Source: an optimization exercise on an open RTL-to-GDS flow (aim: small area, a short achievable clock period and few clock cycles). Production flows keep margins and buffers that such runs may drop.
Function was checked by simulation only, so behaviour that the tests miss may differ from the original.
The series may have gaps, and a smaller design here may also do less where the tests do not look.
Power figures rest on the tool's default switching activity, not on a simulated workload.

==> flow/constraint.sdc <==
create_clock -name core_clock -period 8.5 [get_ports {clk}]
set_input_delay 1.7000 -clock core_clock [delete_from_list [all_inputs] [get_ports {clk}]]
set_output_delay 1.7000 -clock core_clock [all_outputs]
set_load 0.01 [all_outputs]
==> flow/run.sh <==
#!/bin/bash
# synth_recipe.tcl (not shown) runs the flow's synth.tcl, then flattens the netlist and writes it again
# the make line also repeats each setting of config.mk as NAME=value (left out here)
make -C /OpenROAD-flow-scripts/flow DESIGN_CONFIG=/design/flow/config.mk WORK_HOME=/design/flow/orfs CLKGATE_MAP_FILE= SYNTH_SCRIPT=/design/flow/synth_recipe.tcl finish
==> flow/design.v <==
module FemtoRV32(
   input  wire        clk,
   output wire [31:0] mem_addr,   
   output wire [31:0] mem_wdata,  
   output wire [3:0]  mem_wmask,  
   input  wire [31:0] mem_rdata,  
   output wire        mem_rstrb,  
   input  wire        mem_rbusy,  
   input  wire        mem_wbusy,  
   input  wire        reset       
);
   parameter RESET_ADDR       = 32'h00000000;
   parameter ADDR_WIDTH       = 24;
 wire [4:0] rdId = instr[11:7];
 (* onehot *)
 wire [7:0] funct3Is = 8'b00000001 << instr[14:12];
 wire [31:0] Uimm = {    instr[31],   instr[30:12], {12{1'b0}}};
 wire [31:0] Iimm = {{21{instr[31]}}, instr[30:20]};
 /*verilator lint_off UNUSED*/  
 wire [31:0] Simm = {{21{instr[31]}}, instr[30:25],instr[11:7]};
 wire [31:0] Bimm = {{20{instr[31]}}, instr[7],instr[30:25],instr[11:8],1'b0};
 wire [31:0] Jimm = {{12{instr[31]}}, instr[19:12],instr[20],instr[30:21],1'b0};
 /*verilator lint_on UNUSED*/
   wire isLoad    =  (instr[6:2] == 5'b00000);  
   wire isALUimm  =  (instr[6:2] == 5'b00100);  
   wire isAUIPC   =  (instr[6:2] == 5'b00101);  
   wire isStore   =  (instr[6:2] == 5'b01000);  
   wire isALUreg  =  (instr[6:2] == 5'b01100);  
   wire isLUI     =  (instr[6:2] == 5'b01101);  
   wire isBranch  =  (instr[6:2] == 5'b11000);  
   wire isJALR    =  (instr[6:2] == 5'b11001);  
   wire isJAL     =  (instr[6:2] == 5'b11011);  
   wire isSYSTEM  =  (instr[6:2] == 5'b11100);  
   wire isALU = isALUimm | isALUreg;
   reg [31:0] rs1;
   reg [31:0] rs2;
   (* ram_style = "logic" *)
   reg [31:0] registerFile [31:0];
   always @(posedge clk) begin
     if (writeBack)
       if (rdId != 0)
         registerFile[rdId] <= writeBackData;
   end
   wire [31:0] aluIn1 = rs1;
   wire [31:0] aluIn2 = isALUreg | isBranch ? rs2 : Iimm;
   reg  [31:0] aluReg;        
   reg  [4:0]  aluShamt;      
   wire aluBusy = |aluShamt;  
   wire aluWr;                
   wire [31:0] aluPlus = aluIn1 + aluIn2;
   wire [32:0] aluMinus = {1'b1, ~aluIn2} + {1'b0,aluIn1} + 33'b1;
   wire        LT  = (aluIn1[31] ^ aluIn2[31]) ? aluIn1[31] : aluMinus[32];
   wire        LTU = aluMinus[32];
   wire        EQ  = (aluMinus[31:0] == 0);
   wire [31:0] aluOut =
     (funct3Is[0]  ? instr[30] & instr[5] ? aluMinus[31:0] : aluPlus : 32'b0) |
     (funct3Is[2]  ? {31'b0, LT}                                     : 32'b0) |
     (funct3Is[3]  ? {31'b0, LTU}                                    : 32'b0) |
     (funct3Is[4]  ? aluIn1 ^ aluIn2                                 : 32'b0) |
     (funct3Is[6]  ? aluIn1 | aluIn2                                 : 32'b0) |
     (funct3Is[7]  ? aluIn1 & aluIn2                                 : 32'b0) |
     (funct3IsShift ? aluReg                                         : 32'b0) ;
   wire funct3IsShift = funct3Is[1] | funct3Is[5];
   always @(posedge clk) begin
      if(!reset) begin
         aluShamt <= 0;
      end else begin
      if(aluWr) begin
         if (funct3IsShift) begin   
            aluReg <= aluIn1;
            aluShamt <= aluIn2[4:0];
         end
      end
      if (|aluShamt) begin
         aluShamt <= aluShamt - 1;
         aluReg <= funct3Is[1] ? aluReg << 1 :               
                   {instr[30] & aluReg[31], aluReg[31:1]};   
      end
      end
   end
   wire predicate =
        funct3Is[0] &  EQ  |  
        funct3Is[1] & !EQ  |  
        funct3Is[4] &  LT  |  
        funct3Is[5] & !LT  |  
        funct3Is[6] &  LTU |  
        funct3Is[7] & !LTU ;  
   reg  [ADDR_WIDTH-1:0] PC;  
   reg  [31:2] instr;         
   wire [ADDR_WIDTH-1:0] PCplus4 = PC + 4;
   wire [ADDR_WIDTH-1:0] PCplusImm = PC + ( instr[3] ? Jimm[ADDR_WIDTH-1:0] :
                                            instr[4] ? Uimm[ADDR_WIDTH-1:0] :
                                                       Bimm[ADDR_WIDTH-1:0] );
   wire [ADDR_WIDTH-1:0] loadstore_addr = rs1[ADDR_WIDTH-1:0] +
                   (instr[5] ? Simm[ADDR_WIDTH-1:0] : Iimm[ADDR_WIDTH-1:0]);
   /*verilator lint_off WIDTH*/
   assign mem_addr = state[WAIT_INSTR_bit] | state[FETCH_INSTR_bit] ?
                     PC : loadstore_addr ;
   wire [31:0] writeBackData  =
      (isSYSTEM            ? cycles     : 32'b0) |   
      (isLUI               ? Uimm       : 32'b0) |   
      (isALU               ? aluOut     : 32'b0) |   
      (isAUIPC             ? PCplusImm  : 32'b0) |   
      (isJALR   | isJAL    ? PCplus4    : 32'b0) |   
      (isLoad              ? LOAD_data  : 32'b0) ;   
   /*verilator lint_on WIDTH*/
   wire mem_byteAccess     = instr[13:12] == 2'b00;  
   wire mem_halfwordAccess = instr[13:12] == 2'b01;  
   wire LOAD_sign =
        !instr[14] & (mem_byteAccess ? LOAD_byte[7] : LOAD_halfword[15]);
   wire [31:0] LOAD_data =
         mem_byteAccess ? {{24{LOAD_sign}},     LOAD_byte} :
     mem_halfwordAccess ? {{16{LOAD_sign}}, LOAD_halfword} :
                          mem_rdata ;
   wire [15:0] LOAD_halfword =
               loadstore_addr[1] ? mem_rdata[31:16] : mem_rdata[15:0];
   wire  [7:0] LOAD_byte =
               loadstore_addr[0] ? LOAD_halfword[15:8] : LOAD_halfword[7:0];
   assign mem_wdata[ 7: 0] = rs2[7:0];
   assign mem_wdata[15: 8] = loadstore_addr[0] ? rs2[7:0]  : rs2[15: 8];
   assign mem_wdata[23:16] = loadstore_addr[1] ? rs2[7:0]  : rs2[23:16];
   assign mem_wdata[31:24] = loadstore_addr[0] ? rs2[7:0]  :
                             loadstore_addr[1] ? rs2[15:8] : rs2[31:24];
   wire [3:0] STORE_wmask =
              mem_byteAccess      ?
                    (loadstore_addr[1] ?
                          (loadstore_addr[0] ? 4'b1000 : 4'b0100) :
                          (loadstore_addr[0] ? 4'b0010 : 4'b0001)
                    ) :
              mem_halfwordAccess ?
                    (loadstore_addr[1] ? 4'b1100 : 4'b0011) :
              4'b1111;
   localparam FETCH_INSTR_bit     = 0;
   localparam WAIT_INSTR_bit      = 1;
   localparam EXECUTE_bit         = 2;
   localparam WAIT_ALU_OR_MEM_bit = 3;
   localparam NB_STATES           = 4;
   localparam FETCH_INSTR     = 1 << FETCH_INSTR_bit;
   localparam WAIT_INSTR      = 1 << WAIT_INSTR_bit;
   localparam EXECUTE         = 1 << EXECUTE_bit;
   localparam WAIT_ALU_OR_MEM = 1 << WAIT_ALU_OR_MEM_bit;
   (* onehot *)
   reg [NB_STATES-1:0] state;
   wire writeBack = ~(isBranch | isStore ) &
                    (state[EXECUTE_bit] | state[WAIT_ALU_OR_MEM_bit]);
   assign mem_rstrb = state[EXECUTE_bit] & isLoad | state[FETCH_INSTR_bit];
   assign mem_wmask = {4{state[EXECUTE_bit] & isStore}} & STORE_wmask;
   assign aluWr = state[EXECUTE_bit] & isALU;
   wire jumpToPCplusImm = isJAL | (isBranch & predicate);
   wire needToWait = isLoad | isStore | isALU & funct3IsShift;
   always @(posedge clk) begin
      if(!reset) begin
         state      <= WAIT_ALU_OR_MEM;  
         PC         <= RESET_ADDR[ADDR_WIDTH-1:0];
      end else
      case(1'b1)
        state[WAIT_INSTR_bit]: begin
           if(!mem_rbusy) begin  
              rs1 <= (mem_rdata[19:15] == 0) ? 32'b0 : registerFile[mem_rdata[19:15]];
              rs2 <= (mem_rdata[24:20] == 0) ? 32'b0 : registerFile[mem_rdata[24:20]];
              instr <= mem_rdata[31:2];  
              state <= EXECUTE;          
           end
        end
        state[EXECUTE_bit]: begin
           PC <= isJALR          ? {aluPlus[ADDR_WIDTH-1:1],1'b0} :
                 jumpToPCplusImm ? PCplusImm :
                 PCplus4;
           state <= needToWait ? WAIT_ALU_OR_MEM : FETCH_INSTR;
        end
        state[WAIT_ALU_OR_MEM_bit]: begin
           if(!aluBusy & !mem_rbusy & !mem_wbusy) state <= FETCH_INSTR;
        end
        default: begin  
          state <= WAIT_INSTR;
        end
      endcase
   end
   reg [31:0]  cycles;
   always @(posedge clk) begin
      if(!reset) cycles <= 0;
      else cycles <= cycles + 1;
   end
endmodule
==> flow/config.mk <==
export PLATFORM = sky130hd
export DESIGN_NAME = FemtoRV32
export DESIGN_NICKNAME = FemtoRV32
export VERILOG_FILES = /design/flow/design.v
export SDC_FILE = /design/flow/constraint.sdc
export NUM_CORES = 4
export LEC_CHECK = 0
export CAP_MARGIN = 20
export CORE_MARGIN = 2
export CORE_UTILIZATION = 45
export PLACE_DENSITY = 0.6
export SLEW_MARGIN = 20
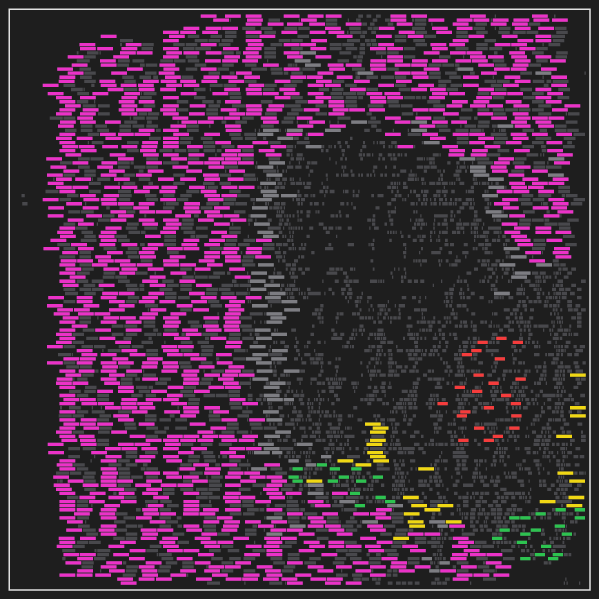
*Sequential cells grouped by signal name, run 1*
Drawn at 1.5 px/um. Other sequential cells in the stronger grey, the rest of the logic in the fainter grey.
legend:
  magenta:
    netlist_name: registerFile
    sequential_cells: 1024
    where: spread over the die
  yellow:
    netlist_name: instr
    sequential_cells: 30
  green:
    netlist_name: cycles
    sequential_cells: 32
    where: lower right
  red:
    netlist_name: PC
    sequential_cells: 23
not coloured: 105
fraction of area in registers: 48.4%
fin util: 50.9%
sequential cell power: 0.00694 W
Register Area: 35800 um2

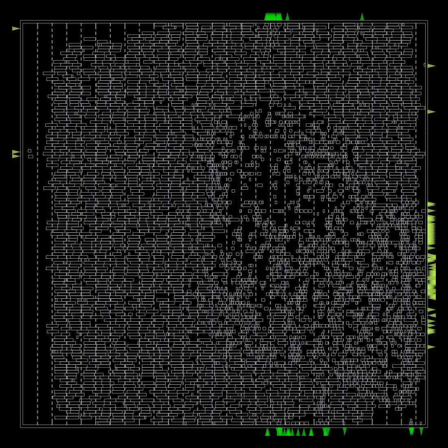
*Cell outlines without signal wires, run 1*
fillers: 12.1k
num sequential: 1214
num rows: 140
Taps Inserted: 1917
Core Area: 145000 um2

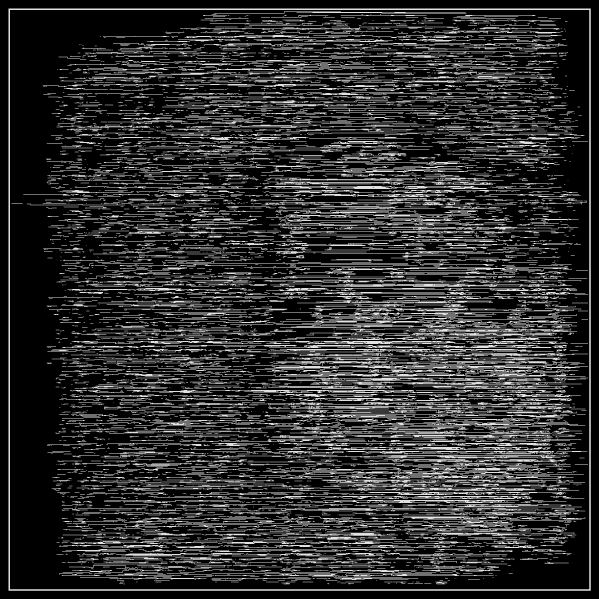
*Met1 routing, run 1*
Drawn at 1.5 px/um.
main direction: horizontal
wire length on this layer: 95.2 mm
share of all routed wire: 39%
nets with wire on the layer: 4315
longest straight run: 154 um
vias: 43.5k
M1 GR Usage: 44.3%

run 1: layout make-up:
cell class	count	area, um2
antenna	5	12.5
clock buffer	155	3470
clock inverter	88	946
inverter	134	503
fill	12100	71500
timing repair buffer	228	2080
sequential	1214	35800
tap	1917	2400
multi-input combinational	2681	28700
run 1: registers in the layout, summed over array words and instances (netlist names):
name	cells
instr	30
registerFile	1024
aluShamt	5
state	4
rs1	32
cycles	32
aluReg	32
rs2	32
PC	23
run 1: critical path, cell delays in order (launching register included):
cell	delay (ns)
edfxtp_1	0.66
mux2_2	0.41
ha_1	0.22
fa_2	0.38
a21o_1	0.16
a21oi_1	0.25
o21ba_2	0.19
o21ai_0	0.13
a21boi_0	0.69
o21ai_0	0.23
o41ai_1	0.55
o211ai_1	0.22
or4_1	0.42
a31oi_1	0.20
xor2_1	0.09
o21ai_0	0.17
clkdlybuf4s50_1	0.58
run 1: report_power, final:
part	total [W]	switching [W]	internal [W]	leakage [nW]
clock network	0.00585	0.00252	0.00333	2.13
registers	0.00694	0.000181	0.00676	11.2
logic	0.00208	0.00126	0.000819	11.5
==> results.ini, run 1 <==
[outcome]
outcome=timing/DRC/antenna clean

[synth]
ys.flop_type=edfxtp_1
synth_area_um2=65700
synth_top_family_by_area=multiplexers
seq_area_frac_synth_pct=54.5
yosysMostFrequentCell=edfxtp_1
synth_common_cells=1150 x edfxtp_1, 640 x mux4_2, 249 x nor2_1
ys_warn_count=1
synth_compound_area_share_pct=7.33
yosysTopAreaCell=edfxtp_1

[finish]
drive_gt1_share_pct=25.1
post-route-cell-area_um2=73900

[routing]
via_per_inst=6.77
drtIter0Drc=6023
wl_met1_um=95200
drc=0
drt-wirelength-per-cell_um=38.2
firstDrtPassIters=9
dr_wl_met3_um=23400

[worst_hold_path]
hold_start=cycles[0]

[global_route]
gr-usage-met3_pct=7.42
grt_antenna_before_repair=10
track_usage_pct=33.0
met2_usage_pct=51.1

[clock_tree]
max-clock-path-buffers=3
cts-resized-gates=0
cts_buffers=135
cts_post_setup_buffers_inserted=0
clk_pin_slew_ns=0.07
cts_root_buf=clkbuf_16
clk_latency_ns=0.80
ctsHoldBuffers=0
cts.sinks=1214

[setup_path]
worstSetupEndpointType=output port
arrival_ns=6.33
rr_startpoint=instr[3]
rrSetupSlack_ns=1.16
setup.worst_path.start=instr[5]
endpoint=mem_addr[22]

[floorplanning]
fp.dieH_um=386
initial_utilization_pct=45.2
die_w_um=386

[place]
placed_area_um2=69500
placed_cells=6174
dp_hpwl_um=161000
gp_congestion=1.06

[sta]
worst_slack_ns=0.471
period_share_pct=94.5
relSlewSlack_pct=17.6
rsz0062_at_grt=false

[power_and_ir_drop]
p_per_area_nw_per_um2=201
ir_drop_uv=207
leakage_nw=24.8

Testbench counts for the RTL of run 1, summed over its fixed seeds: cycles 101,780.
## Run 2: files that changed since run 1, shown whole
==> flow/design.v <==
module FemtoRV32(
   input  wire        clk,
   output wire [31:0] mem_addr,   
   output wire [31:0] mem_wdata,  
   output wire [3:0]  mem_wmask,  
   input  wire [31:0] mem_rdata,  
   output wire        mem_rstrb,  
   input  wire        mem_rbusy,  
   input  wire        mem_wbusy,  
   input  wire        reset       
);
   parameter RESET_ADDR       = 32'h00000000;
   parameter ADDR_WIDTH       = 24;
   localparam AW = ADDR_WIDTH;
   reg [AW-1:0] fpc;       
   reg [AW-1:0] dpc;       
   reg          f_pend;    
   reg          f_kill;    
   reg          ev;        
   reg [31:2]   ei;        
   reg [31:0]   e_rs1;
   reg [31:0]   e_rs2;
   reg [AW-1:0] e_pc;
   reg [AW-1:0] e_link;    
   reg e_isLoad, e_isStore, e_isBranch, e_isJAL, e_isJALR;
   reg e_isLUI, e_isAUIPC, e_isALUreg, e_isALUimm, e_isSYS;
   reg e_wr;               
   reg e_sub;              
   reg          wv;
   reg [4:0]    w_rd;
   reg [2:0]    w_f3;
   reg [1:0]    w_a;
   reg [31:0]   cycles;
   reg [31:0] registerFile [31:0];
   wire        rf_we;
   wire [4:0]  rf_wa;
   wire [31:0] rf_wd;
   always @(posedge clk) begin
      if (rf_we)
         registerFile[rf_wa] <= rf_wd;
   end
   wire [4:0] e_rd = ei[11:7];
   wire [2:0] e_f3 = ei[14:12];
   wire [31:0] Uimm = {    ei[31],   ei[30:12], {12{1'b0}}};
   wire [31:0] Iimm = {{21{ei[31]}}, ei[30:20]};
   wire [31:0] Simm = {{21{ei[31]}}, ei[30:25],ei[11:7]};
   wire [31:0] Bimm = {{20{ei[31]}}, ei[7],ei[30:25],ei[11:8],1'b0};
   wire [31:0] Jimm = {{12{ei[31]}}, ei[19:12],ei[20],ei[30:21],1'b0};
   wire e_isMem = e_isLoad | e_isStore;
   wire e_isCT  = e_isBranch | e_isJAL | e_isJALR;
   wire [31:0] aluIn2 = (e_isALUreg | e_isBranch) ? e_rs2 : Iimm;
   wire [32:0] addsub = {1'b0, e_rs1} + {1'b0, aluIn2 ^ {32{e_sub}}} + {32'b0, e_sub};
   wire LTU = ~addsub[32];
   wire LT  = (e_rs1[31] ^ aluIn2[31]) ? e_rs1[31] : LTU;
   wire EQ  = (e_rs1 == e_rs2);
   wire        shl = ~e_f3[2];
   wire [31:0] rs1_rev;
   genvar gi;
   generate for (gi = 0; gi < 32; gi = gi + 1) begin : REV1
      assign rs1_rev[gi] = e_rs1[31-gi];
   end endgenerate
   wire [31:0] sh_in  = shl ? rs1_rev : e_rs1;
   wire        sh_fill = ei[30] & e_rs1[31] & ~shl;    
   wire [31:0] sh_s0 = aluIn2[0] ? {{ 1{sh_fill}}, sh_in[31: 1]} : sh_in;
   wire [31:0] sh_s1 = aluIn2[1] ? {{ 2{sh_fill}}, sh_s0[31: 2]} : sh_s0;
   wire [31:0] sh_s2 = aluIn2[2] ? {{ 4{sh_fill}}, sh_s1[31: 4]} : sh_s1;
   wire [31:0] sh_s3 = aluIn2[3] ? {{ 8{sh_fill}}, sh_s2[31: 8]} : sh_s2;
   wire [31:0] sh_r  = aluIn2[4] ? {{16{sh_fill}}, sh_s3[31:16]} : sh_s3;
   wire [31:0] sh_rev;
   generate for (gi = 0; gi < 32; gi = gi + 1) begin : REV2
      assign sh_rev[gi] = sh_r[31-gi];
   end endgenerate
   wire [31:0] sh_out = shl ? sh_rev : sh_r[31:0];
   reg [31:0] aluOut;
   always @(*) begin
      case (e_f3)
        3'd0: aluOut = addsub[31:0];
        3'd2: aluOut = {31'b0, LT};
        3'd3: aluOut = {31'b0, LTU};
        3'd4: aluOut = e_rs1 ^ aluIn2;
        3'd6: aluOut = e_rs1 | aluIn2;
        3'd7: aluOut = e_rs1 & aluIn2;
        default: aluOut = sh_out;
      endcase
   end
   wire [AW-1:0] pcimm = e_pc + ( ei[3] ? Jimm[AW-1:0] :
                                  ei[4] ? Uimm[AW-1:0] :
                                          Bimm[AW-1:0] );
   wire [AW-1:0] lsa = e_rs1[AW-1:0] + (e_isStore ? Simm[AW-1:0] : Iimm[AW-1:0]);
   /*verilator lint_off WIDTH*/
   wire [31:0] eres =
      (e_isSYS              ? cycles : 32'b0) |
      (e_isLUI              ? Uimm   : 32'b0) |
      ((e_isALUreg|e_isALUimm) ? aluOut : 32'b0) |
      (e_isAUIPC            ? pcimm  : 32'b0) |
      ((e_isJAL|e_isJALR)   ? e_link : 32'b0);
   /*verilator lint_on WIDTH*/
   wire predicate =
        (e_f3 == 3'd0) &  EQ  |
        (e_f3 == 3'd1) & !EQ  |
        (e_f3 == 3'd4) &  LT  |
        (e_f3 == 3'd5) & !LT  |
        (e_f3 == 3'd6) &  LTU |
        (e_f3 == 3'd7) & !LTU ;
   wire taken = e_isJAL | e_isJALR | (e_isBranch & predicate);
   wire bus_free = ~mem_rbusy & ~mem_wbusy;
   wire e_act  = ev & ~wv;              
   wire e_memw = e_act & e_isMem;       
   wire e_go   = e_act & (~e_isMem | bus_free);
   wire f_issue = bus_free & ~e_memw;   
   wire spec    = e_act & e_isCT;       
   wire [AW-1:0] tgt   = e_isJALR ? {lsa[AW-1:1], 1'b0} : pcimm;
   wire [AW-1:0] faddr = spec ? tgt : fpc;
   wire f_arr  = f_pend & ~mem_rbusy;   
   wire e_free = ~ev | e_go;
   wire d_load = f_arr & e_free;
   wire d_valid = d_load & ~f_kill & ~(e_go & taken);
   wire w_done = wv & ~mem_rbusy;
   /*verilator lint_off WIDTH*/
   assign mem_addr  = e_memw ? lsa : faddr;
   /*verilator lint_on WIDTH*/
   assign mem_rstrb = bus_free & (e_memw ? e_isLoad : 1'b1);
   wire [1:0] la = lsa[1:0];
   wire [3:0] STORE_wmask =
              (e_f3[1:0] == 2'b00) ? (la[1] ? (la[0] ? 4'b1000 : 4'b0100) :
                                              (la[0] ? 4'b0010 : 4'b0001)) :
              (e_f3[1:0] == 2'b01) ? (la[1] ? 4'b1100 : 4'b0011) :
                                     4'b1111;
   assign mem_wmask = {4{bus_free & e_memw & e_isStore}} & STORE_wmask;
   assign mem_wdata = (e_f3[1:0] == 2'b00) ? {4{e_rs2[7:0]}} :
                      (e_f3[1:0] == 2'b01) ? {2{e_rs2[15:0]}} :
                                             e_rs2;
   wire [15:0] LOAD_halfword = w_a[1] ? mem_rdata[31:16] : mem_rdata[15:0];
   wire  [7:0] LOAD_byte     = w_a[0] ? LOAD_halfword[15:8] : LOAD_halfword[7:0];
   wire LOAD_sign = ~w_f3[2] & ((w_f3[1:0] == 2'b00) ? LOAD_byte[7] : LOAD_halfword[15]);
   wire [31:0] LOAD_data =
         (w_f3[1:0] == 2'b00) ? {{24{LOAD_sign}}, LOAD_byte} :
         (w_f3[1:0] == 2'b01) ? {{16{LOAD_sign}}, LOAD_halfword} :
                                mem_rdata;
   assign rf_we = wv ? (w_done & (w_rd != 5'd0)) : (e_go & e_wr);
   assign rf_wa = wv ? w_rd : e_rd;
   assign rf_wd = wv ? LOAD_data : eres;
   wire [4:0] d_op  = mem_rdata[6:2];
   wire [2:0] d_f3  = mem_rdata[14:12];
   wire [4:0] d_rd  = mem_rdata[11:7];
   wire [4:0] d_rs1 = mem_rdata[19:15];
   wire [4:0] d_rs2 = mem_rdata[24:20];
   wire d_isLoad   = (d_op == 5'b00000);
   wire d_isALUimm = (d_op == 5'b00100);
   wire d_isAUIPC  = (d_op == 5'b00101);
   wire d_isStore  = (d_op == 5'b01000);
   wire d_isALUreg = (d_op == 5'b01100);
   wire d_isLUI    = (d_op == 5'b01101);
   wire d_isBranch = (d_op == 5'b11000);
   wire d_isJALR   = (d_op == 5'b11001);
   wire d_isJAL    = (d_op == 5'b11011);
   wire d_isSYS    = (d_op == 5'b11100);
   wire d_sub = d_isBranch |
                ((d_isALUreg | d_isALUimm) & (d_f3[2:1] == 2'b01)) |
                (d_isALUreg & (d_f3 == 3'd0) & mem_rdata[30]);
   wire d_wr  = (d_rd != 5'd0) & ~(d_isLoad | d_isStore | d_isBranch);
   wire byp1 = ev & e_wr & (e_rd == d_rs1);
   wire byp2 = ev & e_wr & (e_rd == d_rs2);
   wire [31:0] rf1 = (d_rs1 == 5'd0) ? 32'b0 : registerFile[d_rs1];
   wire [31:0] rf2 = (d_rs2 == 5'd0) ? 32'b0 : registerFile[d_rs2];
   wire patch1 = w_done & (w_rd != 5'd0) & (w_rd == ei[19:15]);
   wire patch2 = w_done & (w_rd != 5'd0) & (w_rd == ei[24:20]);
   always @(posedge clk) begin
      if (d_load) begin
         ei    <= mem_rdata[31:2];
         e_rs1 <= byp1 ? eres : rf1;
         e_rs2 <= byp2 ? eres : rf2;
         e_pc  <= dpc;
         e_link <= fpc;
         e_isLoad   <= d_isLoad;
         e_isStore  <= d_isStore;
         e_isBranch <= d_isBranch;
         e_isJAL    <= d_isJAL;
         e_isJALR   <= d_isJALR;
         e_isLUI    <= d_isLUI;
         e_isAUIPC  <= d_isAUIPC;
         e_isALUreg <= d_isALUreg;
         e_isALUimm <= d_isALUimm;
         e_isSYS    <= d_isSYS;
         e_wr  <= d_wr;
         e_sub <= d_sub;
      end else begin
         if (patch1) e_rs1 <= LOAD_data;
         if (patch2) e_rs2 <= LOAD_data;
      end
      if (e_go & e_isLoad) begin
         w_rd <= e_rd;
         w_f3 <= e_f3;
         w_a  <= la;
      end
   end
   always @(posedge clk) begin
      if (!reset) begin
         fpc    <= RESET_ADDR[AW-1:0];
         f_pend <= 1'b0;
         f_kill <= 1'b0;
         ev     <= 1'b0;
         wv     <= 1'b0;
      end else begin
         if (f_issue) begin
            f_pend <= 1'b1;
            f_kill <= spec & ~taken;
            dpc    <= faddr;
            if (~(spec & ~taken)) fpc <= faddr + 4;
         end else begin
            if (f_arr & (e_free | f_kill)) f_pend <= 1'b0;
            if (e_go & taken) begin
               f_kill <= 1'b1;
               fpc    <= tgt;
            end
         end
         if (d_load)    ev <= d_valid;
         else if (e_go) ev <= 1'b0;
         if (e_go & e_isLoad) wv <= 1'b1;
         else if (w_done)     wv <= 1'b0;
      end
   end
   always @(posedge clk) begin
      if(!reset) cycles <= 0;
      else cycles <= cycles + 1;
   end
endmodule
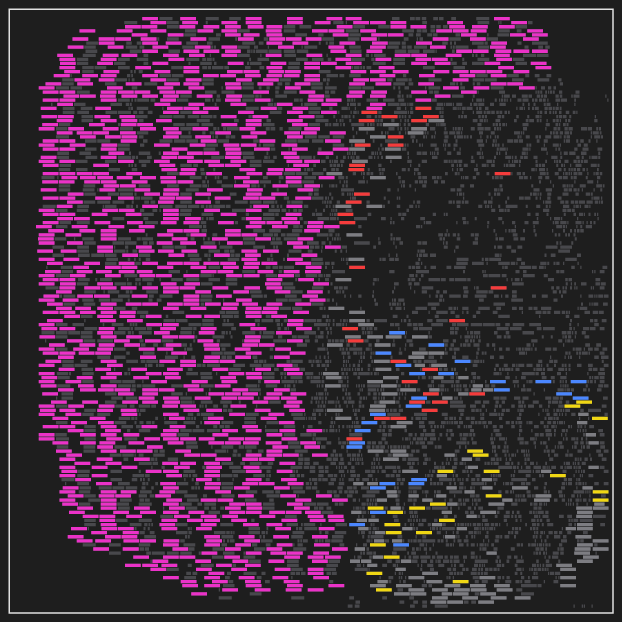
*Sequential cells grouped by signal name, run 2*
Drawn at 1.5 px/um. Other sequential cells in the stronger grey, the rest of the logic in the fainter grey.
legend:
  blue:
    netlist_name: ei
    sequential_cells: 27
  red:
    netlist_name: e_rs1
    sequential_cells: 32
  magenta:
    netlist_name: registerFile
    sequential_cells: 1024
  yellow:
    netlist_name: e_link
    sequential_cells: 24
not coloured: 162
fin util: 50.7%
fraction of area in registers: 47.3%

==> run 2 against run 1 <==
Against the previous run:
- critical path depth down 2
- highest routed layer unchanged
- hold slack worse by 0.092 ns
- first-iteration DRC count increased by 25%
- total power is 2.8% lower
- clock skew is 0.0017 ns higher
- global-route usage increased by 0.71 points
- design area grew 7.3%
- largest power group unchanged
- count of clock-buffer cells in the layout rose by 28
==> results.ini, run 2 <==
[power_and_ir_drop]
clkPwrFrac_pct=40.9  ; was 39.4%
p_sw_share_pct=25.3  ; was 26.6%
p_sw_w=0.00365  ; was 0.00396 W
p_comb_share_pct=11.1  ; was 14.0%
seqPwrFrac_pct=48.0  ; was 46.7%
p_per_area_nw_per_um2=182  ; was 201 nW/um2
leakage_nw=26.7  ; was 24.8 nW
ir_drop_uv=209  ; was 207 uV

[clock_tree]
cts-resized-gates=0  ; unchanged
clk_latency_ns=0.80  ; about the same
clk_pin_slew_ns=0.06  ; was 0.07 ns
cts_post_setup_buffers_inserted=0  ; unchanged
cts_buffers=141  ; was 135
cts.sinks=1269  ; was 1214
max-clock-path-buffers=3  ; unchanged
cts_root_buf=clkbuf_16  ; unchanged

[routing]
via_per_inst=6.90  ; was 6.77
wl_met1_um=104000  ; was 95200 um
dr_wl_met3_um=29000  ; was 23400 um
firstDrtPassIters=7  ; was 9
vias=51200  ; was 43.5k
drt-wirelength-per-cell_um=37.1  ; was 38.2 um
drtIter0Drc=7499  ; was 6023
drc=0  ; unchanged

[floorplanning]
fp.dieH_um=401  ; was 386 um
die_w_um=401  ; was 386 um
initial_utilization_pct=45.4  ; was 45.2%

[global_route]
grt_use_met1_pct=45.1  ; was 44.3%
grt_max_degree=104  ; was 107
track_usage_pct=33.7  ; was 33.0%
gr-usage-met3_pct=7.37  ; was 7.42%
grt_antenna_before_repair=9  ; was 10

[setup_path]
critPathLaunchType=flop  ; unchanged
rrSetupSlack_ns=1.84  ; was 1.16 ns
setup.worst_path.start=ei[31]  ; was instr[5]
arrival_ns=5.65  ; was 6.33 ns
worstSetupEndpointType=output port  ; unchanged
rr_startpoint=e_isBranch  ; was instr[3]

[finish]
multiInputGateArea_um2=32100  ; was 28700 um2
top_register=registerFile  ; unchanged
post-route-cell-area_um2=79400  ; was 73900 um2
largest_reg_flops=1024  ; unchanged
seq_area_um2=37500  ; was 35800 um2

[synth]
ys_warn_count=1  ; unchanged
synth-xor-area-share_pct=2.20  ; was 1.97%
synth_common_cells=1209 x edfxtp_1, 543 x mux4_2, 338 x nand2_1  ; was 1150 x edfxtp_1, 640 x mux4_2, 249 x nor2_1
synth_area_um2=71100  ; was 65700 um2
seq_area_frac_synth_pct=52.8  ; was 54.5%
synth_compound_area_share_pct=11.0  ; was 7.33%
ys.flop_type=edfxtp_1  ; unchanged
synth_top_family_by_area=multiplexers  ; unchanged
synth_seq_cells=1269  ; was 1214
yosysTopAreaCell=edfxtp_1  ; unchanged

[sta]
worst_slack_ns=1.15  ; was 0.471 ns
period_share_pct=86.4  ; was 94.5%

[worst_hold_path]
hold_start=dpc[1]  ; was cycles[0]

[outcome]
outcome=timing/DRC/antenna clean  ; unchanged

[place]
placed_cells=7159  ; was 6174
placed_area_um2=75000  ; was 69500 um2
gp_congestion=1.04  ; was 1.06

Testbench counts for the RTL of run 2, summed over its fixed seeds: cycles 30,791.
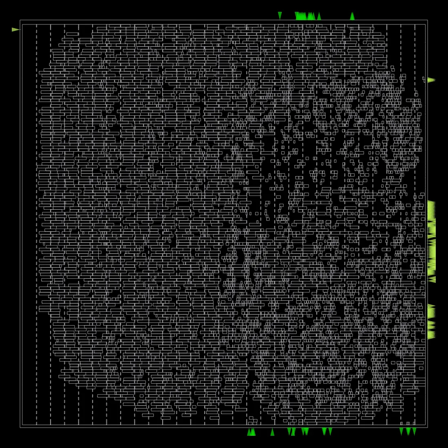
*Cell outlines without signal wires, run 2*
num rows: 145
Taps Inserted: 2058
fillers: 13.2k
num sequential: 1269

run 2: power by group through the flow:
| stage | registers, W | logic, W | clock network (W) |
|---|---|---|---|
| after floorplan | 0.00704 | 0.00100 | 0 |
| after global placement | 0.00707 | 0.00157 | 0 |
| after detailed placement | 0.00707 | 0.00157 | 0 |
| after CTS | 0.00693 | 0.00158 | 0.00597 |
| after global routing | 0.00693 | 0.00169 | 0.00621 |
| final | 0.00694 | 0.00161 | 0.00591 |
run 2: final cells by class:
class / instances / share of cell area, %
sequential: 1269 / 47.3
multi-input combinational: 3438 / 40.4
clock buffer: 183 / 4.75
tap: 2058 / 3.24
timing repair buffer: 267 / 2.96
clock inverter: 70 / 0.760
inverter: 127 / 0.607
antenna: 6 / 0.0189
run 2: worst max-delay path: stages (launching register included):
cell,delay (ns)
edfxtp_1,0.73
inv_1,0.29
nor2_1,0.50
a21o_1,0.15
ha_1,0.35
a21oi_1,0.23
o21ai_0,0.12
a31oi_1,0.31
a21oi_1,0.18
o41ai_1,0.44
xor2_1,0.22
a221oi_2,0.50
nand2_1,0.09
o21ai_0,0.16
clkdlybuf4s50_1,0.60
### Met2 routing, run 2

Drawn at 1.5 px/um.
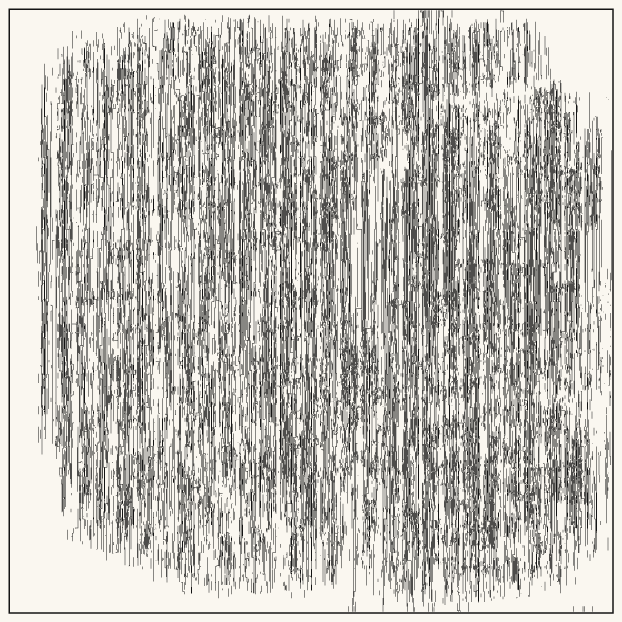

--- run 3 (changed files replaced; the others as in run 2) ---
==> flow/design.v <==
module FemtoRV32(
   input  wire        clk,
   output wire [31:0] mem_addr,   
   output wire [31:0] mem_wdata,  
   output wire [3:0]  mem_wmask,  
   input  wire [31:0] mem_rdata,  
   output wire        mem_rstrb,  
   input  wire        mem_rbusy,  
   input  wire        mem_wbusy,  
   input  wire        reset       
);
   parameter RESET_ADDR       = 32'h00000000;
   parameter ADDR_WIDTH       = 24;
   localparam AW = ADDR_WIDTH;
   reg [AW-1:0] fpc;       
   reg [AW-1:0] dpc;       
   reg          f_pend;    
   reg          f_kill;    
   reg          ev;        
   reg [31:2]   ei;        
   reg [31:0]   e_rs1;
   reg [31:0]   e_rs2;     
   reg          e_useRs2;
   reg [AW-1:0] e_pcimm;   
   reg [AW-1:0] e_link;    
   reg [11:0]   e_lsimm;   
   reg [AW-1:0] e_lsa;     
   reg          e_lsok;    
   reg e_isLoad, e_isStore, e_isBranch, e_isJAL, e_isJALR;
   reg e_isLUI, e_isAUIPC, e_isALUreg, e_isALUimm, e_isSYS;
   reg e_wr;               
   reg e_sub;              
   reg          wv;
   reg [4:0]    w_rd;
   reg [2:0]    w_f3;
   reg [1:0]    w_a;
   reg [31:0]   cycles;
   wire        rf_we;
   wire [4:0]  rf_wa;
   wire [31:0] rf_wd;
   wire [32*32-1:0] rf_q;
   assign rf_q[31:0] = 32'b0;
   genvar gi;
   generate for (gi = 1; gi < 32; gi = gi + 1) begin : RF
      reg [31:0] x;
      always @(posedge clk) begin
         if (rf_we & (rf_wa == gi))
            x <= rf_wd;
      end
      assign rf_q[32*gi +: 32] = x;
   end endgenerate
   function [31:0] rf_read;
      input [4:0] idx;
      input [32*32-1:0] q;
      integer k;
      begin
         rf_read = 32'b0;
         for (k = 1; k < 32; k = k + 1)
            rf_read = rf_read | ({32{idx == k}} & q[32*k +: 32]);
      end
   endfunction
   function [32:0] fast_add;
      input [31:0] a;
      input [31:0] b;
      input        cin;
      reg   [32:0] g, p;
      integer l, i, j;
      begin
         g = {a & b, cin};      
         p = {a ^ b, 1'b0};
         for (l = 0; l < 6; l = l + 1)
            for (i = 0; i < 33; i = i + 1)
               if ((i >> l) & 1) begin
                  j = ((i >> l) << l) - 1;
                  g[i] = g[i] | (p[i] & g[j]);
                  p[i] = p[i] & p[j];
               end
         fast_add = {g[32], (a ^ b) ^ g[31:0]};
      end
   endfunction
   wire [4:0] e_rd = ei[11:7];
   wire [2:0] e_f3 = ei[14:12];
   wire [31:0] Uimm = {    ei[31],   ei[30:12], {12{1'b0}}};
   wire [31:0] Iimm = {{21{ei[31]}}, ei[30:20]};
   wire [31:0] Simm = {{21{ei[31]}}, ei[30:25],ei[11:7]};
   wire [31:0] Bimm = {{20{ei[31]}}, ei[7],ei[30:25],ei[11:8],1'b0};
   wire [31:0] Jimm = {{12{ei[31]}}, ei[19:12],ei[20],ei[30:21],1'b0};
   wire e_isMem = e_isLoad | e_isStore;
   wire e_isCT  = e_isBranch | e_isJAL | e_isJALR;
   wire [31:0] aluIn2 = e_rs2;
   wire [32:0] addsub = fast_add(e_rs1, aluIn2, e_sub);
   wire LTU = ~addsub[32];
   wire LT  = (e_rs1[31] ^ ~aluIn2[31]) ? e_rs1[31] : LTU;    
   wire EQ  = &(e_rs1 ^ e_rs2);                             
   wire        shl = ~e_f3[2];
   wire [31:0] rs1_rev;
   generate for (gi = 0; gi < 32; gi = gi + 1) begin : REV1
      assign rs1_rev[gi] = e_rs1[31-gi];
   end endgenerate
   wire [31:0] sh_in  = shl ? rs1_rev : e_rs1;
   wire        sh_fill = ei[30] & e_rs1[31] & ~shl;    
   wire [31:0] sh_s0 = aluIn2[0] ? {{ 1{sh_fill}}, sh_in[31: 1]} : sh_in;
   wire [31:0] sh_s1 = aluIn2[1] ? {{ 2{sh_fill}}, sh_s0[31: 2]} : sh_s0;
   wire [31:0] sh_s2 = aluIn2[2] ? {{ 4{sh_fill}}, sh_s1[31: 4]} : sh_s1;
   wire [31:0] sh_s3 = aluIn2[3] ? {{ 8{sh_fill}}, sh_s2[31: 8]} : sh_s2;
   wire [31:0] sh_r  = aluIn2[4] ? {{16{sh_fill}}, sh_s3[31:16]} : sh_s3;
   wire [31:0] sh_rev;
   generate for (gi = 0; gi < 32; gi = gi + 1) begin : REV2
      assign sh_rev[gi] = sh_r[31-gi];
   end endgenerate
   wire [31:0] sh_out = shl ? sh_rev : sh_r[31:0];
   reg [31:0] aluOut;
   always @(*) begin
      case (e_f3)
        3'd0: aluOut = addsub[31:0];
        3'd2: aluOut = {31'b0, LT};
        3'd3: aluOut = {31'b0, LTU};
        3'd4: aluOut = e_rs1 ^ aluIn2;
        3'd6: aluOut = e_rs1 | aluIn2;
        3'd7: aluOut = e_rs1 & aluIn2;
        default: aluOut = sh_out;
      endcase
   end
   wire [AW-1:0] pcimm = e_pcimm;
   wire [AW-1:0] lsa = e_lsa;
   /*verilator lint_off WIDTH*/
   wire [31:0] eres =
      (e_isSYS              ? cycles : 32'b0) |
      (e_isLUI              ? Uimm   : 32'b0) |
      ((e_isALUreg|e_isALUimm) ? aluOut : 32'b0) |
      (e_isAUIPC            ? pcimm  : 32'b0) |
      ((e_isJAL|e_isJALR)   ? e_link : 32'b0);
   /*verilator lint_on WIDTH*/
   wire predicate =
        (e_f3 == 3'd0) &  EQ  |
        (e_f3 == 3'd1) & !EQ  |
        (e_f3 == 3'd4) &  LT  |
        (e_f3 == 3'd5) & !LT  |
        (e_f3 == 3'd6) &  LTU |
        (e_f3 == 3'd7) & !LTU ;
   wire taken = e_isJAL | e_isJALR | (e_isBranch & predicate);
   wire bus_free = ~mem_rbusy & ~mem_wbusy;
   wire e_recalc = ev & ~wv & ~e_lsok;   
   wire e_act  = ev & ~wv & e_lsok;     
   wire e_memw = e_act & e_isMem;       
   wire e_go   = e_act & (~e_isMem | bus_free);
   wire f_issue = bus_free & ~e_memw & ~(e_recalc & f_pend);   
   wire spec    = e_act & e_isCT;       
   wire [AW-1:0] tgt   = e_isJALR ? {lsa[AW-1:1], 1'b0} : pcimm;
   wire [AW-1:0] faddr = spec ? tgt : fpc;
   wire f_arr  = f_pend & ~mem_rbusy;   
   wire e_free = ~ev | e_go;
   wire d_load = f_arr & e_free;
   wire d_valid = d_load & ~f_kill & ~(e_go & taken);
   wire w_done = wv & ~mem_rbusy;
   wire          sel_lsa = e_act & (e_isMem | e_isJALR);
   wire [AW-1:0] addr_nl = (e_act & (e_isBranch | e_isJAL)) ? pcimm : fpc;
   wire [AW-1:0] addr_o  = sel_lsa ? {lsa[AW-1:1], lsa[0] & ~e_isJALR} : addr_nl;
   /*verilator lint_off WIDTH*/
   assign mem_addr  = addr_o;
   /*verilator lint_on WIDTH*/
   assign mem_rstrb = bus_free & (e_memw ? e_isLoad : ~(e_recalc & f_pend));
   wire [1:0] la = lsa[1:0];
   wire [3:0] STORE_wmask =
              (e_f3[1:0] == 2'b00) ? (la[1] ? (la[0] ? 4'b1000 : 4'b0100) :
                                              (la[0] ? 4'b0010 : 4'b0001)) :
              (e_f3[1:0] == 2'b01) ? (la[1] ? 4'b1100 : 4'b0011) :
                                     4'b1111;
   assign mem_wmask = {4{bus_free & e_memw & e_isStore}} & STORE_wmask;
   assign mem_wdata = (e_f3[1:0] == 2'b00) ? {4{e_rs2[7:0]}} :
                      (e_f3[1:0] == 2'b01) ? {2{e_rs2[15:0]}} :
                                             e_rs2;
   wire [15:0] LOAD_halfword = w_a[1] ? mem_rdata[31:16] : mem_rdata[15:0];
   wire  [7:0] LOAD_byte     = w_a[0] ? LOAD_halfword[15:8] : LOAD_halfword[7:0];
   wire LOAD_sign = ~w_f3[2] & ((w_f3[1:0] == 2'b00) ? LOAD_byte[7] : LOAD_halfword[15]);
   wire [31:0] LOAD_data =
         (w_f3[1:0] == 2'b00) ? {{24{LOAD_sign}}, LOAD_byte} :
         (w_f3[1:0] == 2'b01) ? {{16{LOAD_sign}}, LOAD_halfword} :
                                mem_rdata;
   assign rf_we = wv ? (w_done & (w_rd != 5'd0)) : (e_go & e_wr);
   assign rf_wa = wv ? w_rd : e_rd;
   assign rf_wd = wv ? LOAD_data : eres;
   wire [4:0] d_op  = mem_rdata[6:2];
   wire [2:0] d_f3  = mem_rdata[14:12];
   wire [4:0] d_rd  = mem_rdata[11:7];
   wire [4:0] d_rs1 = mem_rdata[19:15];
   wire [4:0] d_rs2 = mem_rdata[24:20];
   wire d_isLoad   = (d_op == 5'b00000);
   wire d_isALUimm = (d_op == 5'b00100);
   wire d_isAUIPC  = (d_op == 5'b00101);
   wire d_isStore  = (d_op == 5'b01000);
   wire d_isALUreg = (d_op == 5'b01100);
   wire d_isLUI    = (d_op == 5'b01101);
   wire d_isBranch = (d_op == 5'b11000);
   wire d_isJALR   = (d_op == 5'b11001);
   wire d_isJAL    = (d_op == 5'b11011);
   wire d_isSYS    = (d_op == 5'b11100);
   wire [31:0] d_Uimm = {    mem_rdata[31],   mem_rdata[30:12], {12{1'b0}}};
   wire [31:0] d_Bimm = {{20{mem_rdata[31]}}, mem_rdata[7],mem_rdata[30:25],mem_rdata[11:8],1'b0};
   wire [31:0] d_Jimm = {{12{mem_rdata[31]}}, mem_rdata[19:12],mem_rdata[20],mem_rdata[30:21],1'b0};
   wire [31:0] d_imm = mem_rdata[3] ? d_Jimm : mem_rdata[4] ? d_Uimm : d_Bimm;
   wire [32:0] d_pcimm_sum = fast_add({{(32-AW){1'b0}}, dpc}, d_imm, 1'b0);
   wire [AW-1:0] d_pcimm = d_pcimm_sum[AW-1:0];
   wire [11:0] d_lsimm = d_isStore ? {mem_rdata[31:25], mem_rdata[11:7]} : mem_rdata[31:20];
   wire d_sub = d_isBranch |
                ((d_isALUreg | d_isALUimm) & (d_f3[2:1] == 2'b01)) |
                (d_isALUreg & (d_f3 == 3'd0) & mem_rdata[30]);
   wire d_useRs2 = d_isALUreg | d_isBranch | d_isStore;
   wire [31:0] d_Iimm = {{21{mem_rdata[31]}}, mem_rdata[30:20]};
   wire d_wr  = (d_rd != 5'd0) & ~(d_isLoad | d_isStore | d_isBranch);
   wire byp1 = ev & e_wr & (e_rd == d_rs1);
   wire byp2 = ev & e_wr & (e_rd == d_rs2);
   wire [31:0] rf1 = rf_read(d_rs1, rf_q);
   wire [31:0] rf2 = rf_read(d_rs2, rf_q);
   wire patch1 = w_done & (w_rd != 5'd0) & (w_rd == ei[19:15]);
   wire patch2 = w_done & (w_rd != 5'd0) & (w_rd == ei[24:20]) & e_useRs2;
   wire [31:0] d_rs1v   = byp1 ? eres : rf1;
   wire [31:0] lsa_rs1  = e_recalc ? e_rs1 : rf1;
   wire [11:0] lsa_imm  = e_recalc ? e_lsimm : d_lsimm;
   wire d_useLsa = d_isLoad | d_isStore | d_isJALR;
   wire [32:0] lsa_sum  = fast_add({{(32-AW){1'b0}}, lsa_rs1[AW-1:0]},
                                   {{(32-12){lsa_imm[11]}}, lsa_imm}, 1'b0);
   wire [AW-1:0] lsa_next = lsa_sum[AW-1:0];
   always @(posedge clk) begin
      if (d_load) begin
         ei    <= mem_rdata[31:2];
         e_rs1 <= d_rs1v;
         e_lsa <= lsa_next;
         e_lsok <= ~(byp1 & d_useLsa);
         e_rs2 <= (~d_useRs2 ? d_Iimm : byp2 ? eres : rf2) ^ {32{d_sub}};
         e_useRs2 <= d_useRs2;
         e_pcimm <= d_pcimm;
         e_link  <= fpc;
         e_lsimm <= d_lsimm;
         e_isLoad   <= d_isLoad;
         e_isStore  <= d_isStore;
         e_isBranch <= d_isBranch;
         e_isJAL    <= d_isJAL;
         e_isJALR   <= d_isJALR;
         e_isLUI    <= d_isLUI;
         e_isAUIPC  <= d_isAUIPC;
         e_isALUreg <= d_isALUreg;
         e_isALUimm <= d_isALUimm;
         e_isSYS    <= d_isSYS;
         e_wr  <= d_wr;
         e_sub <= d_sub;
      end else begin
         if (patch1) begin
            e_rs1 <= LOAD_data;
            if (e_isMem | e_isJALR) e_lsok <= 1'b0;
         end
         if (e_recalc) begin
            e_lsa  <= lsa_next;
            e_lsok <= 1'b1;
         end
         if (patch2) e_rs2 <= LOAD_data ^ {32{e_sub}};
      end
      if (e_go & e_isLoad) begin
         w_rd <= e_rd;
         w_f3 <= e_f3;
         w_a  <= la;
      end
   end
   always @(posedge clk) begin
      if (!reset) begin
         fpc    <= RESET_ADDR[AW-1:0];
         f_pend <= 1'b0;
         f_kill <= 1'b0;
         ev     <= 1'b0;
         wv     <= 1'b0;
      end else begin
         if (f_issue) begin
            f_pend <= 1'b1;
            f_kill <= spec & ~taken;
            dpc    <= faddr;
            if (~(spec & ~taken)) fpc <= faddr + 4;
         end else begin
            if (f_arr & (e_free | f_kill)) f_pend <= 1'b0;
            if (e_go & taken) begin
               f_kill <= 1'b1;
               fpc    <= tgt;
            end
         end
         if (d_load)    ev <= d_valid;
         else if (e_go) ev <= 1'b0;
         if (e_go & e_isLoad) wv <= 1'b1;
         else if (w_done)     wv <= 1'b0;
      end
   end
   always @(posedge clk) begin
      if(!reset) cycles <= 0;
      else cycles <= cycles + 1;
   end
endmodule
==> flow/config.mk <==
export PLATFORM = sky130hd
export DESIGN_NAME = FemtoRV32
export DESIGN_NICKNAME = FemtoRV32
export VERILOG_FILES = /design/flow/design.v
export SDC_FILE = /design/flow/constraint.sdc
export NUM_CORES = 4
export LEC_CHECK = 0
export ABC_CLOCK_PERIOD_IN_PS = 3500
export CAP_MARGIN = 20
export CORE_MARGIN = 2
export CORE_UTILIZATION = 35
export PLACE_DENSITY = 0.5
export SETUP_SLACK_MARGIN = 4.0
export SLEW_MARGIN = 20
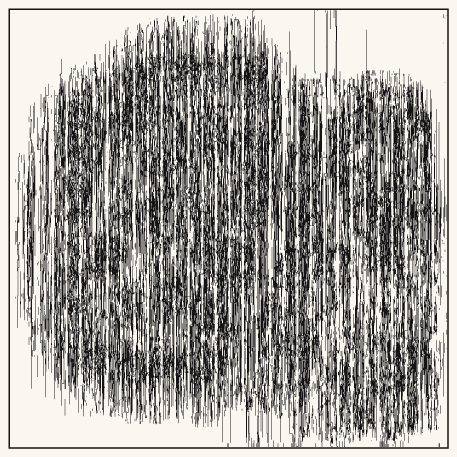
*Met2 routing, run 3*
Drawn at 1 px/um.
wire length on this layer: 159 mm
nets with wire on the layer: 5330
share of all routed wire: 42%
GR met2 Demand/Resource: 56.5%
DRT Wirelength: 377000 um
vias: 60.6k

==> run 3 against run 2 <==
Against the previous run:
- still clean
- first-iteration DRC count up 54%
- fmax up 42%
- setup slack better by 2.2 ns
- largest cell class unchanged
==> results.ini, run 3 <==
[setup_path]
cpLargestDelayFamily=simple AND/OR/NAND/NOR gates  ; was compound AO/OA/AOI/OAI gates
cp_slowest_stage_delay_ns=0.47  ; was 0.73 ns
crit_slowest_cell=or4_1  ; was edfxtp_1
critPathLaunchType=input pin  ; was flop
crit_buf_inv=5  ; was 2
worstSetupEndpointType=flop  ; was output port

[global_route]
grt_max_degree=112  ; was 104
track_usage_pct=38.2  ; was 33.7%
gr-usage-met3_pct=12.5  ; was 7.37%

[synth]
synth_seq_cells=1266  ; was 1269
yosysMostFrequentCell=edfxtp_1  ; unchanged
seq_area_frac_synth_pct=57.0  ; was 52.8%
synth_area_um2=65700  ; was 71100 um2

[finish]
flops_and_latches=1266  ; was 1269
seq_area_um2=37400  ; was 37500 um2
clock_area_share_pct=5.79  ; was 5.51%
top_area_cell_class=flip-flops and latches  ; unchanged
top_register=RF.x  ; was registerFile
signal_buffers=745  ; was 267
antennaDiodeCount=4  ; was 6
seq_share_pct=45.7  ; was 47.3%
drive_gt1_share_pct=22.1  ; was 21.0%
nClkBuffers=177  ; was 183
post-route-cell-area_um2=81800  ; was 79400 um2

[clock_tree]
max-clock-path-buffers=3  ; unchanged
cts.sinks=1266  ; was 1269
clk_latency_ns=0.83  ; was 0.80 ns
cts_root_buf=clkbuf_16  ; unchanged
ctsHoldBuffers=0  ; unchanged
clk_pin_slew_ns=0.06  ; about the same

[power_and_ir_drop]
ir_drop_uv=165  ; was 209 uV
leakage_nw=28.4  ; was 26.7 nW

[routing]
wl_met1_um=134000  ; was 104000 um
dr_wl_met3_um=49800  ; was 29000 um

[sta]
relSlewSlack_pct=17.1  ; was 13.4%
period_share_pct=61.1  ; was 86.4%
rsz0062_at_grt=true  ; was false

[floorplanning]
fp.dieH_um=437  ; was 401 um
core_um2=187000  ; was 157000 um2
fp-row-count=159  ; was 145

[outcome]
outcome=timing/DRC/antenna clean  ; unchanged

[place]
gp_congestion=1.02  ; was 1.04
dp_hpwl_um=242000  ; was 180000 um

Testbench counts for the RTL of run 3, summed over its fixed seeds: cycles 31,047.
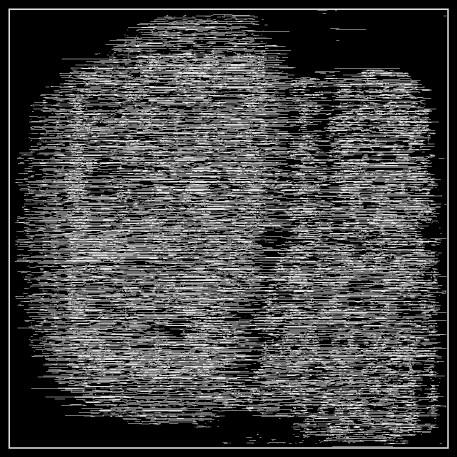
*Met1 routing, run 3*
Drawn at 1 px/um.
share of all routed wire: 36%
nets with wire on the layer: 5980
M1 GR Usage: 47.4%

[run 3: cell count changes in the layout (fill, tap and decap cells not counted), sizes merged, moves of 47 or more]
cell,delta
a222oi,+66
buf,+480
clkdlybuf4s50,-47
mux2,-58
a21oi,-69
a22oi,+794
o21ai,-88
nor2,+133
mux2i,-133
mux4,-473
nand2,+199
nand4,+75
[run 3: power breakdown]
| group | switching, W | total [W] | internal (W) |
|---|---|---|---|
| Combinational | 0.00125 | 0.00192 | 0.000666 |
| Sequential | 0.0000706 | 0.00700 | 0.00693 |
| Clock | 0.00277 | 0.00639 | 0.00362 |
| Total | 0.00409 | 0.0153 | 0.0112 |
[run 3: final timing paths]
path | start | to | slack, ns | cells past startpoint
setup reg to reg | e_rs1[17] | RF[20].x[31] | 3.80 | 20
setup / recovery | mem_rdata[16] | e_lsa[23] | 3.31 | 20
hold / removal | dpc[0] | e_pcimm[0] | 0.45 | 0
hold reg to reg | dpc[0] | e_pcimm[0] | 0.45 | 0
[run 3: repair_timing]
item,CTS,global route
setup buffers,277,65
gates cloned,18,4
pin swaps,122,82
gates resized for setup,403,178
endpoints found under the setup margin,1358,507
==> run 3 -> run 4 <==
--- a/flow/config.mk
+++ b/flow/config.mk
@@ -6,9 +6,12 @@
 export NUM_CORES = 4
 export LEC_CHECK = 0
 export ABC_CLOCK_PERIOD_IN_PS = 3500
-export CAP_MARGIN = 20
+export CAP_MARGIN = 30
 export CORE_MARGIN = 2
 export CORE_UTILIZATION = 35
+export CTS_BUF_LIST = sky130_fd_sc_hd__clkbuf_8
+export CTS_CLUSTER_SIZE = 20
 export PLACE_DENSITY = 0.5
 export SETUP_SLACK_MARGIN = 4.0
-export SLEW_MARGIN = 20
+export SLEW_MARGIN = 30
+export TNS_END_PERCENT = 5
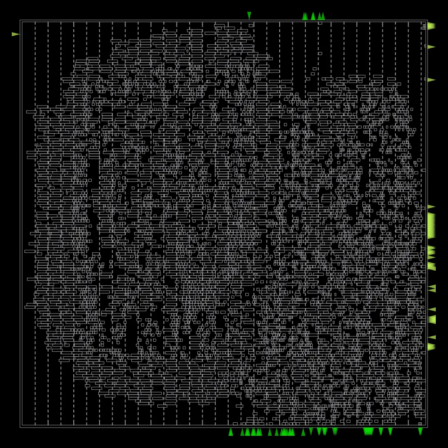
*Cell outlines without signal wires, run 4*
num sequential: 1266
fillers: 17.6k
Core Area: 187000 um2
fraction of area in registers: 46.8%

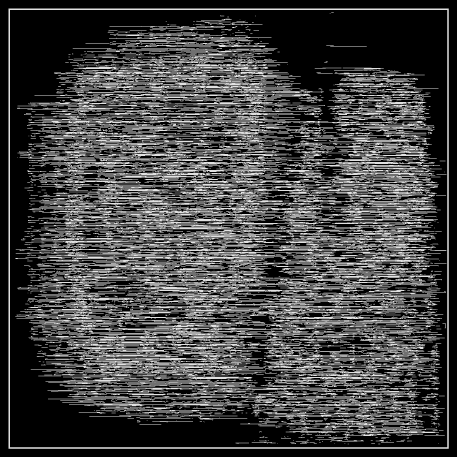
*Met1 routing, run 4*
Drawn at 1 px/um.
share of all routed wire: 36%
wire length on this layer: 133 mm
DRT Wirelength: 371000 um
vias: 60.4k

==> run 4 against run 3 <==
Against the previous run:
- highest routed layer unchanged
- critical path type unchanged
- first-iteration DRC count is 1.8% higher
- sequential share of layout area is 1.0 points higher
- die area stayed put
- setup slack better by 0.24 ns
- critical path depth is 4 higher
- largest cell class unchanged
- area after synthesis stayed put
- still clean on timing, DRC and antenna
==> results.ini, run 4 <==
[setup_path]
r2r_end=RF[29].x[30]  ; was RF[20].x[31]
endpoint=e_lsa[16]  ; was e_lsa[23]
path_cells=buf_12 -> buf_8 -> or2_4 -> buf_4 -> buf_12 -> nor2_4 -> buf_4 -> buf_4 -> a22oi_1 -> nand2_1 -> nor2_1 -> nand4_1 -> or4_4 -> nor2_1 -> a21oi_1 -> ha_1 -> and3_1 -> nand3_2 -> o21ai_4 -> o21a_1 -> a21oi_2 -> buf_4 -> fa_1 -> xnor2_1  ; was buf_12 -> buf_12 -> or2_4 -> buf_6 -> nor2_4 -> buf_6 -> buf_4 -> a22oi_1 -> and4_1 -> nand4_1 -> or4_1 -> nor2_1 -> a21oi_1 -> ha_1 -> nand3_1 -> nand2_1 -> nor3_2 -> o21bai_1 -> a21oi_1 -> xnor2_1
critPathLaunchType=input pin  ; unchanged
cp_slowest_stage_delay_ns=0.47  ; about the same
arrival_ns=5.70  ; was 5.74 ns
worst-r2r-cell-count=12  ; was 20
cp.depth=24  ; was 20
crit_buf_inv=7  ; was 5
rrSetupSlack_ns=3.66  ; was 3.80 ns
worstSetupEndpointType=flop  ; unchanged
cpLargestDelayFamily=simple AND/OR/NAND/NOR gates  ; unchanged

[routing]
firstDrtPassIters=12  ; was 14
drc=0  ; unchanged
drt-wirelength-per-cell_um=42.0  ; was 43.0 um
via_per_inst=6.84  ; was 6.92

[power_and_ir_drop]
p_sw_w=0.00403  ; was 0.00409 W
internal_power_w=0.0104  ; was 0.0112 W
p_comb_share_pct=12.5  ; about the same

[floorplanning]
fp.dieH_um=437  ; unchanged
die_w_um=437  ; unchanged

[worst_hold_path]
min_path_cells=0  ; unchanged
hold_start=dpc[0]  ; unchanged

[clock_tree]
cts_root_buf=clkbuf_8  ; was clkbuf_16
cts.sinks=1266  ; unchanged
max-clock-path-buffers=3  ; unchanged
clk_pin_slew_ns=0.07  ; was 0.06 ns

[place]
gp_congestion=1.01  ; was 1.02

[synth]
synth_compound_area_share_pct=19.4  ; unchanged
ys.flop_type=edfxtp_1  ; unchanged
yosysMostFrequentCell=edfxtp_1  ; unchanged
ys_warn_count=1  ; unchanged
synth-xor-area-share_pct=2.07  ; unchanged
seq_area_frac_synth_pct=57.0  ; unchanged

[global_route]
grt_max_degree=90  ; was 112
track_usage_pct=37.4  ; was 38.2%

[finish]
top_register=RF.x  ; unchanged
final_core_util_pct=42.7  ; was 43.7%

[sta]
relSlewSlack_pct=22.7  ; was 17.1%
period_share_pct=58.3  ; was 61.1%

[outcome]
outcome=timing/DRC/antenna clean  ; unchanged

## run 4: layout make-up
type                    instances  area [um2]  area share (%)
repair buffers                682        6850            8.56
repair inverters                1        5.00         0.00625
clock buffers                 219        3010            3.77
flip-flops and latches       1266       37400            46.8
well taps                    2495        3120            3.90
multi-input cells            3837       27800            34.8
clock inverters               182        1210            1.52
diodes                         12        30.0          0.0375
inverters                     141         556           0.694
## run 4: power groups by stage
stage          clock (W)  combinational [W]  sequential [W]
3_5_place_dp           0            0.00153         0.00714
6_report         0.00559            0.00180         0.00699
4_1_cts          0.00560            0.00167         0.00699
2_1_floorplan          0           0.000852         0.00709
3_3_place_gp           0            0.00152         0.00714
5_1_grt          0.00588            0.00185         0.00699
## run 4: what timing repair did
item | CTS | global route
setup endpoints to repair | 1085 | 692
cloned | 4 | 4
resized for setup | 259 | 88
setup buffers | 222 | 19
pin swaps | 104 | 34
## run 4: layer usage
metal | global-route usage, % | vias to the layer above | wire [um]
li1 | - | 23400 | -
met1 | 46.6 | 29700 | 133000
met2 | 55.2 | 5606 | 155000
met3 | 12.1 | 1705 | 49300
met4 | 25.5 | 12 | 33700
met5 | 0.706 | - | 240
==> run 4 -> run 5 <==
--- a/flow/config.mk
+++ b/flow/config.mk
@@ -12,6 +12,6 @@
 export CTS_BUF_LIST = sky130_fd_sc_hd__clkbuf_8
 export CTS_CLUSTER_SIZE = 20
 export PLACE_DENSITY = 0.5
-export SETUP_SLACK_MARGIN = 4.0
+export SETUP_SLACK_MARGIN = 3.7
 export SLEW_MARGIN = 30
 export TNS_END_PERCENT = 5
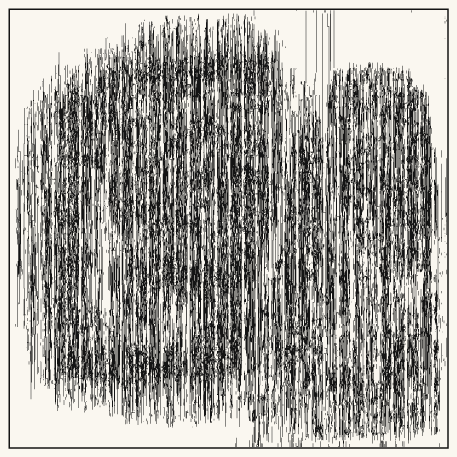
*Met2 routing, run 5*
Drawn at 1 px/um.
share of all routed wire: 43%
nets with wire on the layer: 5287
main direction: vertical
vias: 60.1k
DRT Wirelength: 370000 um
GR met2 Demand/Resource: 56.0%

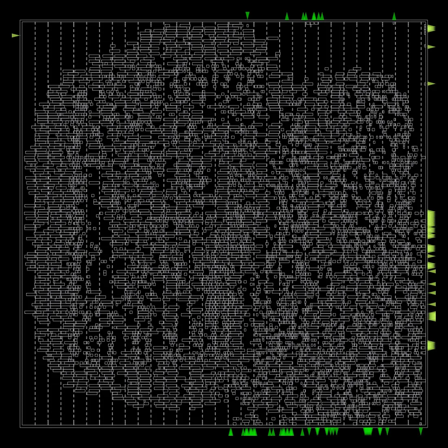
*Cell outlines without signal wires, run 5*
fillers: 17.5k
num rows: 159
Taps Inserted: 2495
fin util: 42.4%

==> run 5 against run 4 <==
Against the previous run:
- setup slack lost 0.022 ns
- largest power group unchanged
- clock power grew 3%
- area after synthesis is the same
- sequential cell count is the same
- hold slack gained 0.028 ns
- non-clock buffer count shrank 54
- sequential share of layout area grew 0.41 points
==> results.ini, run 5 <==
[outcome]
outcome=timing/DRC/antenna clean  ; unchanged

[synth]
synth_seq_cells=1266  ; unchanged
ys_warn_count=1  ; unchanged
synth_top_family_by_area=compound AO/OA/AOI/OAI gates  ; unchanged
yosysTopAreaCell=edfxtp_1  ; unchanged

[worst_hold_path]
whs_endpoint=e_pcimm[0]  ; unchanged

[setup_path]
cp_slowest_stage_delay_ns=0.47  ; about the same
crit_slowest_cell=or3_1  ; was or4_4
crit_buf_inv=4  ; was 7
critPathLaunchType=input pin  ; unchanged
worstSetupEndpointType=flop  ; unchanged
endpoint=e_lsa[22]  ; was e_lsa[16]
rr_startpoint=e_rs1[27]  ; was ei[14]
path_cells=buf_16 -> nand3b_1 -> buf_4 -> nor2_4 -> buf_4 -> a22oi_1 -> and4_1 -> nand4_1 -> or3_1 -> nor2_1 -> a21oi_1 -> ha_1 -> and4_1 -> a211oi_1 -> a21oi_2 -> nor3_2 -> o21bai_2 -> buf_4 -> xor2_1  ; was buf_12 -> buf_8 -> or2_4 -> buf_4 -> buf_12 -> nor2_4 -> buf_4 -> buf_4 -> a22oi_1 -> nand2_1 -> nor2_1 -> nand4_1 -> or4_4 -> nor2_1 -> a21oi_1 -> ha_1 -> and3_1 -> nand3_2 -> o21ai_4 -> o21a_1 -> a21oi_2 -> buf_4 -> fa_1 -> xnor2_1
cpLargestDelayFamily=simple AND/OR/NAND/NOR gates  ; unchanged

[routing]
drt-wirelength-per-cell_um=42.1  ; was 42.0 um
drc=0  ; unchanged

[floorplanning]
initial_utilization_pct=35.1  ; unchanged

[place]
gp_congestion=1.01  ; about the same
dp_hpwl_um=245000  ; about the same

[clock_tree]
max-clock-path-buffers=3  ; unchanged
cts_root_buf=clkbuf_8  ; unchanged
clk_latency_ns=1.08  ; was 1.04 ns
cts_buffers=216  ; was 217

[sta]
relSlewSlack_pct=24.7  ; was 22.7%
period_share_pct=58.5  ; was 58.3%

[finish]
drive_gt1_share_pct=19.2  ; was 20.6%

[power_and_ir_drop]
leakage_nw=27.5  ; was 27.8 nW
ir_drop_uv=140  ; was 186 uV
p_per_area_nw_per_um2=183  ; was 180 nW/um2

-- run 5: kinds of logic (layout without fill, tap and decap cells) --
group                      count (synthesis)  after routing
AOI/OAI and AO/OA                       1797           1797
xor gates and xnor gates                 155            155
adders and majority gates                125            125
buffers and inverters                    574           1166
DFF                                     1266           1266
muxes                                    212            212
other                                      1             28
and+or+nand+nor                         1539           1543
-- run 5: area by class of cell --
cell class	instances	area, um2	share of cell area (%)
diodes	20	50.0	0.0631
clock buffers	223	3070	3.87
clock inverters	173	1290	1.62
inverters	141	549	0.692
multi-input cells	3840	27600	34.8
flip-flops and latches	1266	37400	47.2
well taps	2495	3120	3.94
repair buffers	628	6250	7.87
repair inverters	1	5.00	0.00631
-- run 5: metal layers --
layer	up-vias	track usage [%]	wire length (um)
met2	5502	56.0	158000
met3	1494	11.6	47000
met5	-	0	295
li1	23300	-	-
met4	12	22.9	29300
met1	29800	47.0	135000
-- run 5: power breakdown --
group          internal [W]  leakage (nW)  switching, W
logic              0.000575          13.7       0.00118
clock network       0.00298          2.43       0.00279
registers           0.00693          11.4     0.0000689
-- run 5: what timing repair did --
item	in CTS	in global routing
buffers inserted	163	51
gates resized for setup	161	78
pin swaps	70	43
setup endpoints to repair	638	544
cloned	2	5
==> run 5 -> run 6 <==
--- a/flow/design.v
+++ b/flow/design.v
@@ -23,7 +23,6 @@
    reg          e_useRs2;
    reg [AW-1:0] e_pcimm;   
    reg [AW-1:0] e_link;    
-   reg [11:0]   e_lsimm;   
    reg [AW-1:0] e_lsa;     
    reg          e_lsok;    
    reg e_isLoad, e_isStore, e_isBranch, e_isJAL, e_isJALR;
@@ -216,6 +215,7 @@
    wire patch2 = w_done & (w_rd != 5'd0) & (w_rd == ei[24:20]) & e_useRs2;
    wire [31:0] d_rs1v   = byp1 ? eres : rf1;
    wire [31:0] lsa_rs1  = e_recalc ? e_rs1 : rf1;
+   wire [11:0] e_lsimm  = e_isStore ? {ei[31:25], ei[11:7]} : ei[31:20];   
    wire [11:0] lsa_imm  = e_recalc ? e_lsimm : d_lsimm;
    wire d_useLsa = d_isLoad | d_isStore | d_isJALR;
    wire [32:0] lsa_sum  = fast_add({{(32-AW){1'b0}}, lsa_rs1[AW-1:0]},
@@ -231,7 +231,6 @@
          e_useRs2 <= d_useRs2;
          e_pcimm <= d_pcimm;
          e_link  <= fpc;
-         e_lsimm <= d_lsimm;
          e_isLoad   <= d_isLoad;
          e_isStore  <= d_isStore;
          e_isBranch <= d_isBranch;
--- a/flow/config.mk
+++ b/flow/config.mk
@@ -12,6 +12,6 @@
 export CTS_BUF_LIST = sky130_fd_sc_hd__clkbuf_8
 export CTS_CLUSTER_SIZE = 20
 export PLACE_DENSITY = 0.5
-export SETUP_SLACK_MARGIN = 3.7
+export SETUP_SLACK_MARGIN = 4.0
 export SLEW_MARGIN = 30
 export TNS_END_PERCENT = 5
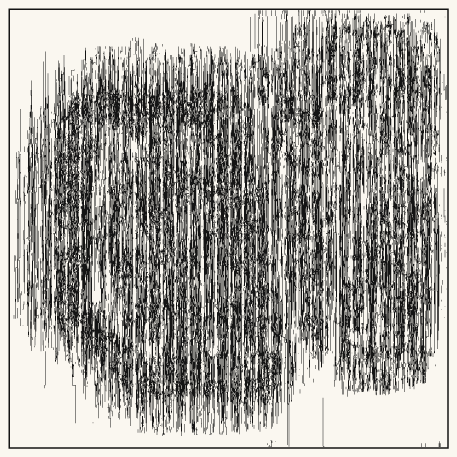
*Met2 routing, run 6*
Drawn at 1 px/um.
longest straight run: 166 um
wire length on this layer: 156 mm
share of all routed wire: 42%
nets with wire on the layer: 5270
main direction: vertical
DRT Wirelength: 370000 um
GR met2 Demand/Resource: 55.6%
vias: 60.3k

==> run 6 against run 5 <==
Against the previous run:
- sequential power is essentially flat
- clock skew grew 0.016 ns
- combinational power grew 4%
- critical path type unchanged
- first-iteration DRC count grew 7.6%
- count of clock-buffer cells in the layout grew 3
- largest power group unchanged
==> results.ini, run 6 <==
[floorplanning]
fp-row-count=159  ; unchanged
tap_cells=2495  ; unchanged
core_um2=187000  ; unchanged
fp.dieH_um=437  ; about the same

[synth]
yosysMostFrequentCell=edfxtp_1  ; unchanged
yosysTopAreaCell=edfxtp_1  ; unchanged
synth_area_um2=65700  ; about the same
synth_common_cells=1201 x edfxtp_1, 857 x a22oi_1, 507 x nand2_1  ; was 1206 x edfxtp_1, 852 x a22oi_1, 537 x nand2_1
synth_seq_cells=1261  ; was 1266
ys_warn_count=1  ; unchanged

[finish]
multi_input_gates=3845  ; was 3840
post-route-cell-area_um2=80100  ; was 79300 um2
seq_area_um2=37300  ; was 37400 um2
nClkBuffers=226  ; was 223
antennaDiodeCount=8  ; was 20
signal_buffers=645  ; was 628
drive_gt1_share_pct=21.0  ; was 19.2%
multi_input_area_share_pct=35.4  ; was 34.8%
nNonClkInverters=134  ; was 142
flops_and_latches=1261  ; was 1266
clock_area_share_pct=5.21  ; was 5.49%
top_area_cell_class=flip-flops and latches  ; unchanged
multiInputGateArea_um2=28300  ; was 27600 um2

[clock_tree]
cts.sinks=1261  ; was 1266
clk_latency_ns=1.05  ; was 1.08 ns
max-clock-path-buffers=3  ; unchanged
clk_pin_slew_ns=0.06  ; about the same
cts_root_buf=clkbuf_8  ; unchanged

[setup_path]
crit_slowest_cell=nor2_4  ; was or3_1
endpoint=RF[24].x[6]  ; was e_lsa[22]
cpLargestDelayFamily=simple AND/OR/NAND/NOR gates  ; unchanged
r2r_end=RF[11].x[16]  ; was e_rs2[31]
cp.depth=10  ; was 19
cp_slowest_stage_delay_ns=0.94  ; was 0.47 ns
rr_startpoint=e_rs1[6]  ; was e_rs1[27]
critPathLaunchType=input pin  ; unchanged
crit_buf_inv=3  ; was 4
worstSetupEndpointType=flop  ; unchanged

[place]
dp_hpwl_um=239000  ; was 245000 um
gp_congestion=1.00  ; was 1.01
placed_area_um2=71500  ; was 72000 um2

[power_and_ir_drop]
leakage_nw=27.7  ; was 27.5 nW
pg_clk_w=0.00551  ; was 0.00577 W
internal_power_w=0.0103  ; was 0.0105 W
seq_power_w=0.00697  ; was 0.00700 W
ir_drop_uv=122  ; was 140 uV
p_comb_share_pct=12.7  ; was 12.1%
p_per_area_nw_per_um2=179  ; was 183 nW/um2
seqPwrFrac_pct=48.7  ; was 48.2%

[global_route]
grt_max_degree=97  ; was 110
grt_antenna_before_repair=29  ; was 20

[routing]
via_per_inst=6.87  ; was 6.84
drc=0  ; unchanged

[outcome]
outcome=timing/DRC/antenna clean  ; unchanged

[sta]
relSlewSlack_pct=23.3  ; was 24.7%

[worst_hold_path]
min_path_cells=0  ; unchanged

Testbench counts for the RTL of run 6, summed over its fixed seeds: cycles 31,047.
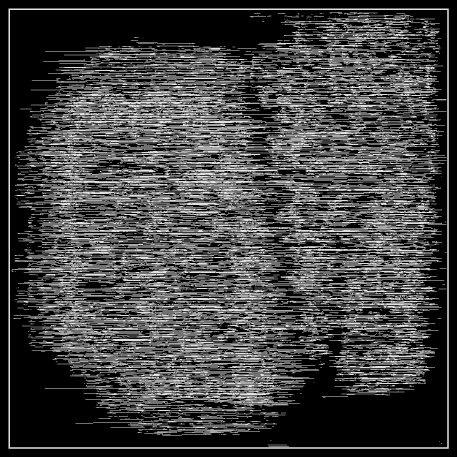
*Met1 routing, run 6*
Drawn at 1 px/um.
share of all routed wire: 36%
longest straight run: 117 um
main direction: horizontal
wire length on this layer: 132 mm
M1 GR Usage: 46.4%

[run 6: changes by cell type after synthesis, moves of 9 or more]
cell	previous run	this run
mux2i_1	119	141
mux4_2	69	58
clkbuf_1	311	283
mux2_2	19	42
and3_1	22	52
nor2_1	445	423
o21ai_1	34	17
o21ai_0	180	204
o211ai_1	32	47
buf_2	33	55
a221oi_1	57	43
a21oi_1	254	245
o221ai_1	16	7
nand2_1	537	507
[run 6: logic make-up after synthesis]
family | share of synthesized area, %
simple gates | 10.7
xor+xnor | 1.99
mux | 5.32
other cells | 0.00571
flops | 56.7
buf+inv | 3.52
fa+ha+maj | 2.55
compound gates | 19.2
[run 6: metal layers]
layer | GRT usage, % | routed length (um) | part of all wire [%]
met1 | 46.4 | 132000 | 36
met2 | 55.6 | 156000 | 42
met3 | 11.9 | 49500 | 13
met4 | 24.0 | 32800 | 8.9
met5 | 0.0252 | 252 | 0.068
[run 6: what timing repair did]
action                     4_1_cts  5_1_grt
gates cloned                    16        3
pin swaps                      101       71
hold buffers                     0        0
buffers inserted               200       60
setup endpoints to repair     1277      967
resized for setup              333      115
==> run 6 -> run 7 <==
--- a/flow/design.v
+++ b/flow/design.v
@@ -23,6 +23,7 @@
    reg          e_useRs2;
    reg [AW-1:0] e_pcimm;   
    reg [AW-1:0] e_link;    
+   reg [11:0]   e_lsimm;   
    reg [AW-1:0] e_lsa;     
    reg          e_lsok;    
    reg e_isLoad, e_isStore, e_isBranch, e_isJAL, e_isJALR;
@@ -147,6 +148,7 @@
    wire spec    = e_act & e_isCT;       
    wire [AW-1:0] tgt   = e_isJALR ? {lsa[AW-1:1], 1'b0} : pcimm;
    wire [AW-1:0] faddr = spec ? tgt : fpc;
+   wire [32:0]   faddr_p4 = fast_add({{(32-AW){1'b0}}, faddr}, 32'd4, 1'b0);
    wire f_arr  = f_pend & ~mem_rbusy;   
    wire e_free = ~ev | e_go;
    wire d_load = f_arr & e_free;
@@ -215,12 +217,17 @@
    wire patch2 = w_done & (w_rd != 5'd0) & (w_rd == ei[24:20]) & e_useRs2;
    wire [31:0] d_rs1v   = byp1 ? eres : rf1;
    wire [31:0] lsa_rs1  = e_recalc ? e_rs1 : rf1;
-   wire [11:0] e_lsimm  = e_isStore ? {ei[31:25], ei[11:7]} : ei[31:20];   
    wire [11:0] lsa_imm  = e_recalc ? e_lsimm : d_lsimm;
    wire d_useLsa = d_isLoad | d_isStore | d_isJALR;
-   wire [32:0] lsa_sum  = fast_add({{(32-AW){1'b0}}, lsa_rs1[AW-1:0]},
-                                   {{(32-12){lsa_imm[11]}}, lsa_imm}, 1'b0);
-   wire [AW-1:0] lsa_next = lsa_sum[AW-1:0];
+   wire [32:0] lsa_lo   = fast_add({20'b0, lsa_rs1[11:0]}, {20'b0, lsa_imm}, 1'b0);
+   wire [AW-13:0] lsa_hi   = lsa_rs1[AW-1:12];
+   wire [32:0] lsa_hi_p = fast_add({{(44-AW){1'b0}}, lsa_hi}, 32'b0, 1'b1);
+   wire [32:0] lsa_hi_m = fast_add({{(44-AW){1'b0}}, lsa_hi}, 32'hffffffff, 1'b0);
+   wire [AW-13:0] lsa_hip1 = lsa_hi_p[AW-13:0];
+   wire [AW-13:0] lsa_him1 = lsa_hi_m[AW-13:0];
+   wire [AW-13:0] lsa_hsel = (lsa_lo[12] == lsa_imm[11]) ? lsa_hi :
+                             lsa_lo[12] ? lsa_hip1 : lsa_him1;
+   wire [AW-1:0] lsa_next = {lsa_hsel, lsa_lo[11:0]};
    always @(posedge clk) begin
       if (d_load) begin
          ei    <= mem_rdata[31:2];
@@ -231,6 +238,7 @@
          e_useRs2 <= d_useRs2;
          e_pcimm <= d_pcimm;
          e_link  <= fpc;
+         e_lsimm <= d_lsimm;
          e_isLoad   <= d_isLoad;
          e_isStore  <= d_isStore;
          e_isBranch <= d_isBranch;
@@ -272,7 +280,7 @@
             f_pend <= 1'b1;
             f_kill <= spec & ~taken;
             dpc    <= faddr;
-            if (~(spec & ~taken)) fpc <= faddr + 4;
+            if (~(spec & ~taken)) fpc <= faddr_p4[AW-1:0];
          end else begin
             if (f_arr & (e_free | f_kill)) f_pend <= 1'b0;
             if (e_go & taken) begin
==> flow/config.mk (replaced) <==
export PLATFORM = sky130hd
export DESIGN_NAME = FemtoRV32
export DESIGN_NICKNAME = FemtoRV32
export VERILOG_FILES = /design/flow/design.v
export SDC_FILE = /design/flow/constraint.sdc
export NUM_CORES = 4
export LEC_CHECK = 0
export CAP_MARGIN = 20
export CORE_MARGIN = 2
export CORE_UTILIZATION = 35
export PLACE_DENSITY = 0.5
export SETUP_SLACK_MARGIN = 3.8
export SLEW_MARGIN = 20
==> run 7 against run 6 <==
Against the previous run:
- now fails the layout checks on max-capacitance violations, max-slew violations
- sequential power is essentially flat
- global-route usage grew 2.5 points
- combinational power is essentially flat
- clock power grew 17%
- utilization grew 0.31 points
- critical path type unchanged
- critical endpoint is now e_lsa[23]
- largest power group unchanged
- highest routed layer unchanged
==> results.ini, run 7 <==
[synth]
synth_top_family_by_area=compound AO/OA/AOI/OAI gates  ; unchanged
synth_seq_cells=1266  ; was 1261
synth_fa_ha_area_share_pct=2.42  ; was 2.55%
yosysTopAreaCell=edfxtp_1  ; unchanged
synth.mux.area_fraction_pct=5.20  ; was 5.32%
synth_compound_area_share_pct=18.6  ; was 19.2%
ys_warn_count=1  ; unchanged

[sta]
drv_slew=5  ; was 0
period_share_pct=61.6  ; was 57.4%

[floorplanning]
fp.dieH_um=441  ; was 437 um
initial_utilization_pct=35.2  ; was 35.1%
die_w_um=441  ; was 437 um

[finish]
top_register=RF.x  ; unchanged

[place]
placed_cells=8226  ; was 8100

[setup_path]
cpLargestDelayFamily=simple AND/OR/NAND/NOR gates  ; unchanged
crit_buf_inv=2  ; was 3
arrival_ns=5.78  ; was 5.48 ns

[global_route]
grt_antenna_before_repair=29  ; unchanged
gr-usage-met3_pct=12.1  ; was 11.9%

[flow_run]
maxCapViolCount=1  ; was 0

[power_and_ir_drop]
leakage_nw=28.8  ; was 27.7 nW
ir_drop_uv=168  ; was 122 uV
p_sw_share_pct=26.8  ; was 28.2%
seq_power_w=0.00699  ; was 0.00697 W
pg_clk_w=0.00645  ; was 0.00551 W

[clock_tree]
cts_root_buf=clkbuf_16  ; was clkbuf_8
max-clock-path-buffers=3  ; unchanged

[outcome]
outcome=failed layout checks  ; was timing/DRC/antenna clean
failed_checks=max-capacitance violations, max-slew violations

[routing]
drtIter0Drc=11300  ; was 11.8k

Testbench counts for the RTL of run 7, summed over its fixed seeds: cycles 31,047.
-- run 7: repair_timing --
item / in CTS / in global routing
cloned: 22 / 6
gates resized for setup: 253 / 178
pin swaps: 81 / 78
endpoints found under the setup margin: 1470 / 683
buffers inserted: 209 / 67
-- run 7: stage by stage --
stage,cell area [um2],hold WS (ns),total power [W],setup slack [ns]
after CTS,80400,0.424,0.0151,3.50
after detailed placement,72400,0.410,0.00863,0.751
after global placement,72300,0.403,0.00863,0.756
final,81800,0.425,0.0152,3.27
after global routing,81800,0.424,0.0155,3.34
after floorplan,67200,0.400,0.00792,2.83
-- run 7: worst paths after layout --
path	start	to	slack [ns]	cells past startpoint
worst min-delay path	dpc[0]	e_pcimm[0]	0.42	0
worst max register to register	e_rs2[2]	fpc[23]	3.73	24
worst min register to register	dpc[0]	e_pcimm[0]	0.42	0
worst max-delay path	mem_rdata[17]	e_lsa[23]	3.27	12
-- run 7: cell type report --
cell class	instances	area, um2	share of cell area, %
clock buffers	174	3870	4.74
diodes	12	30.0	0.0367
inverters	140	553	0.676
flip-flops and latches	1266	37400	45.8
well taps	2511	3140	3.84
multi-input cells	3944	29200	35.7
repair buffers	672	6740	8.24
clock inverters	90	866	1.06
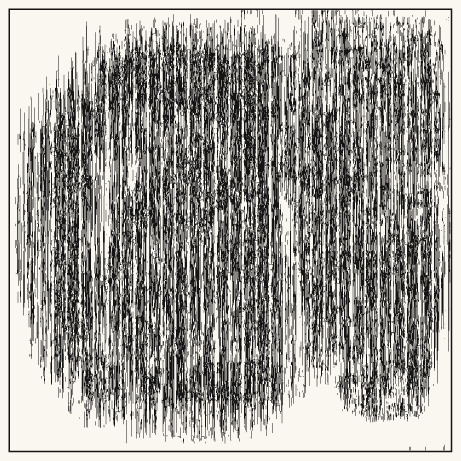
*Met2 routing, run 7*
Drawn at 1 px/um.
main direction: vertical
share of all routed wire: 42%
nets with wire on the layer: 5332
wire length on this layer: 169 mm
longest straight run: 207 um
DRT Wirelength: 399000 um
vias: 61.7k
GR met2 Demand/Resource: 58.9%

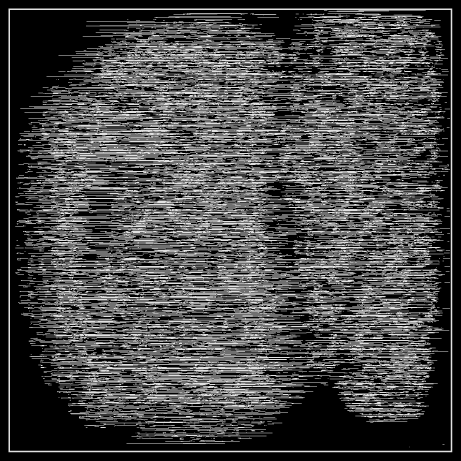
*Met1 routing, run 7*
Drawn at 1 px/um.
share of all routed wire: 36%
longest straight run: 179 um
main direction: horizontal
M1 GR Usage: 49.8%

==> run 7 -> run 8 <==
--- a/flow/design.v
+++ b/flow/design.v
@@ -23,12 +23,12 @@
    reg          e_useRs2;
    reg [AW-1:0] e_pcimm;   
    reg [AW-1:0] e_link;    
-   reg [11:0]   e_lsimm;   
    reg [AW-1:0] e_lsa;     
    reg          e_lsok;    
    reg e_isLoad, e_isStore, e_isBranch, e_isJAL, e_isJALR;
    reg e_isLUI, e_isAUIPC, e_isALUreg, e_isALUimm, e_isSYS;
    reg e_wr;               
+   reg r_add, r_lt, r_ltu, r_xor, r_or, r_and, r_sh;    
    reg e_sub;              
    reg          wv;
    reg [4:0]    w_rd;
@@ -78,6 +78,19 @@
          fast_add = {g[32], (a ^ b) ^ g[31:0]};
       end
    endfunction
+   function [AW-1:0] rs1_plus_imm;
+      input [AW-1:0] r;
+      input [11:0]   imm;
+      reg   [32:0]   lo, hp, hm;
+      begin
+         lo = fast_add({20'b0, r[11:0]}, {20'b0, imm}, 1'b0);
+         hp = fast_add({{(44-AW){1'b0}}, r[AW-1:12]}, 32'b0, 1'b1);
+         hm = fast_add({{(44-AW){1'b0}}, r[AW-1:12]}, 32'hffffffff, 1'b0);
+         rs1_plus_imm[11:0] = lo[11:0];
+         rs1_plus_imm[AW-1:12] = (lo[12] == imm[11]) ? r[AW-1:12] :
+                                 lo[12] ? hp[AW-13:0] : hm[AW-13:0];
+      end
+   endfunction
    wire [4:0] e_rd = ei[11:7];
    wire [2:0] e_f3 = ei[14:12];
    wire [31:0] Uimm = {    ei[31],   ei[30:12], {12{1'b0}}};
@@ -109,27 +122,21 @@
       assign sh_rev[gi] = sh_r[31-gi];
    end endgenerate
    wire [31:0] sh_out = shl ? sh_rev : sh_r[31:0];
-   reg [31:0] aluOut;
-   always @(*) begin
-      case (e_f3)
-        3'd0: aluOut = addsub[31:0];
-        3'd2: aluOut = {31'b0, LT};
-        3'd3: aluOut = {31'b0, LTU};
-        3'd4: aluOut = e_rs1 ^ aluIn2;
-        3'd6: aluOut = e_rs1 | aluIn2;
-        3'd7: aluOut = e_rs1 & aluIn2;
-        default: aluOut = sh_out;
-      endcase
-   end
    wire [AW-1:0] pcimm = e_pcimm;
    wire [AW-1:0] lsa = e_lsa;
    /*verilator lint_off WIDTH*/
    wire [31:0] eres =
-      (e_isSYS              ? cycles : 32'b0) |
-      (e_isLUI              ? Uimm   : 32'b0) |
-      ((e_isALUreg|e_isALUimm) ? aluOut : 32'b0) |
-      (e_isAUIPC            ? pcimm  : 32'b0) |
-      ((e_isJAL|e_isJALR)   ? e_link : 32'b0);
+      ({32{r_add}}  & addsub[31:0])      |
+      {31'b0, r_lt  & LT}                |
+      {31'b0, r_ltu & LTU}               |
+      ({32{r_xor}}  & (e_rs1 ^ aluIn2))  |
+      ({32{r_or}}   & (e_rs1 | aluIn2))  |
+      ({32{r_and}}  & (e_rs1 & aluIn2))  |
+      ({32{r_sh}}   & sh_out)            |
+      ({32{e_isSYS}}   & cycles)         |
+      ({32{e_isLUI}}   & Uimm)           |
+      ({32{e_isAUIPC}} & pcimm)          |
+      ({32{e_isJAL | e_isJALR}} & e_link);
    /*verilator lint_on WIDTH*/
    wire predicate =
         (e_f3 == 3'd0) &  EQ  |
@@ -168,9 +175,7 @@
               (e_f3[1:0] == 2'b01) ? (la[1] ? 4'b1100 : 4'b0011) :
                                      4'b1111;
    assign mem_wmask = {4{bus_free & e_memw & e_isStore}} & STORE_wmask;
-   assign mem_wdata = (e_f3[1:0] == 2'b00) ? {4{e_rs2[7:0]}} :
-                      (e_f3[1:0] == 2'b01) ? {2{e_rs2[15:0]}} :
-                                             e_rs2;
+   assign mem_wdata = e_rs2;    
    wire [15:0] LOAD_halfword = w_a[1] ? mem_rdata[31:16] : mem_rdata[15:0];
    wire  [7:0] LOAD_byte     = w_a[0] ? LOAD_halfword[15:8] : LOAD_halfword[7:0];
    wire LOAD_sign = ~w_f3[2] & ((w_f3[1:0] == 2'b00) ? LOAD_byte[7] : LOAD_halfword[15]);
@@ -203,6 +208,7 @@
    wire [32:0] d_pcimm_sum = fast_add({{(32-AW){1'b0}}, dpc}, d_imm, 1'b0);
    wire [AW-1:0] d_pcimm = d_pcimm_sum[AW-1:0];
    wire [11:0] d_lsimm = d_isStore ? {mem_rdata[31:25], mem_rdata[11:7]} : mem_rdata[31:20];
+   wire d_isALU = d_isALUreg | d_isALUimm;
    wire d_sub = d_isBranch |
                 ((d_isALUreg | d_isALUimm) & (d_f3[2:1] == 2'b01)) |
                 (d_isALUreg & (d_f3 == 3'd0) & mem_rdata[30]);
@@ -216,29 +222,27 @@
    wire patch1 = w_done & (w_rd != 5'd0) & (w_rd == ei[19:15]);
    wire patch2 = w_done & (w_rd != 5'd0) & (w_rd == ei[24:20]) & e_useRs2;
    wire [31:0] d_rs1v   = byp1 ? eres : rf1;
-   wire [31:0] lsa_rs1  = e_recalc ? e_rs1 : rf1;
-   wire [11:0] lsa_imm  = e_recalc ? e_lsimm : d_lsimm;
+   wire [11:0] e_lsimm  = e_isStore ? {ei[31:25], ei[11:7]} : ei[31:20];
    wire d_useLsa = d_isLoad | d_isStore | d_isJALR;
-   wire [32:0] lsa_lo   = fast_add({20'b0, lsa_rs1[11:0]}, {20'b0, lsa_imm}, 1'b0);
-   wire [AW-13:0] lsa_hi   = lsa_rs1[AW-1:12];
-   wire [32:0] lsa_hi_p = fast_add({{(44-AW){1'b0}}, lsa_hi}, 32'b0, 1'b1);
-   wire [32:0] lsa_hi_m = fast_add({{(44-AW){1'b0}}, lsa_hi}, 32'hffffffff, 1'b0);
-   wire [AW-13:0] lsa_hip1 = lsa_hi_p[AW-13:0];
-   wire [AW-13:0] lsa_him1 = lsa_hi_m[AW-13:0];
-   wire [AW-13:0] lsa_hsel = (lsa_lo[12] == lsa_imm[11]) ? lsa_hi :
-                             lsa_lo[12] ? lsa_hip1 : lsa_him1;
-   wire [AW-1:0] lsa_next = {lsa_hsel, lsa_lo[11:0]};
+   wire [AW-1:0] lsa_d = rs1_plus_imm(rf1[AW-1:0], d_lsimm);
+   wire [AW-1:0] lsa_e = rs1_plus_imm(e_rs1[AW-1:0], e_lsimm);
+   wire [31:0] d_rs2v = ~d_useRs2 ? d_Iimm : byp2 ? eres : rf2;
+   function [31:0] store_lanes;
+      input [31:0] v;
+      input [1:0]  sz;
+      store_lanes = (sz == 2'b00) ? {4{v[7:0]}} :
+                    (sz == 2'b01) ? {2{v[15:0]}} : v;
+   endfunction
    always @(posedge clk) begin
       if (d_load) begin
          ei    <= mem_rdata[31:2];
          e_rs1 <= d_rs1v;
-         e_lsa <= lsa_next;
+         e_lsa <= lsa_d;
          e_lsok <= ~(byp1 & d_useLsa);
-         e_rs2 <= (~d_useRs2 ? d_Iimm : byp2 ? eres : rf2) ^ {32{d_sub}};
+         e_rs2 <= d_isStore ? store_lanes(d_rs2v, d_f3[1:0]) : d_rs2v ^ {32{d_sub}};
          e_useRs2 <= d_useRs2;
          e_pcimm <= d_pcimm;
          e_link  <= fpc;
-         e_lsimm <= d_lsimm;
          e_isLoad   <= d_isLoad;
          e_isStore  <= d_isStore;
          e_isBranch <= d_isBranch;
@@ -251,16 +255,23 @@
          e_isSYS    <= d_isSYS;
          e_wr  <= d_wr;
          e_sub <= d_sub;
+         r_add <= d_isALU & (d_f3 == 3'd0);
+         r_lt  <= d_isALU & (d_f3 == 3'd2);
+         r_ltu <= d_isALU & (d_f3 == 3'd3);
+         r_xor <= d_isALU & (d_f3 == 3'd4);
+         r_or  <= d_isALU & (d_f3 == 3'd6);
+         r_and <= d_isALU & (d_f3 == 3'd7);
+         r_sh  <= d_isALU & (d_f3[1:0] == 2'b01);
       end else begin
          if (patch1) begin
             e_rs1 <= LOAD_data;
             if (e_isMem | e_isJALR) e_lsok <= 1'b0;
          end
          if (e_recalc) begin
-            e_lsa  <= lsa_next;
+            e_lsa  <= lsa_e;
             e_lsok <= 1'b1;
          end
-         if (patch2) e_rs2 <= LOAD_data ^ {32{e_sub}};
+         if (patch2) e_rs2 <= e_isStore ? store_lanes(LOAD_data, e_f3[1:0]) : LOAD_data ^ {32{e_sub}};
       end
       if (e_go & e_isLoad) begin
          w_rd <= e_rd;
==> flow/config.mk (replaced) <==
export PLATFORM = sky130hd
export DESIGN_NAME = FemtoRV32
export DESIGN_NICKNAME = FemtoRV32
export VERILOG_FILES = /design/flow/design.v
export SDC_FILE = /design/flow/constraint.sdc
export NUM_CORES = 4
export LEC_CHECK = 0
export CAP_MARGIN = 30
export CORE_MARGIN = 2
export CORE_UTILIZATION = 35
export PLACE_DENSITY = 0.5
export SETUP_SLACK_MARGIN = 4.0
export SLEW_MARGIN = 30
export TNS_END_PERCENT = 5
==> run 8 against run 7 <==
Against the previous run:
- now clean on timing, DRC and antenna
- hold slack lost 0.0068 ns
- clock power grew 3%
- register-to-register slack lost 0.09 ns
- final cell count grew 6.0%
- critical path type unchanged
- critical endpoint is now e_lsa[21]
- largest power group unchanged
==> results.ini, run 8 <==
[outcome]
outcome=timing/DRC/antenna clean  ; was failed layout checks

[setup_path]
arrival_ns=5.72  ; was 5.78 ns
crit_slowest_cell=or3b_4  ; was or4_1
cp_slowest_stage_delay_ns=0.46  ; was 0.69 ns
path_common_cell=buf_12  ; was buf_6
rrSetupSlack_ns=3.64  ; was 3.73 ns
cpLargestDelayFamily=compound AO/OA/AOI/OAI gates  ; was simple AND/OR/NAND/NOR gates
path_cells=buf_12 -> buf_12 -> nand3b_1 -> buf_6 -> nor2_4 -> buf_6 -> a222oi_1 -> nand3_1 -> nor2_2 -> nand2_2 -> ha_4 -> nand2_2 -> o211ai_1 -> or3b_4 -> a31oi_4 -> buf_12 -> buf_8 -> nand4_1 -> o2111a_1 -> a221o_1  ; was buf_6 -> buf_6 -> and3b_2 -> and3_1 -> a2111oi_0 -> nand3_1 -> or4_1 -> o21ai_2 -> nor3b_1 -> and4b_1 -> mux2i_1 -> xnor2_1

[synth]
yosysMostFrequentCell=edfxtp_1  ; unchanged
ys.flop_type=edfxtp_1  ; unchanged
synth_seq_cells=1266  ; unchanged
seq_area_frac_synth_pct=54.4  ; was 56.0%

[sta]
rsz0062_at_grt=true  ; unchanged
relSlewSlack_pct=21.3  ; was -22.7%
drv_slew=0  ; was 5
worst_slack_ns=3.34  ; was 3.27 ns

[clock_tree]
clk_latency_ns=0.87  ; was 0.83 ns
max-clock-path-buffers=3  ; unchanged
cts_buffers=148  ; was 146

[global_route]
track_usage_pct=42.2  ; was 39.7%
grt_antenna_before_repair=36  ; was 29

[flow_run]
maxCapViolCount=0  ; was 1

[finish]
largest_reg_flops=992  ; unchanged
multi_input_gates=4243  ; was 3944
top_area_cell_class=flip-flops and latches  ; unchanged
multiInputGateArea_um2=31500  ; was 29200 um2
antennaDiodeCount=32  ; was 12
buf_share_pct=8.97  ; was 8.24%
post-route-cell-area_um2=85500  ; was 81800 um2
flops_and_latches=1266  ; unchanged
top_register=RF.x  ; unchanged

[floorplanning]
tap_cells=2624  ; was 2511

[place]
placed_area_um2=75100  ; was 72400 um2
placed_cells=8675  ; was 8226
gp_congestion=1.03  ; was 1.01

[power_and_ir_drop]
ir_drop_uv=273  ; was 168 uV
p_total_w=0.0154  ; was 0.0152 W

[routing]
firstDrtPassIters=13  ; was 10

Testbench counts for the RTL of run 8, summed over its fixed seeds: cycles 31,047.
## run 8: logic make-up (layout without fill, tap and decap cells)
family          after synthesis  after routing  share of synthesized area [%]
fa+ha+maj                   142            142                           2.77
flops                      1266           1266                           54.4
other cells                   1             40                        0.00545
compound gates             1674           1677                           17.7
simple gates               1989           1997                           14.4
mux                         278            278                           5.39
xor+xnor                    141            141                           1.79
buf+inv                     609           1169                           3.54
## run 8: worst paths after layout
path | from | endpoint | cells after the start
max | mem_rdata[17] | e_lsa[21] | 20
min | dpc[0] | e_pcimm[0] | 0
max reg2reg | e_rs1[24] | fpc[14] | 18
min reg2reg | dpc[0] | e_pcimm[0] | 0
## run 8: repair_timing
action                                  in CTS  in global routing
buffers inserted                           304                 24
endpoints found under the setup margin    1566                846
cloned                                      19                  6
pin swaps                                  163                 29
hold buffers                                 0                  0
resized for setup                          442                 53
## run 8: where the power goes
part | internal [W] | switching, W
Combinational | 0.000611 | 0.00124
Sequential | 0.00687 | 0.0000654
Clock | 0.00379 | 0.00285
## run 8: layer usage
layer	part of all wire (%)	track usage (%)
met1	35	50.1
met2	42	62.7
met3	13	14.2
met4	10	32.9
met5	0.044	0.0488
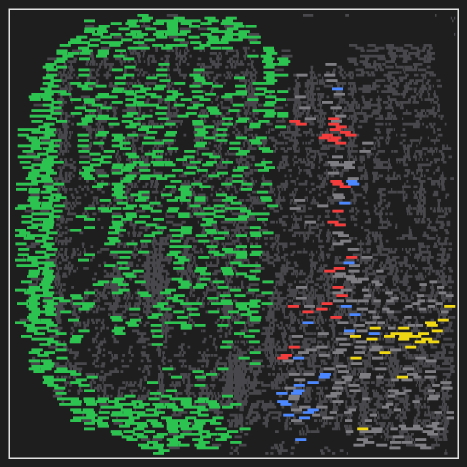
*Sequential cells grouped by signal name, run 8*
Drawn at 1 px/um. Other sequential cells in the stronger grey, the rest of the logic in the fainter grey.
legend:
  green:
    netlist_name: RF.x
    sequential_cells: 992
  blue:
    netlist_name: ei
    sequential_cells: 25
  yellow:
    netlist_name: e_link
    sequential_cells: 24
    where: lower right
  red:
    netlist_name: e_rs1
    sequential_cells: 32
not coloured: 193
fin util: 43.8%
Register Area: 37400 um2
fraction of area in registers: 43.8%

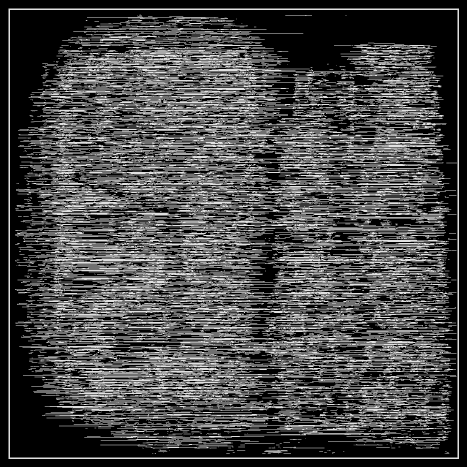
*Met1 routing, run 8*
Drawn at 1 px/um.
share of all routed wire: 35%
wire length on this layer: 150 mm
main direction: horizontal
vias: 66.3k
DRT Wirelength: 434000 um
M1 GR Usage: 50.1%

==> run 8 -> run 9 <==
--- a/flow/design.v
+++ b/flow/design.v
@@ -23,7 +23,8 @@
    reg          e_useRs2;
    reg [AW-1:0] e_pcimm;   
    reg [AW-1:0] e_link;    
-   reg [AW-1:0] e_lsa;     
+   localparam LW = 2 + 3*(AW-12) + 12;
+   reg [LW-1:0] e_lsp;
    reg          e_lsok;    
    reg e_isLoad, e_isStore, e_isBranch, e_isJAL, e_isJALR;
    reg e_isLUI, e_isAUIPC, e_isALUreg, e_isALUimm, e_isSYS;
@@ -78,7 +79,7 @@
          fast_add = {g[32], (a ^ b) ^ g[31:0]};
       end
    endfunction
-   function [AW-1:0] rs1_plus_imm;
+   function [LW-1:0] rs1_plus_imm;
       input [AW-1:0] r;
       input [11:0]   imm;
       reg   [32:0]   lo, hp, hm;
@@ -86,9 +87,8 @@
          lo = fast_add({20'b0, r[11:0]}, {20'b0, imm}, 1'b0);
          hp = fast_add({{(44-AW){1'b0}}, r[AW-1:12]}, 32'b0, 1'b1);
          hm = fast_add({{(44-AW){1'b0}}, r[AW-1:12]}, 32'hffffffff, 1'b0);
-         rs1_plus_imm[11:0] = lo[11:0];
-         rs1_plus_imm[AW-1:12] = (lo[12] == imm[11]) ? r[AW-1:12] :
-                                 lo[12] ? hp[AW-13:0] : hm[AW-13:0];
+         rs1_plus_imm = {lo[12] & ~imm[11], ~lo[12] & imm[11],
+                         hp[AW-13:0], hm[AW-13:0], r[AW-1:12], lo[11:0]};
       end
    endfunction
    wire [4:0] e_rd = ei[11:7];
@@ -123,7 +123,12 @@
    end endgenerate
    wire [31:0] sh_out = shl ? sh_rev : sh_r[31:0];
    wire [AW-1:0] pcimm = e_pcimm;
-   wire [AW-1:0] lsa = e_lsa;
+   wire          lsa_selp = e_lsp[LW-1];
+   wire          lsa_selm = e_lsp[LW-2];
+   wire [AW-13:0] lsa_hp  = e_lsp[12+3*(AW-12)-1 : 12+2*(AW-12)];
+   wire [AW-13:0] lsa_hm  = e_lsp[12+2*(AW-12)-1 : 12+(AW-12)];
+   wire [AW-13:0] lsa_h0  = e_lsp[12+(AW-12)-1 : 12];
+   wire [AW-1:0] lsa = {lsa_selp ? lsa_hp : lsa_selm ? lsa_hm : lsa_h0, e_lsp[11:0]};
    /*verilator lint_off WIDTH*/
    wire [31:0] eres =
       ({32{r_add}}  & addsub[31:0])      |
@@ -224,8 +229,8 @@
    wire [31:0] d_rs1v   = byp1 ? eres : rf1;
    wire [11:0] e_lsimm  = e_isStore ? {ei[31:25], ei[11:7]} : ei[31:20];
    wire d_useLsa = d_isLoad | d_isStore | d_isJALR;
-   wire [AW-1:0] lsa_d = rs1_plus_imm(rf1[AW-1:0], d_lsimm);
-   wire [AW-1:0] lsa_e = rs1_plus_imm(e_rs1[AW-1:0], e_lsimm);
+   wire [LW-1:0] lsa_d = rs1_plus_imm(rf1[AW-1:0], d_lsimm);
+   wire [LW-1:0] lsa_e = rs1_plus_imm(e_rs1[AW-1:0], e_lsimm);
    wire [31:0] d_rs2v = ~d_useRs2 ? d_Iimm : byp2 ? eres : rf2;
    function [31:0] store_lanes;
       input [31:0] v;
@@ -237,7 +242,7 @@
       if (d_load) begin
          ei    <= mem_rdata[31:2];
          e_rs1 <= d_rs1v;
-         e_lsa <= lsa_d;
+         e_lsp <= lsa_d;
          e_lsok <= ~(byp1 & d_useLsa);
          e_rs2 <= d_isStore ? store_lanes(d_rs2v, d_f3[1:0]) : d_rs2v ^ {32{d_sub}};
          e_useRs2 <= d_useRs2;
@@ -268,7 +273,7 @@
             if (e_isMem | e_isJALR) e_lsok <= 1'b0;
          end
          if (e_recalc) begin
-            e_lsa  <= lsa_e;
+            e_lsp  <= lsa_e;
             e_lsok <= 1'b1;
          end
          if (patch2) e_rs2 <= e_isStore ? store_lanes(LOAD_data, e_f3[1:0]) : LOAD_data ^ {32{e_sub}};
--- a/flow/config.mk
+++ b/flow/config.mk
@@ -8,6 +8,8 @@
 export CAP_MARGIN = 30
 export CORE_MARGIN = 2
 export CORE_UTILIZATION = 35
+export CTS_BUF_LIST = sky130_fd_sc_hd__clkbuf_8
+export CTS_CLUSTER_SIZE = 20
 export PLACE_DENSITY = 0.5
 export SETUP_SLACK_MARGIN = 4.0
 export SLEW_MARGIN = 30
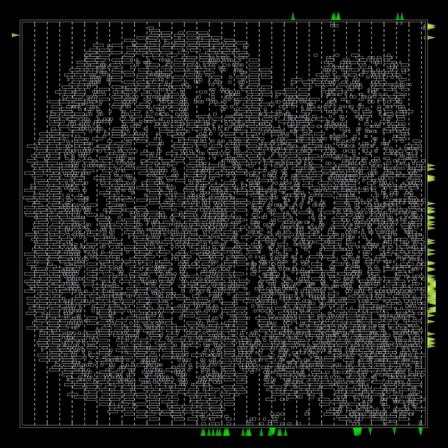
*Cell outlines without signal wires, run 9*
num sequential: 1291
Layout Cells excl Fill: 9475
fillers: 18.8k
Taps Inserted: 2656
num rows: 164

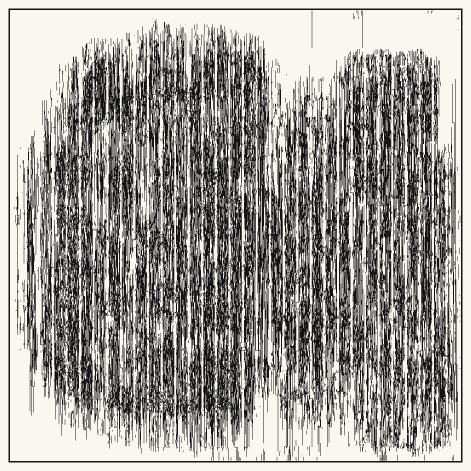
*Met2 routing, run 9*
Drawn at 1 px/um.
nets with wire on the layer: 5752
wire length on this layer: 176 mm
share of all routed wire: 42%
longest straight run: 297 um
DRT Wirelength: 418000 um
vias: 66.3k

==> run 9 against run 8 <==
Against the previous run:
- still clean on timing, DRC and antenna
- setup slack improved by 0.032 ns
- sequential cell count is 25 higher
- die area increased by 1.6%
- combinational power about the same
- fmax up 0.63%
- critical path depth rose by 1
- critical endpoint is now e_rs2[24]
- largest cell class unchanged
- largest power group unchanged
==> results.ini, run 9 <==
[finish]
post-route-cell-area_um2=84500  ; was 85500 um2

[setup_path]
worstSetupEndpointType=flop  ; unchanged
crit_slowest_cell=edfxtp_1  ; was or3b_4
rr_startpoint=e_rs1[22]  ; was e_rs1[24]

[floorplanning]
die_w_um=451  ; was 447 um
initial_utilization_pct=35.1  ; was 35.2%
core_um2=199000  ; was 195000 um2

[sta]
drv_slew=0  ; unchanged

[place]
placed_cells=8800  ; was 8675
placed_area_um2=75900  ; was 75100 um2
gp_congestion=1.05  ; was 1.03

[synth]
ys.flop_type=edfxtp_1  ; unchanged
synth_common_cells=1231 x edfxtp_1, 702 x a22oi_1, 499 x nand2_1  ; was 1206 x edfxtp_1, 660 x a22oi_1, 482 x nand2_1
ys_warn_count=1  ; unchanged
seq_area_frac_synth_pct=54.6  ; was 54.4%
synth_seq_cells=1291  ; was 1266
yosysMostFrequentCell=edfxtp_1  ; unchanged

[clock_tree]
clk_pin_slew_ns=0.06  ; about the same
cts-resized-gates=335  ; was 442
cts_root_buf=clkbuf_8  ; was clkbuf_16
max-clock-path-buffers=3  ; unchanged
cts_buffers=222  ; was 148

[global_route]
grt_max_degree=86  ; was 65
top_usage_layer=met2  ; unchanged
met2_usage_pct=58.4  ; was 62.7%
grt_antenna_before_repair=26  ; was 36

[power_and_ir_drop]
powerComb_w=0.00185  ; about the same
pg_clk_w=0.00598  ; was 0.00663 W

[outcome]
outcome=timing/DRC/antenna clean  ; unchanged

Testbench counts for the RTL of run 9, summed over its fixed seeds: cycles 31,047.
run 9: kinds of logic (layout without fill, tap and decap cells):
logic type      count (synthesis)  count (layout)  synth area share [%]
compound gates               1782            1783                  18.4
xor+xnor                      151             151                  1.89
fa+ha+maj                     142             142                  2.72
buf+inv                       625            1211                  3.75
flops                        1291            1291                  54.6
mux                           246             246                  4.50
other cells                     1              28               0.00536
simple gates                 1958            1967                  14.1
run 9: critical path, delay by kind of cell, from the launching register on:
kind            cells  cell delay [ns]
compound gates     11             2.43
flops               1             0.42
buf+inv             3             0.47
fa+ha+maj           2             0.75
simple gates        5             0.83
run 9: final timing paths:
| path | cells past startpoint | end | slack, ns |
|---|---|---|---|
| min reg2reg | 0 | e_pcimm[0] | 0.43 |
| max | 21 | e_rs2[24] | 3.37 |
| max reg2reg | 21 | e_rs2[24] | 3.37 |
| min | 0 | e_pcimm[0] | 0.43 |
run 9: layout make-up:
class                      instances  area [um2]  area share (%)
timing repair buffer             650        6430            7.62
inverter                         141         597           0.707
antenna                           20        50.0          0.0593
tap                             2656        3320            3.93
clock inverter                   190        1400            1.65
sequential                      1291       38200            45.2
clock buffer                     230        3170            3.75
multi-input combinational       4297       31300            37.1

[what the ideal ports hide]
How much do the figures lean on ideal ports? The routed layouts below were timed once more, with nothing changed but the port constraints. Step 1 assumes that a clkbuf_16 drives the clock port and a buf_2 every other input. Step 2, shift: input delay + t, output delay - t, t = (earliest + latest rising clock arrival at the registers) / 2. This alone moves slack from input paths to output paths. a / b / c = ideal ports / drivers / drivers and shift; a / b = the first two.
run	t, ns	slack for setup (ns)	slew at the worst register clock pin (ns)	worst slew at a driven data input, ns
run 1	0.863	0.471 / 0.388 / 1.158	0.07 / 0.07	0.09
run 2	0.866	1.153 / 1.065 / 1.836	0.08 / 0.08	0.06
run 3	0.892	3.308 / 3.356 / 2.464	0.07 / 0.07	0.06
run 4	1.072	3.545 / 3.490 / 2.499	0.07 / 0.07	0.12
run 5	1.116	3.524 / 3.451 / 2.379	0.07 / 0.07	0.19
run 6	1.069	3.618 / 3.488 / 2.419	0.08 / 0.08	0.33
run 7	0.881	3.268 / 3.272 / 2.391	0.08 / 0.08	0.11
run 8	0.903	3.337 / 3.101 / 2.198	0.08 / 0.08	0.37
run 9	1.136	3.369 / 3.369 / 2.553	0.08 / 0.08	0.10
For run 6, which loses most, drivers alone change the setup slack by -0.130 ns; drivers and shift together by -1.199 ns.
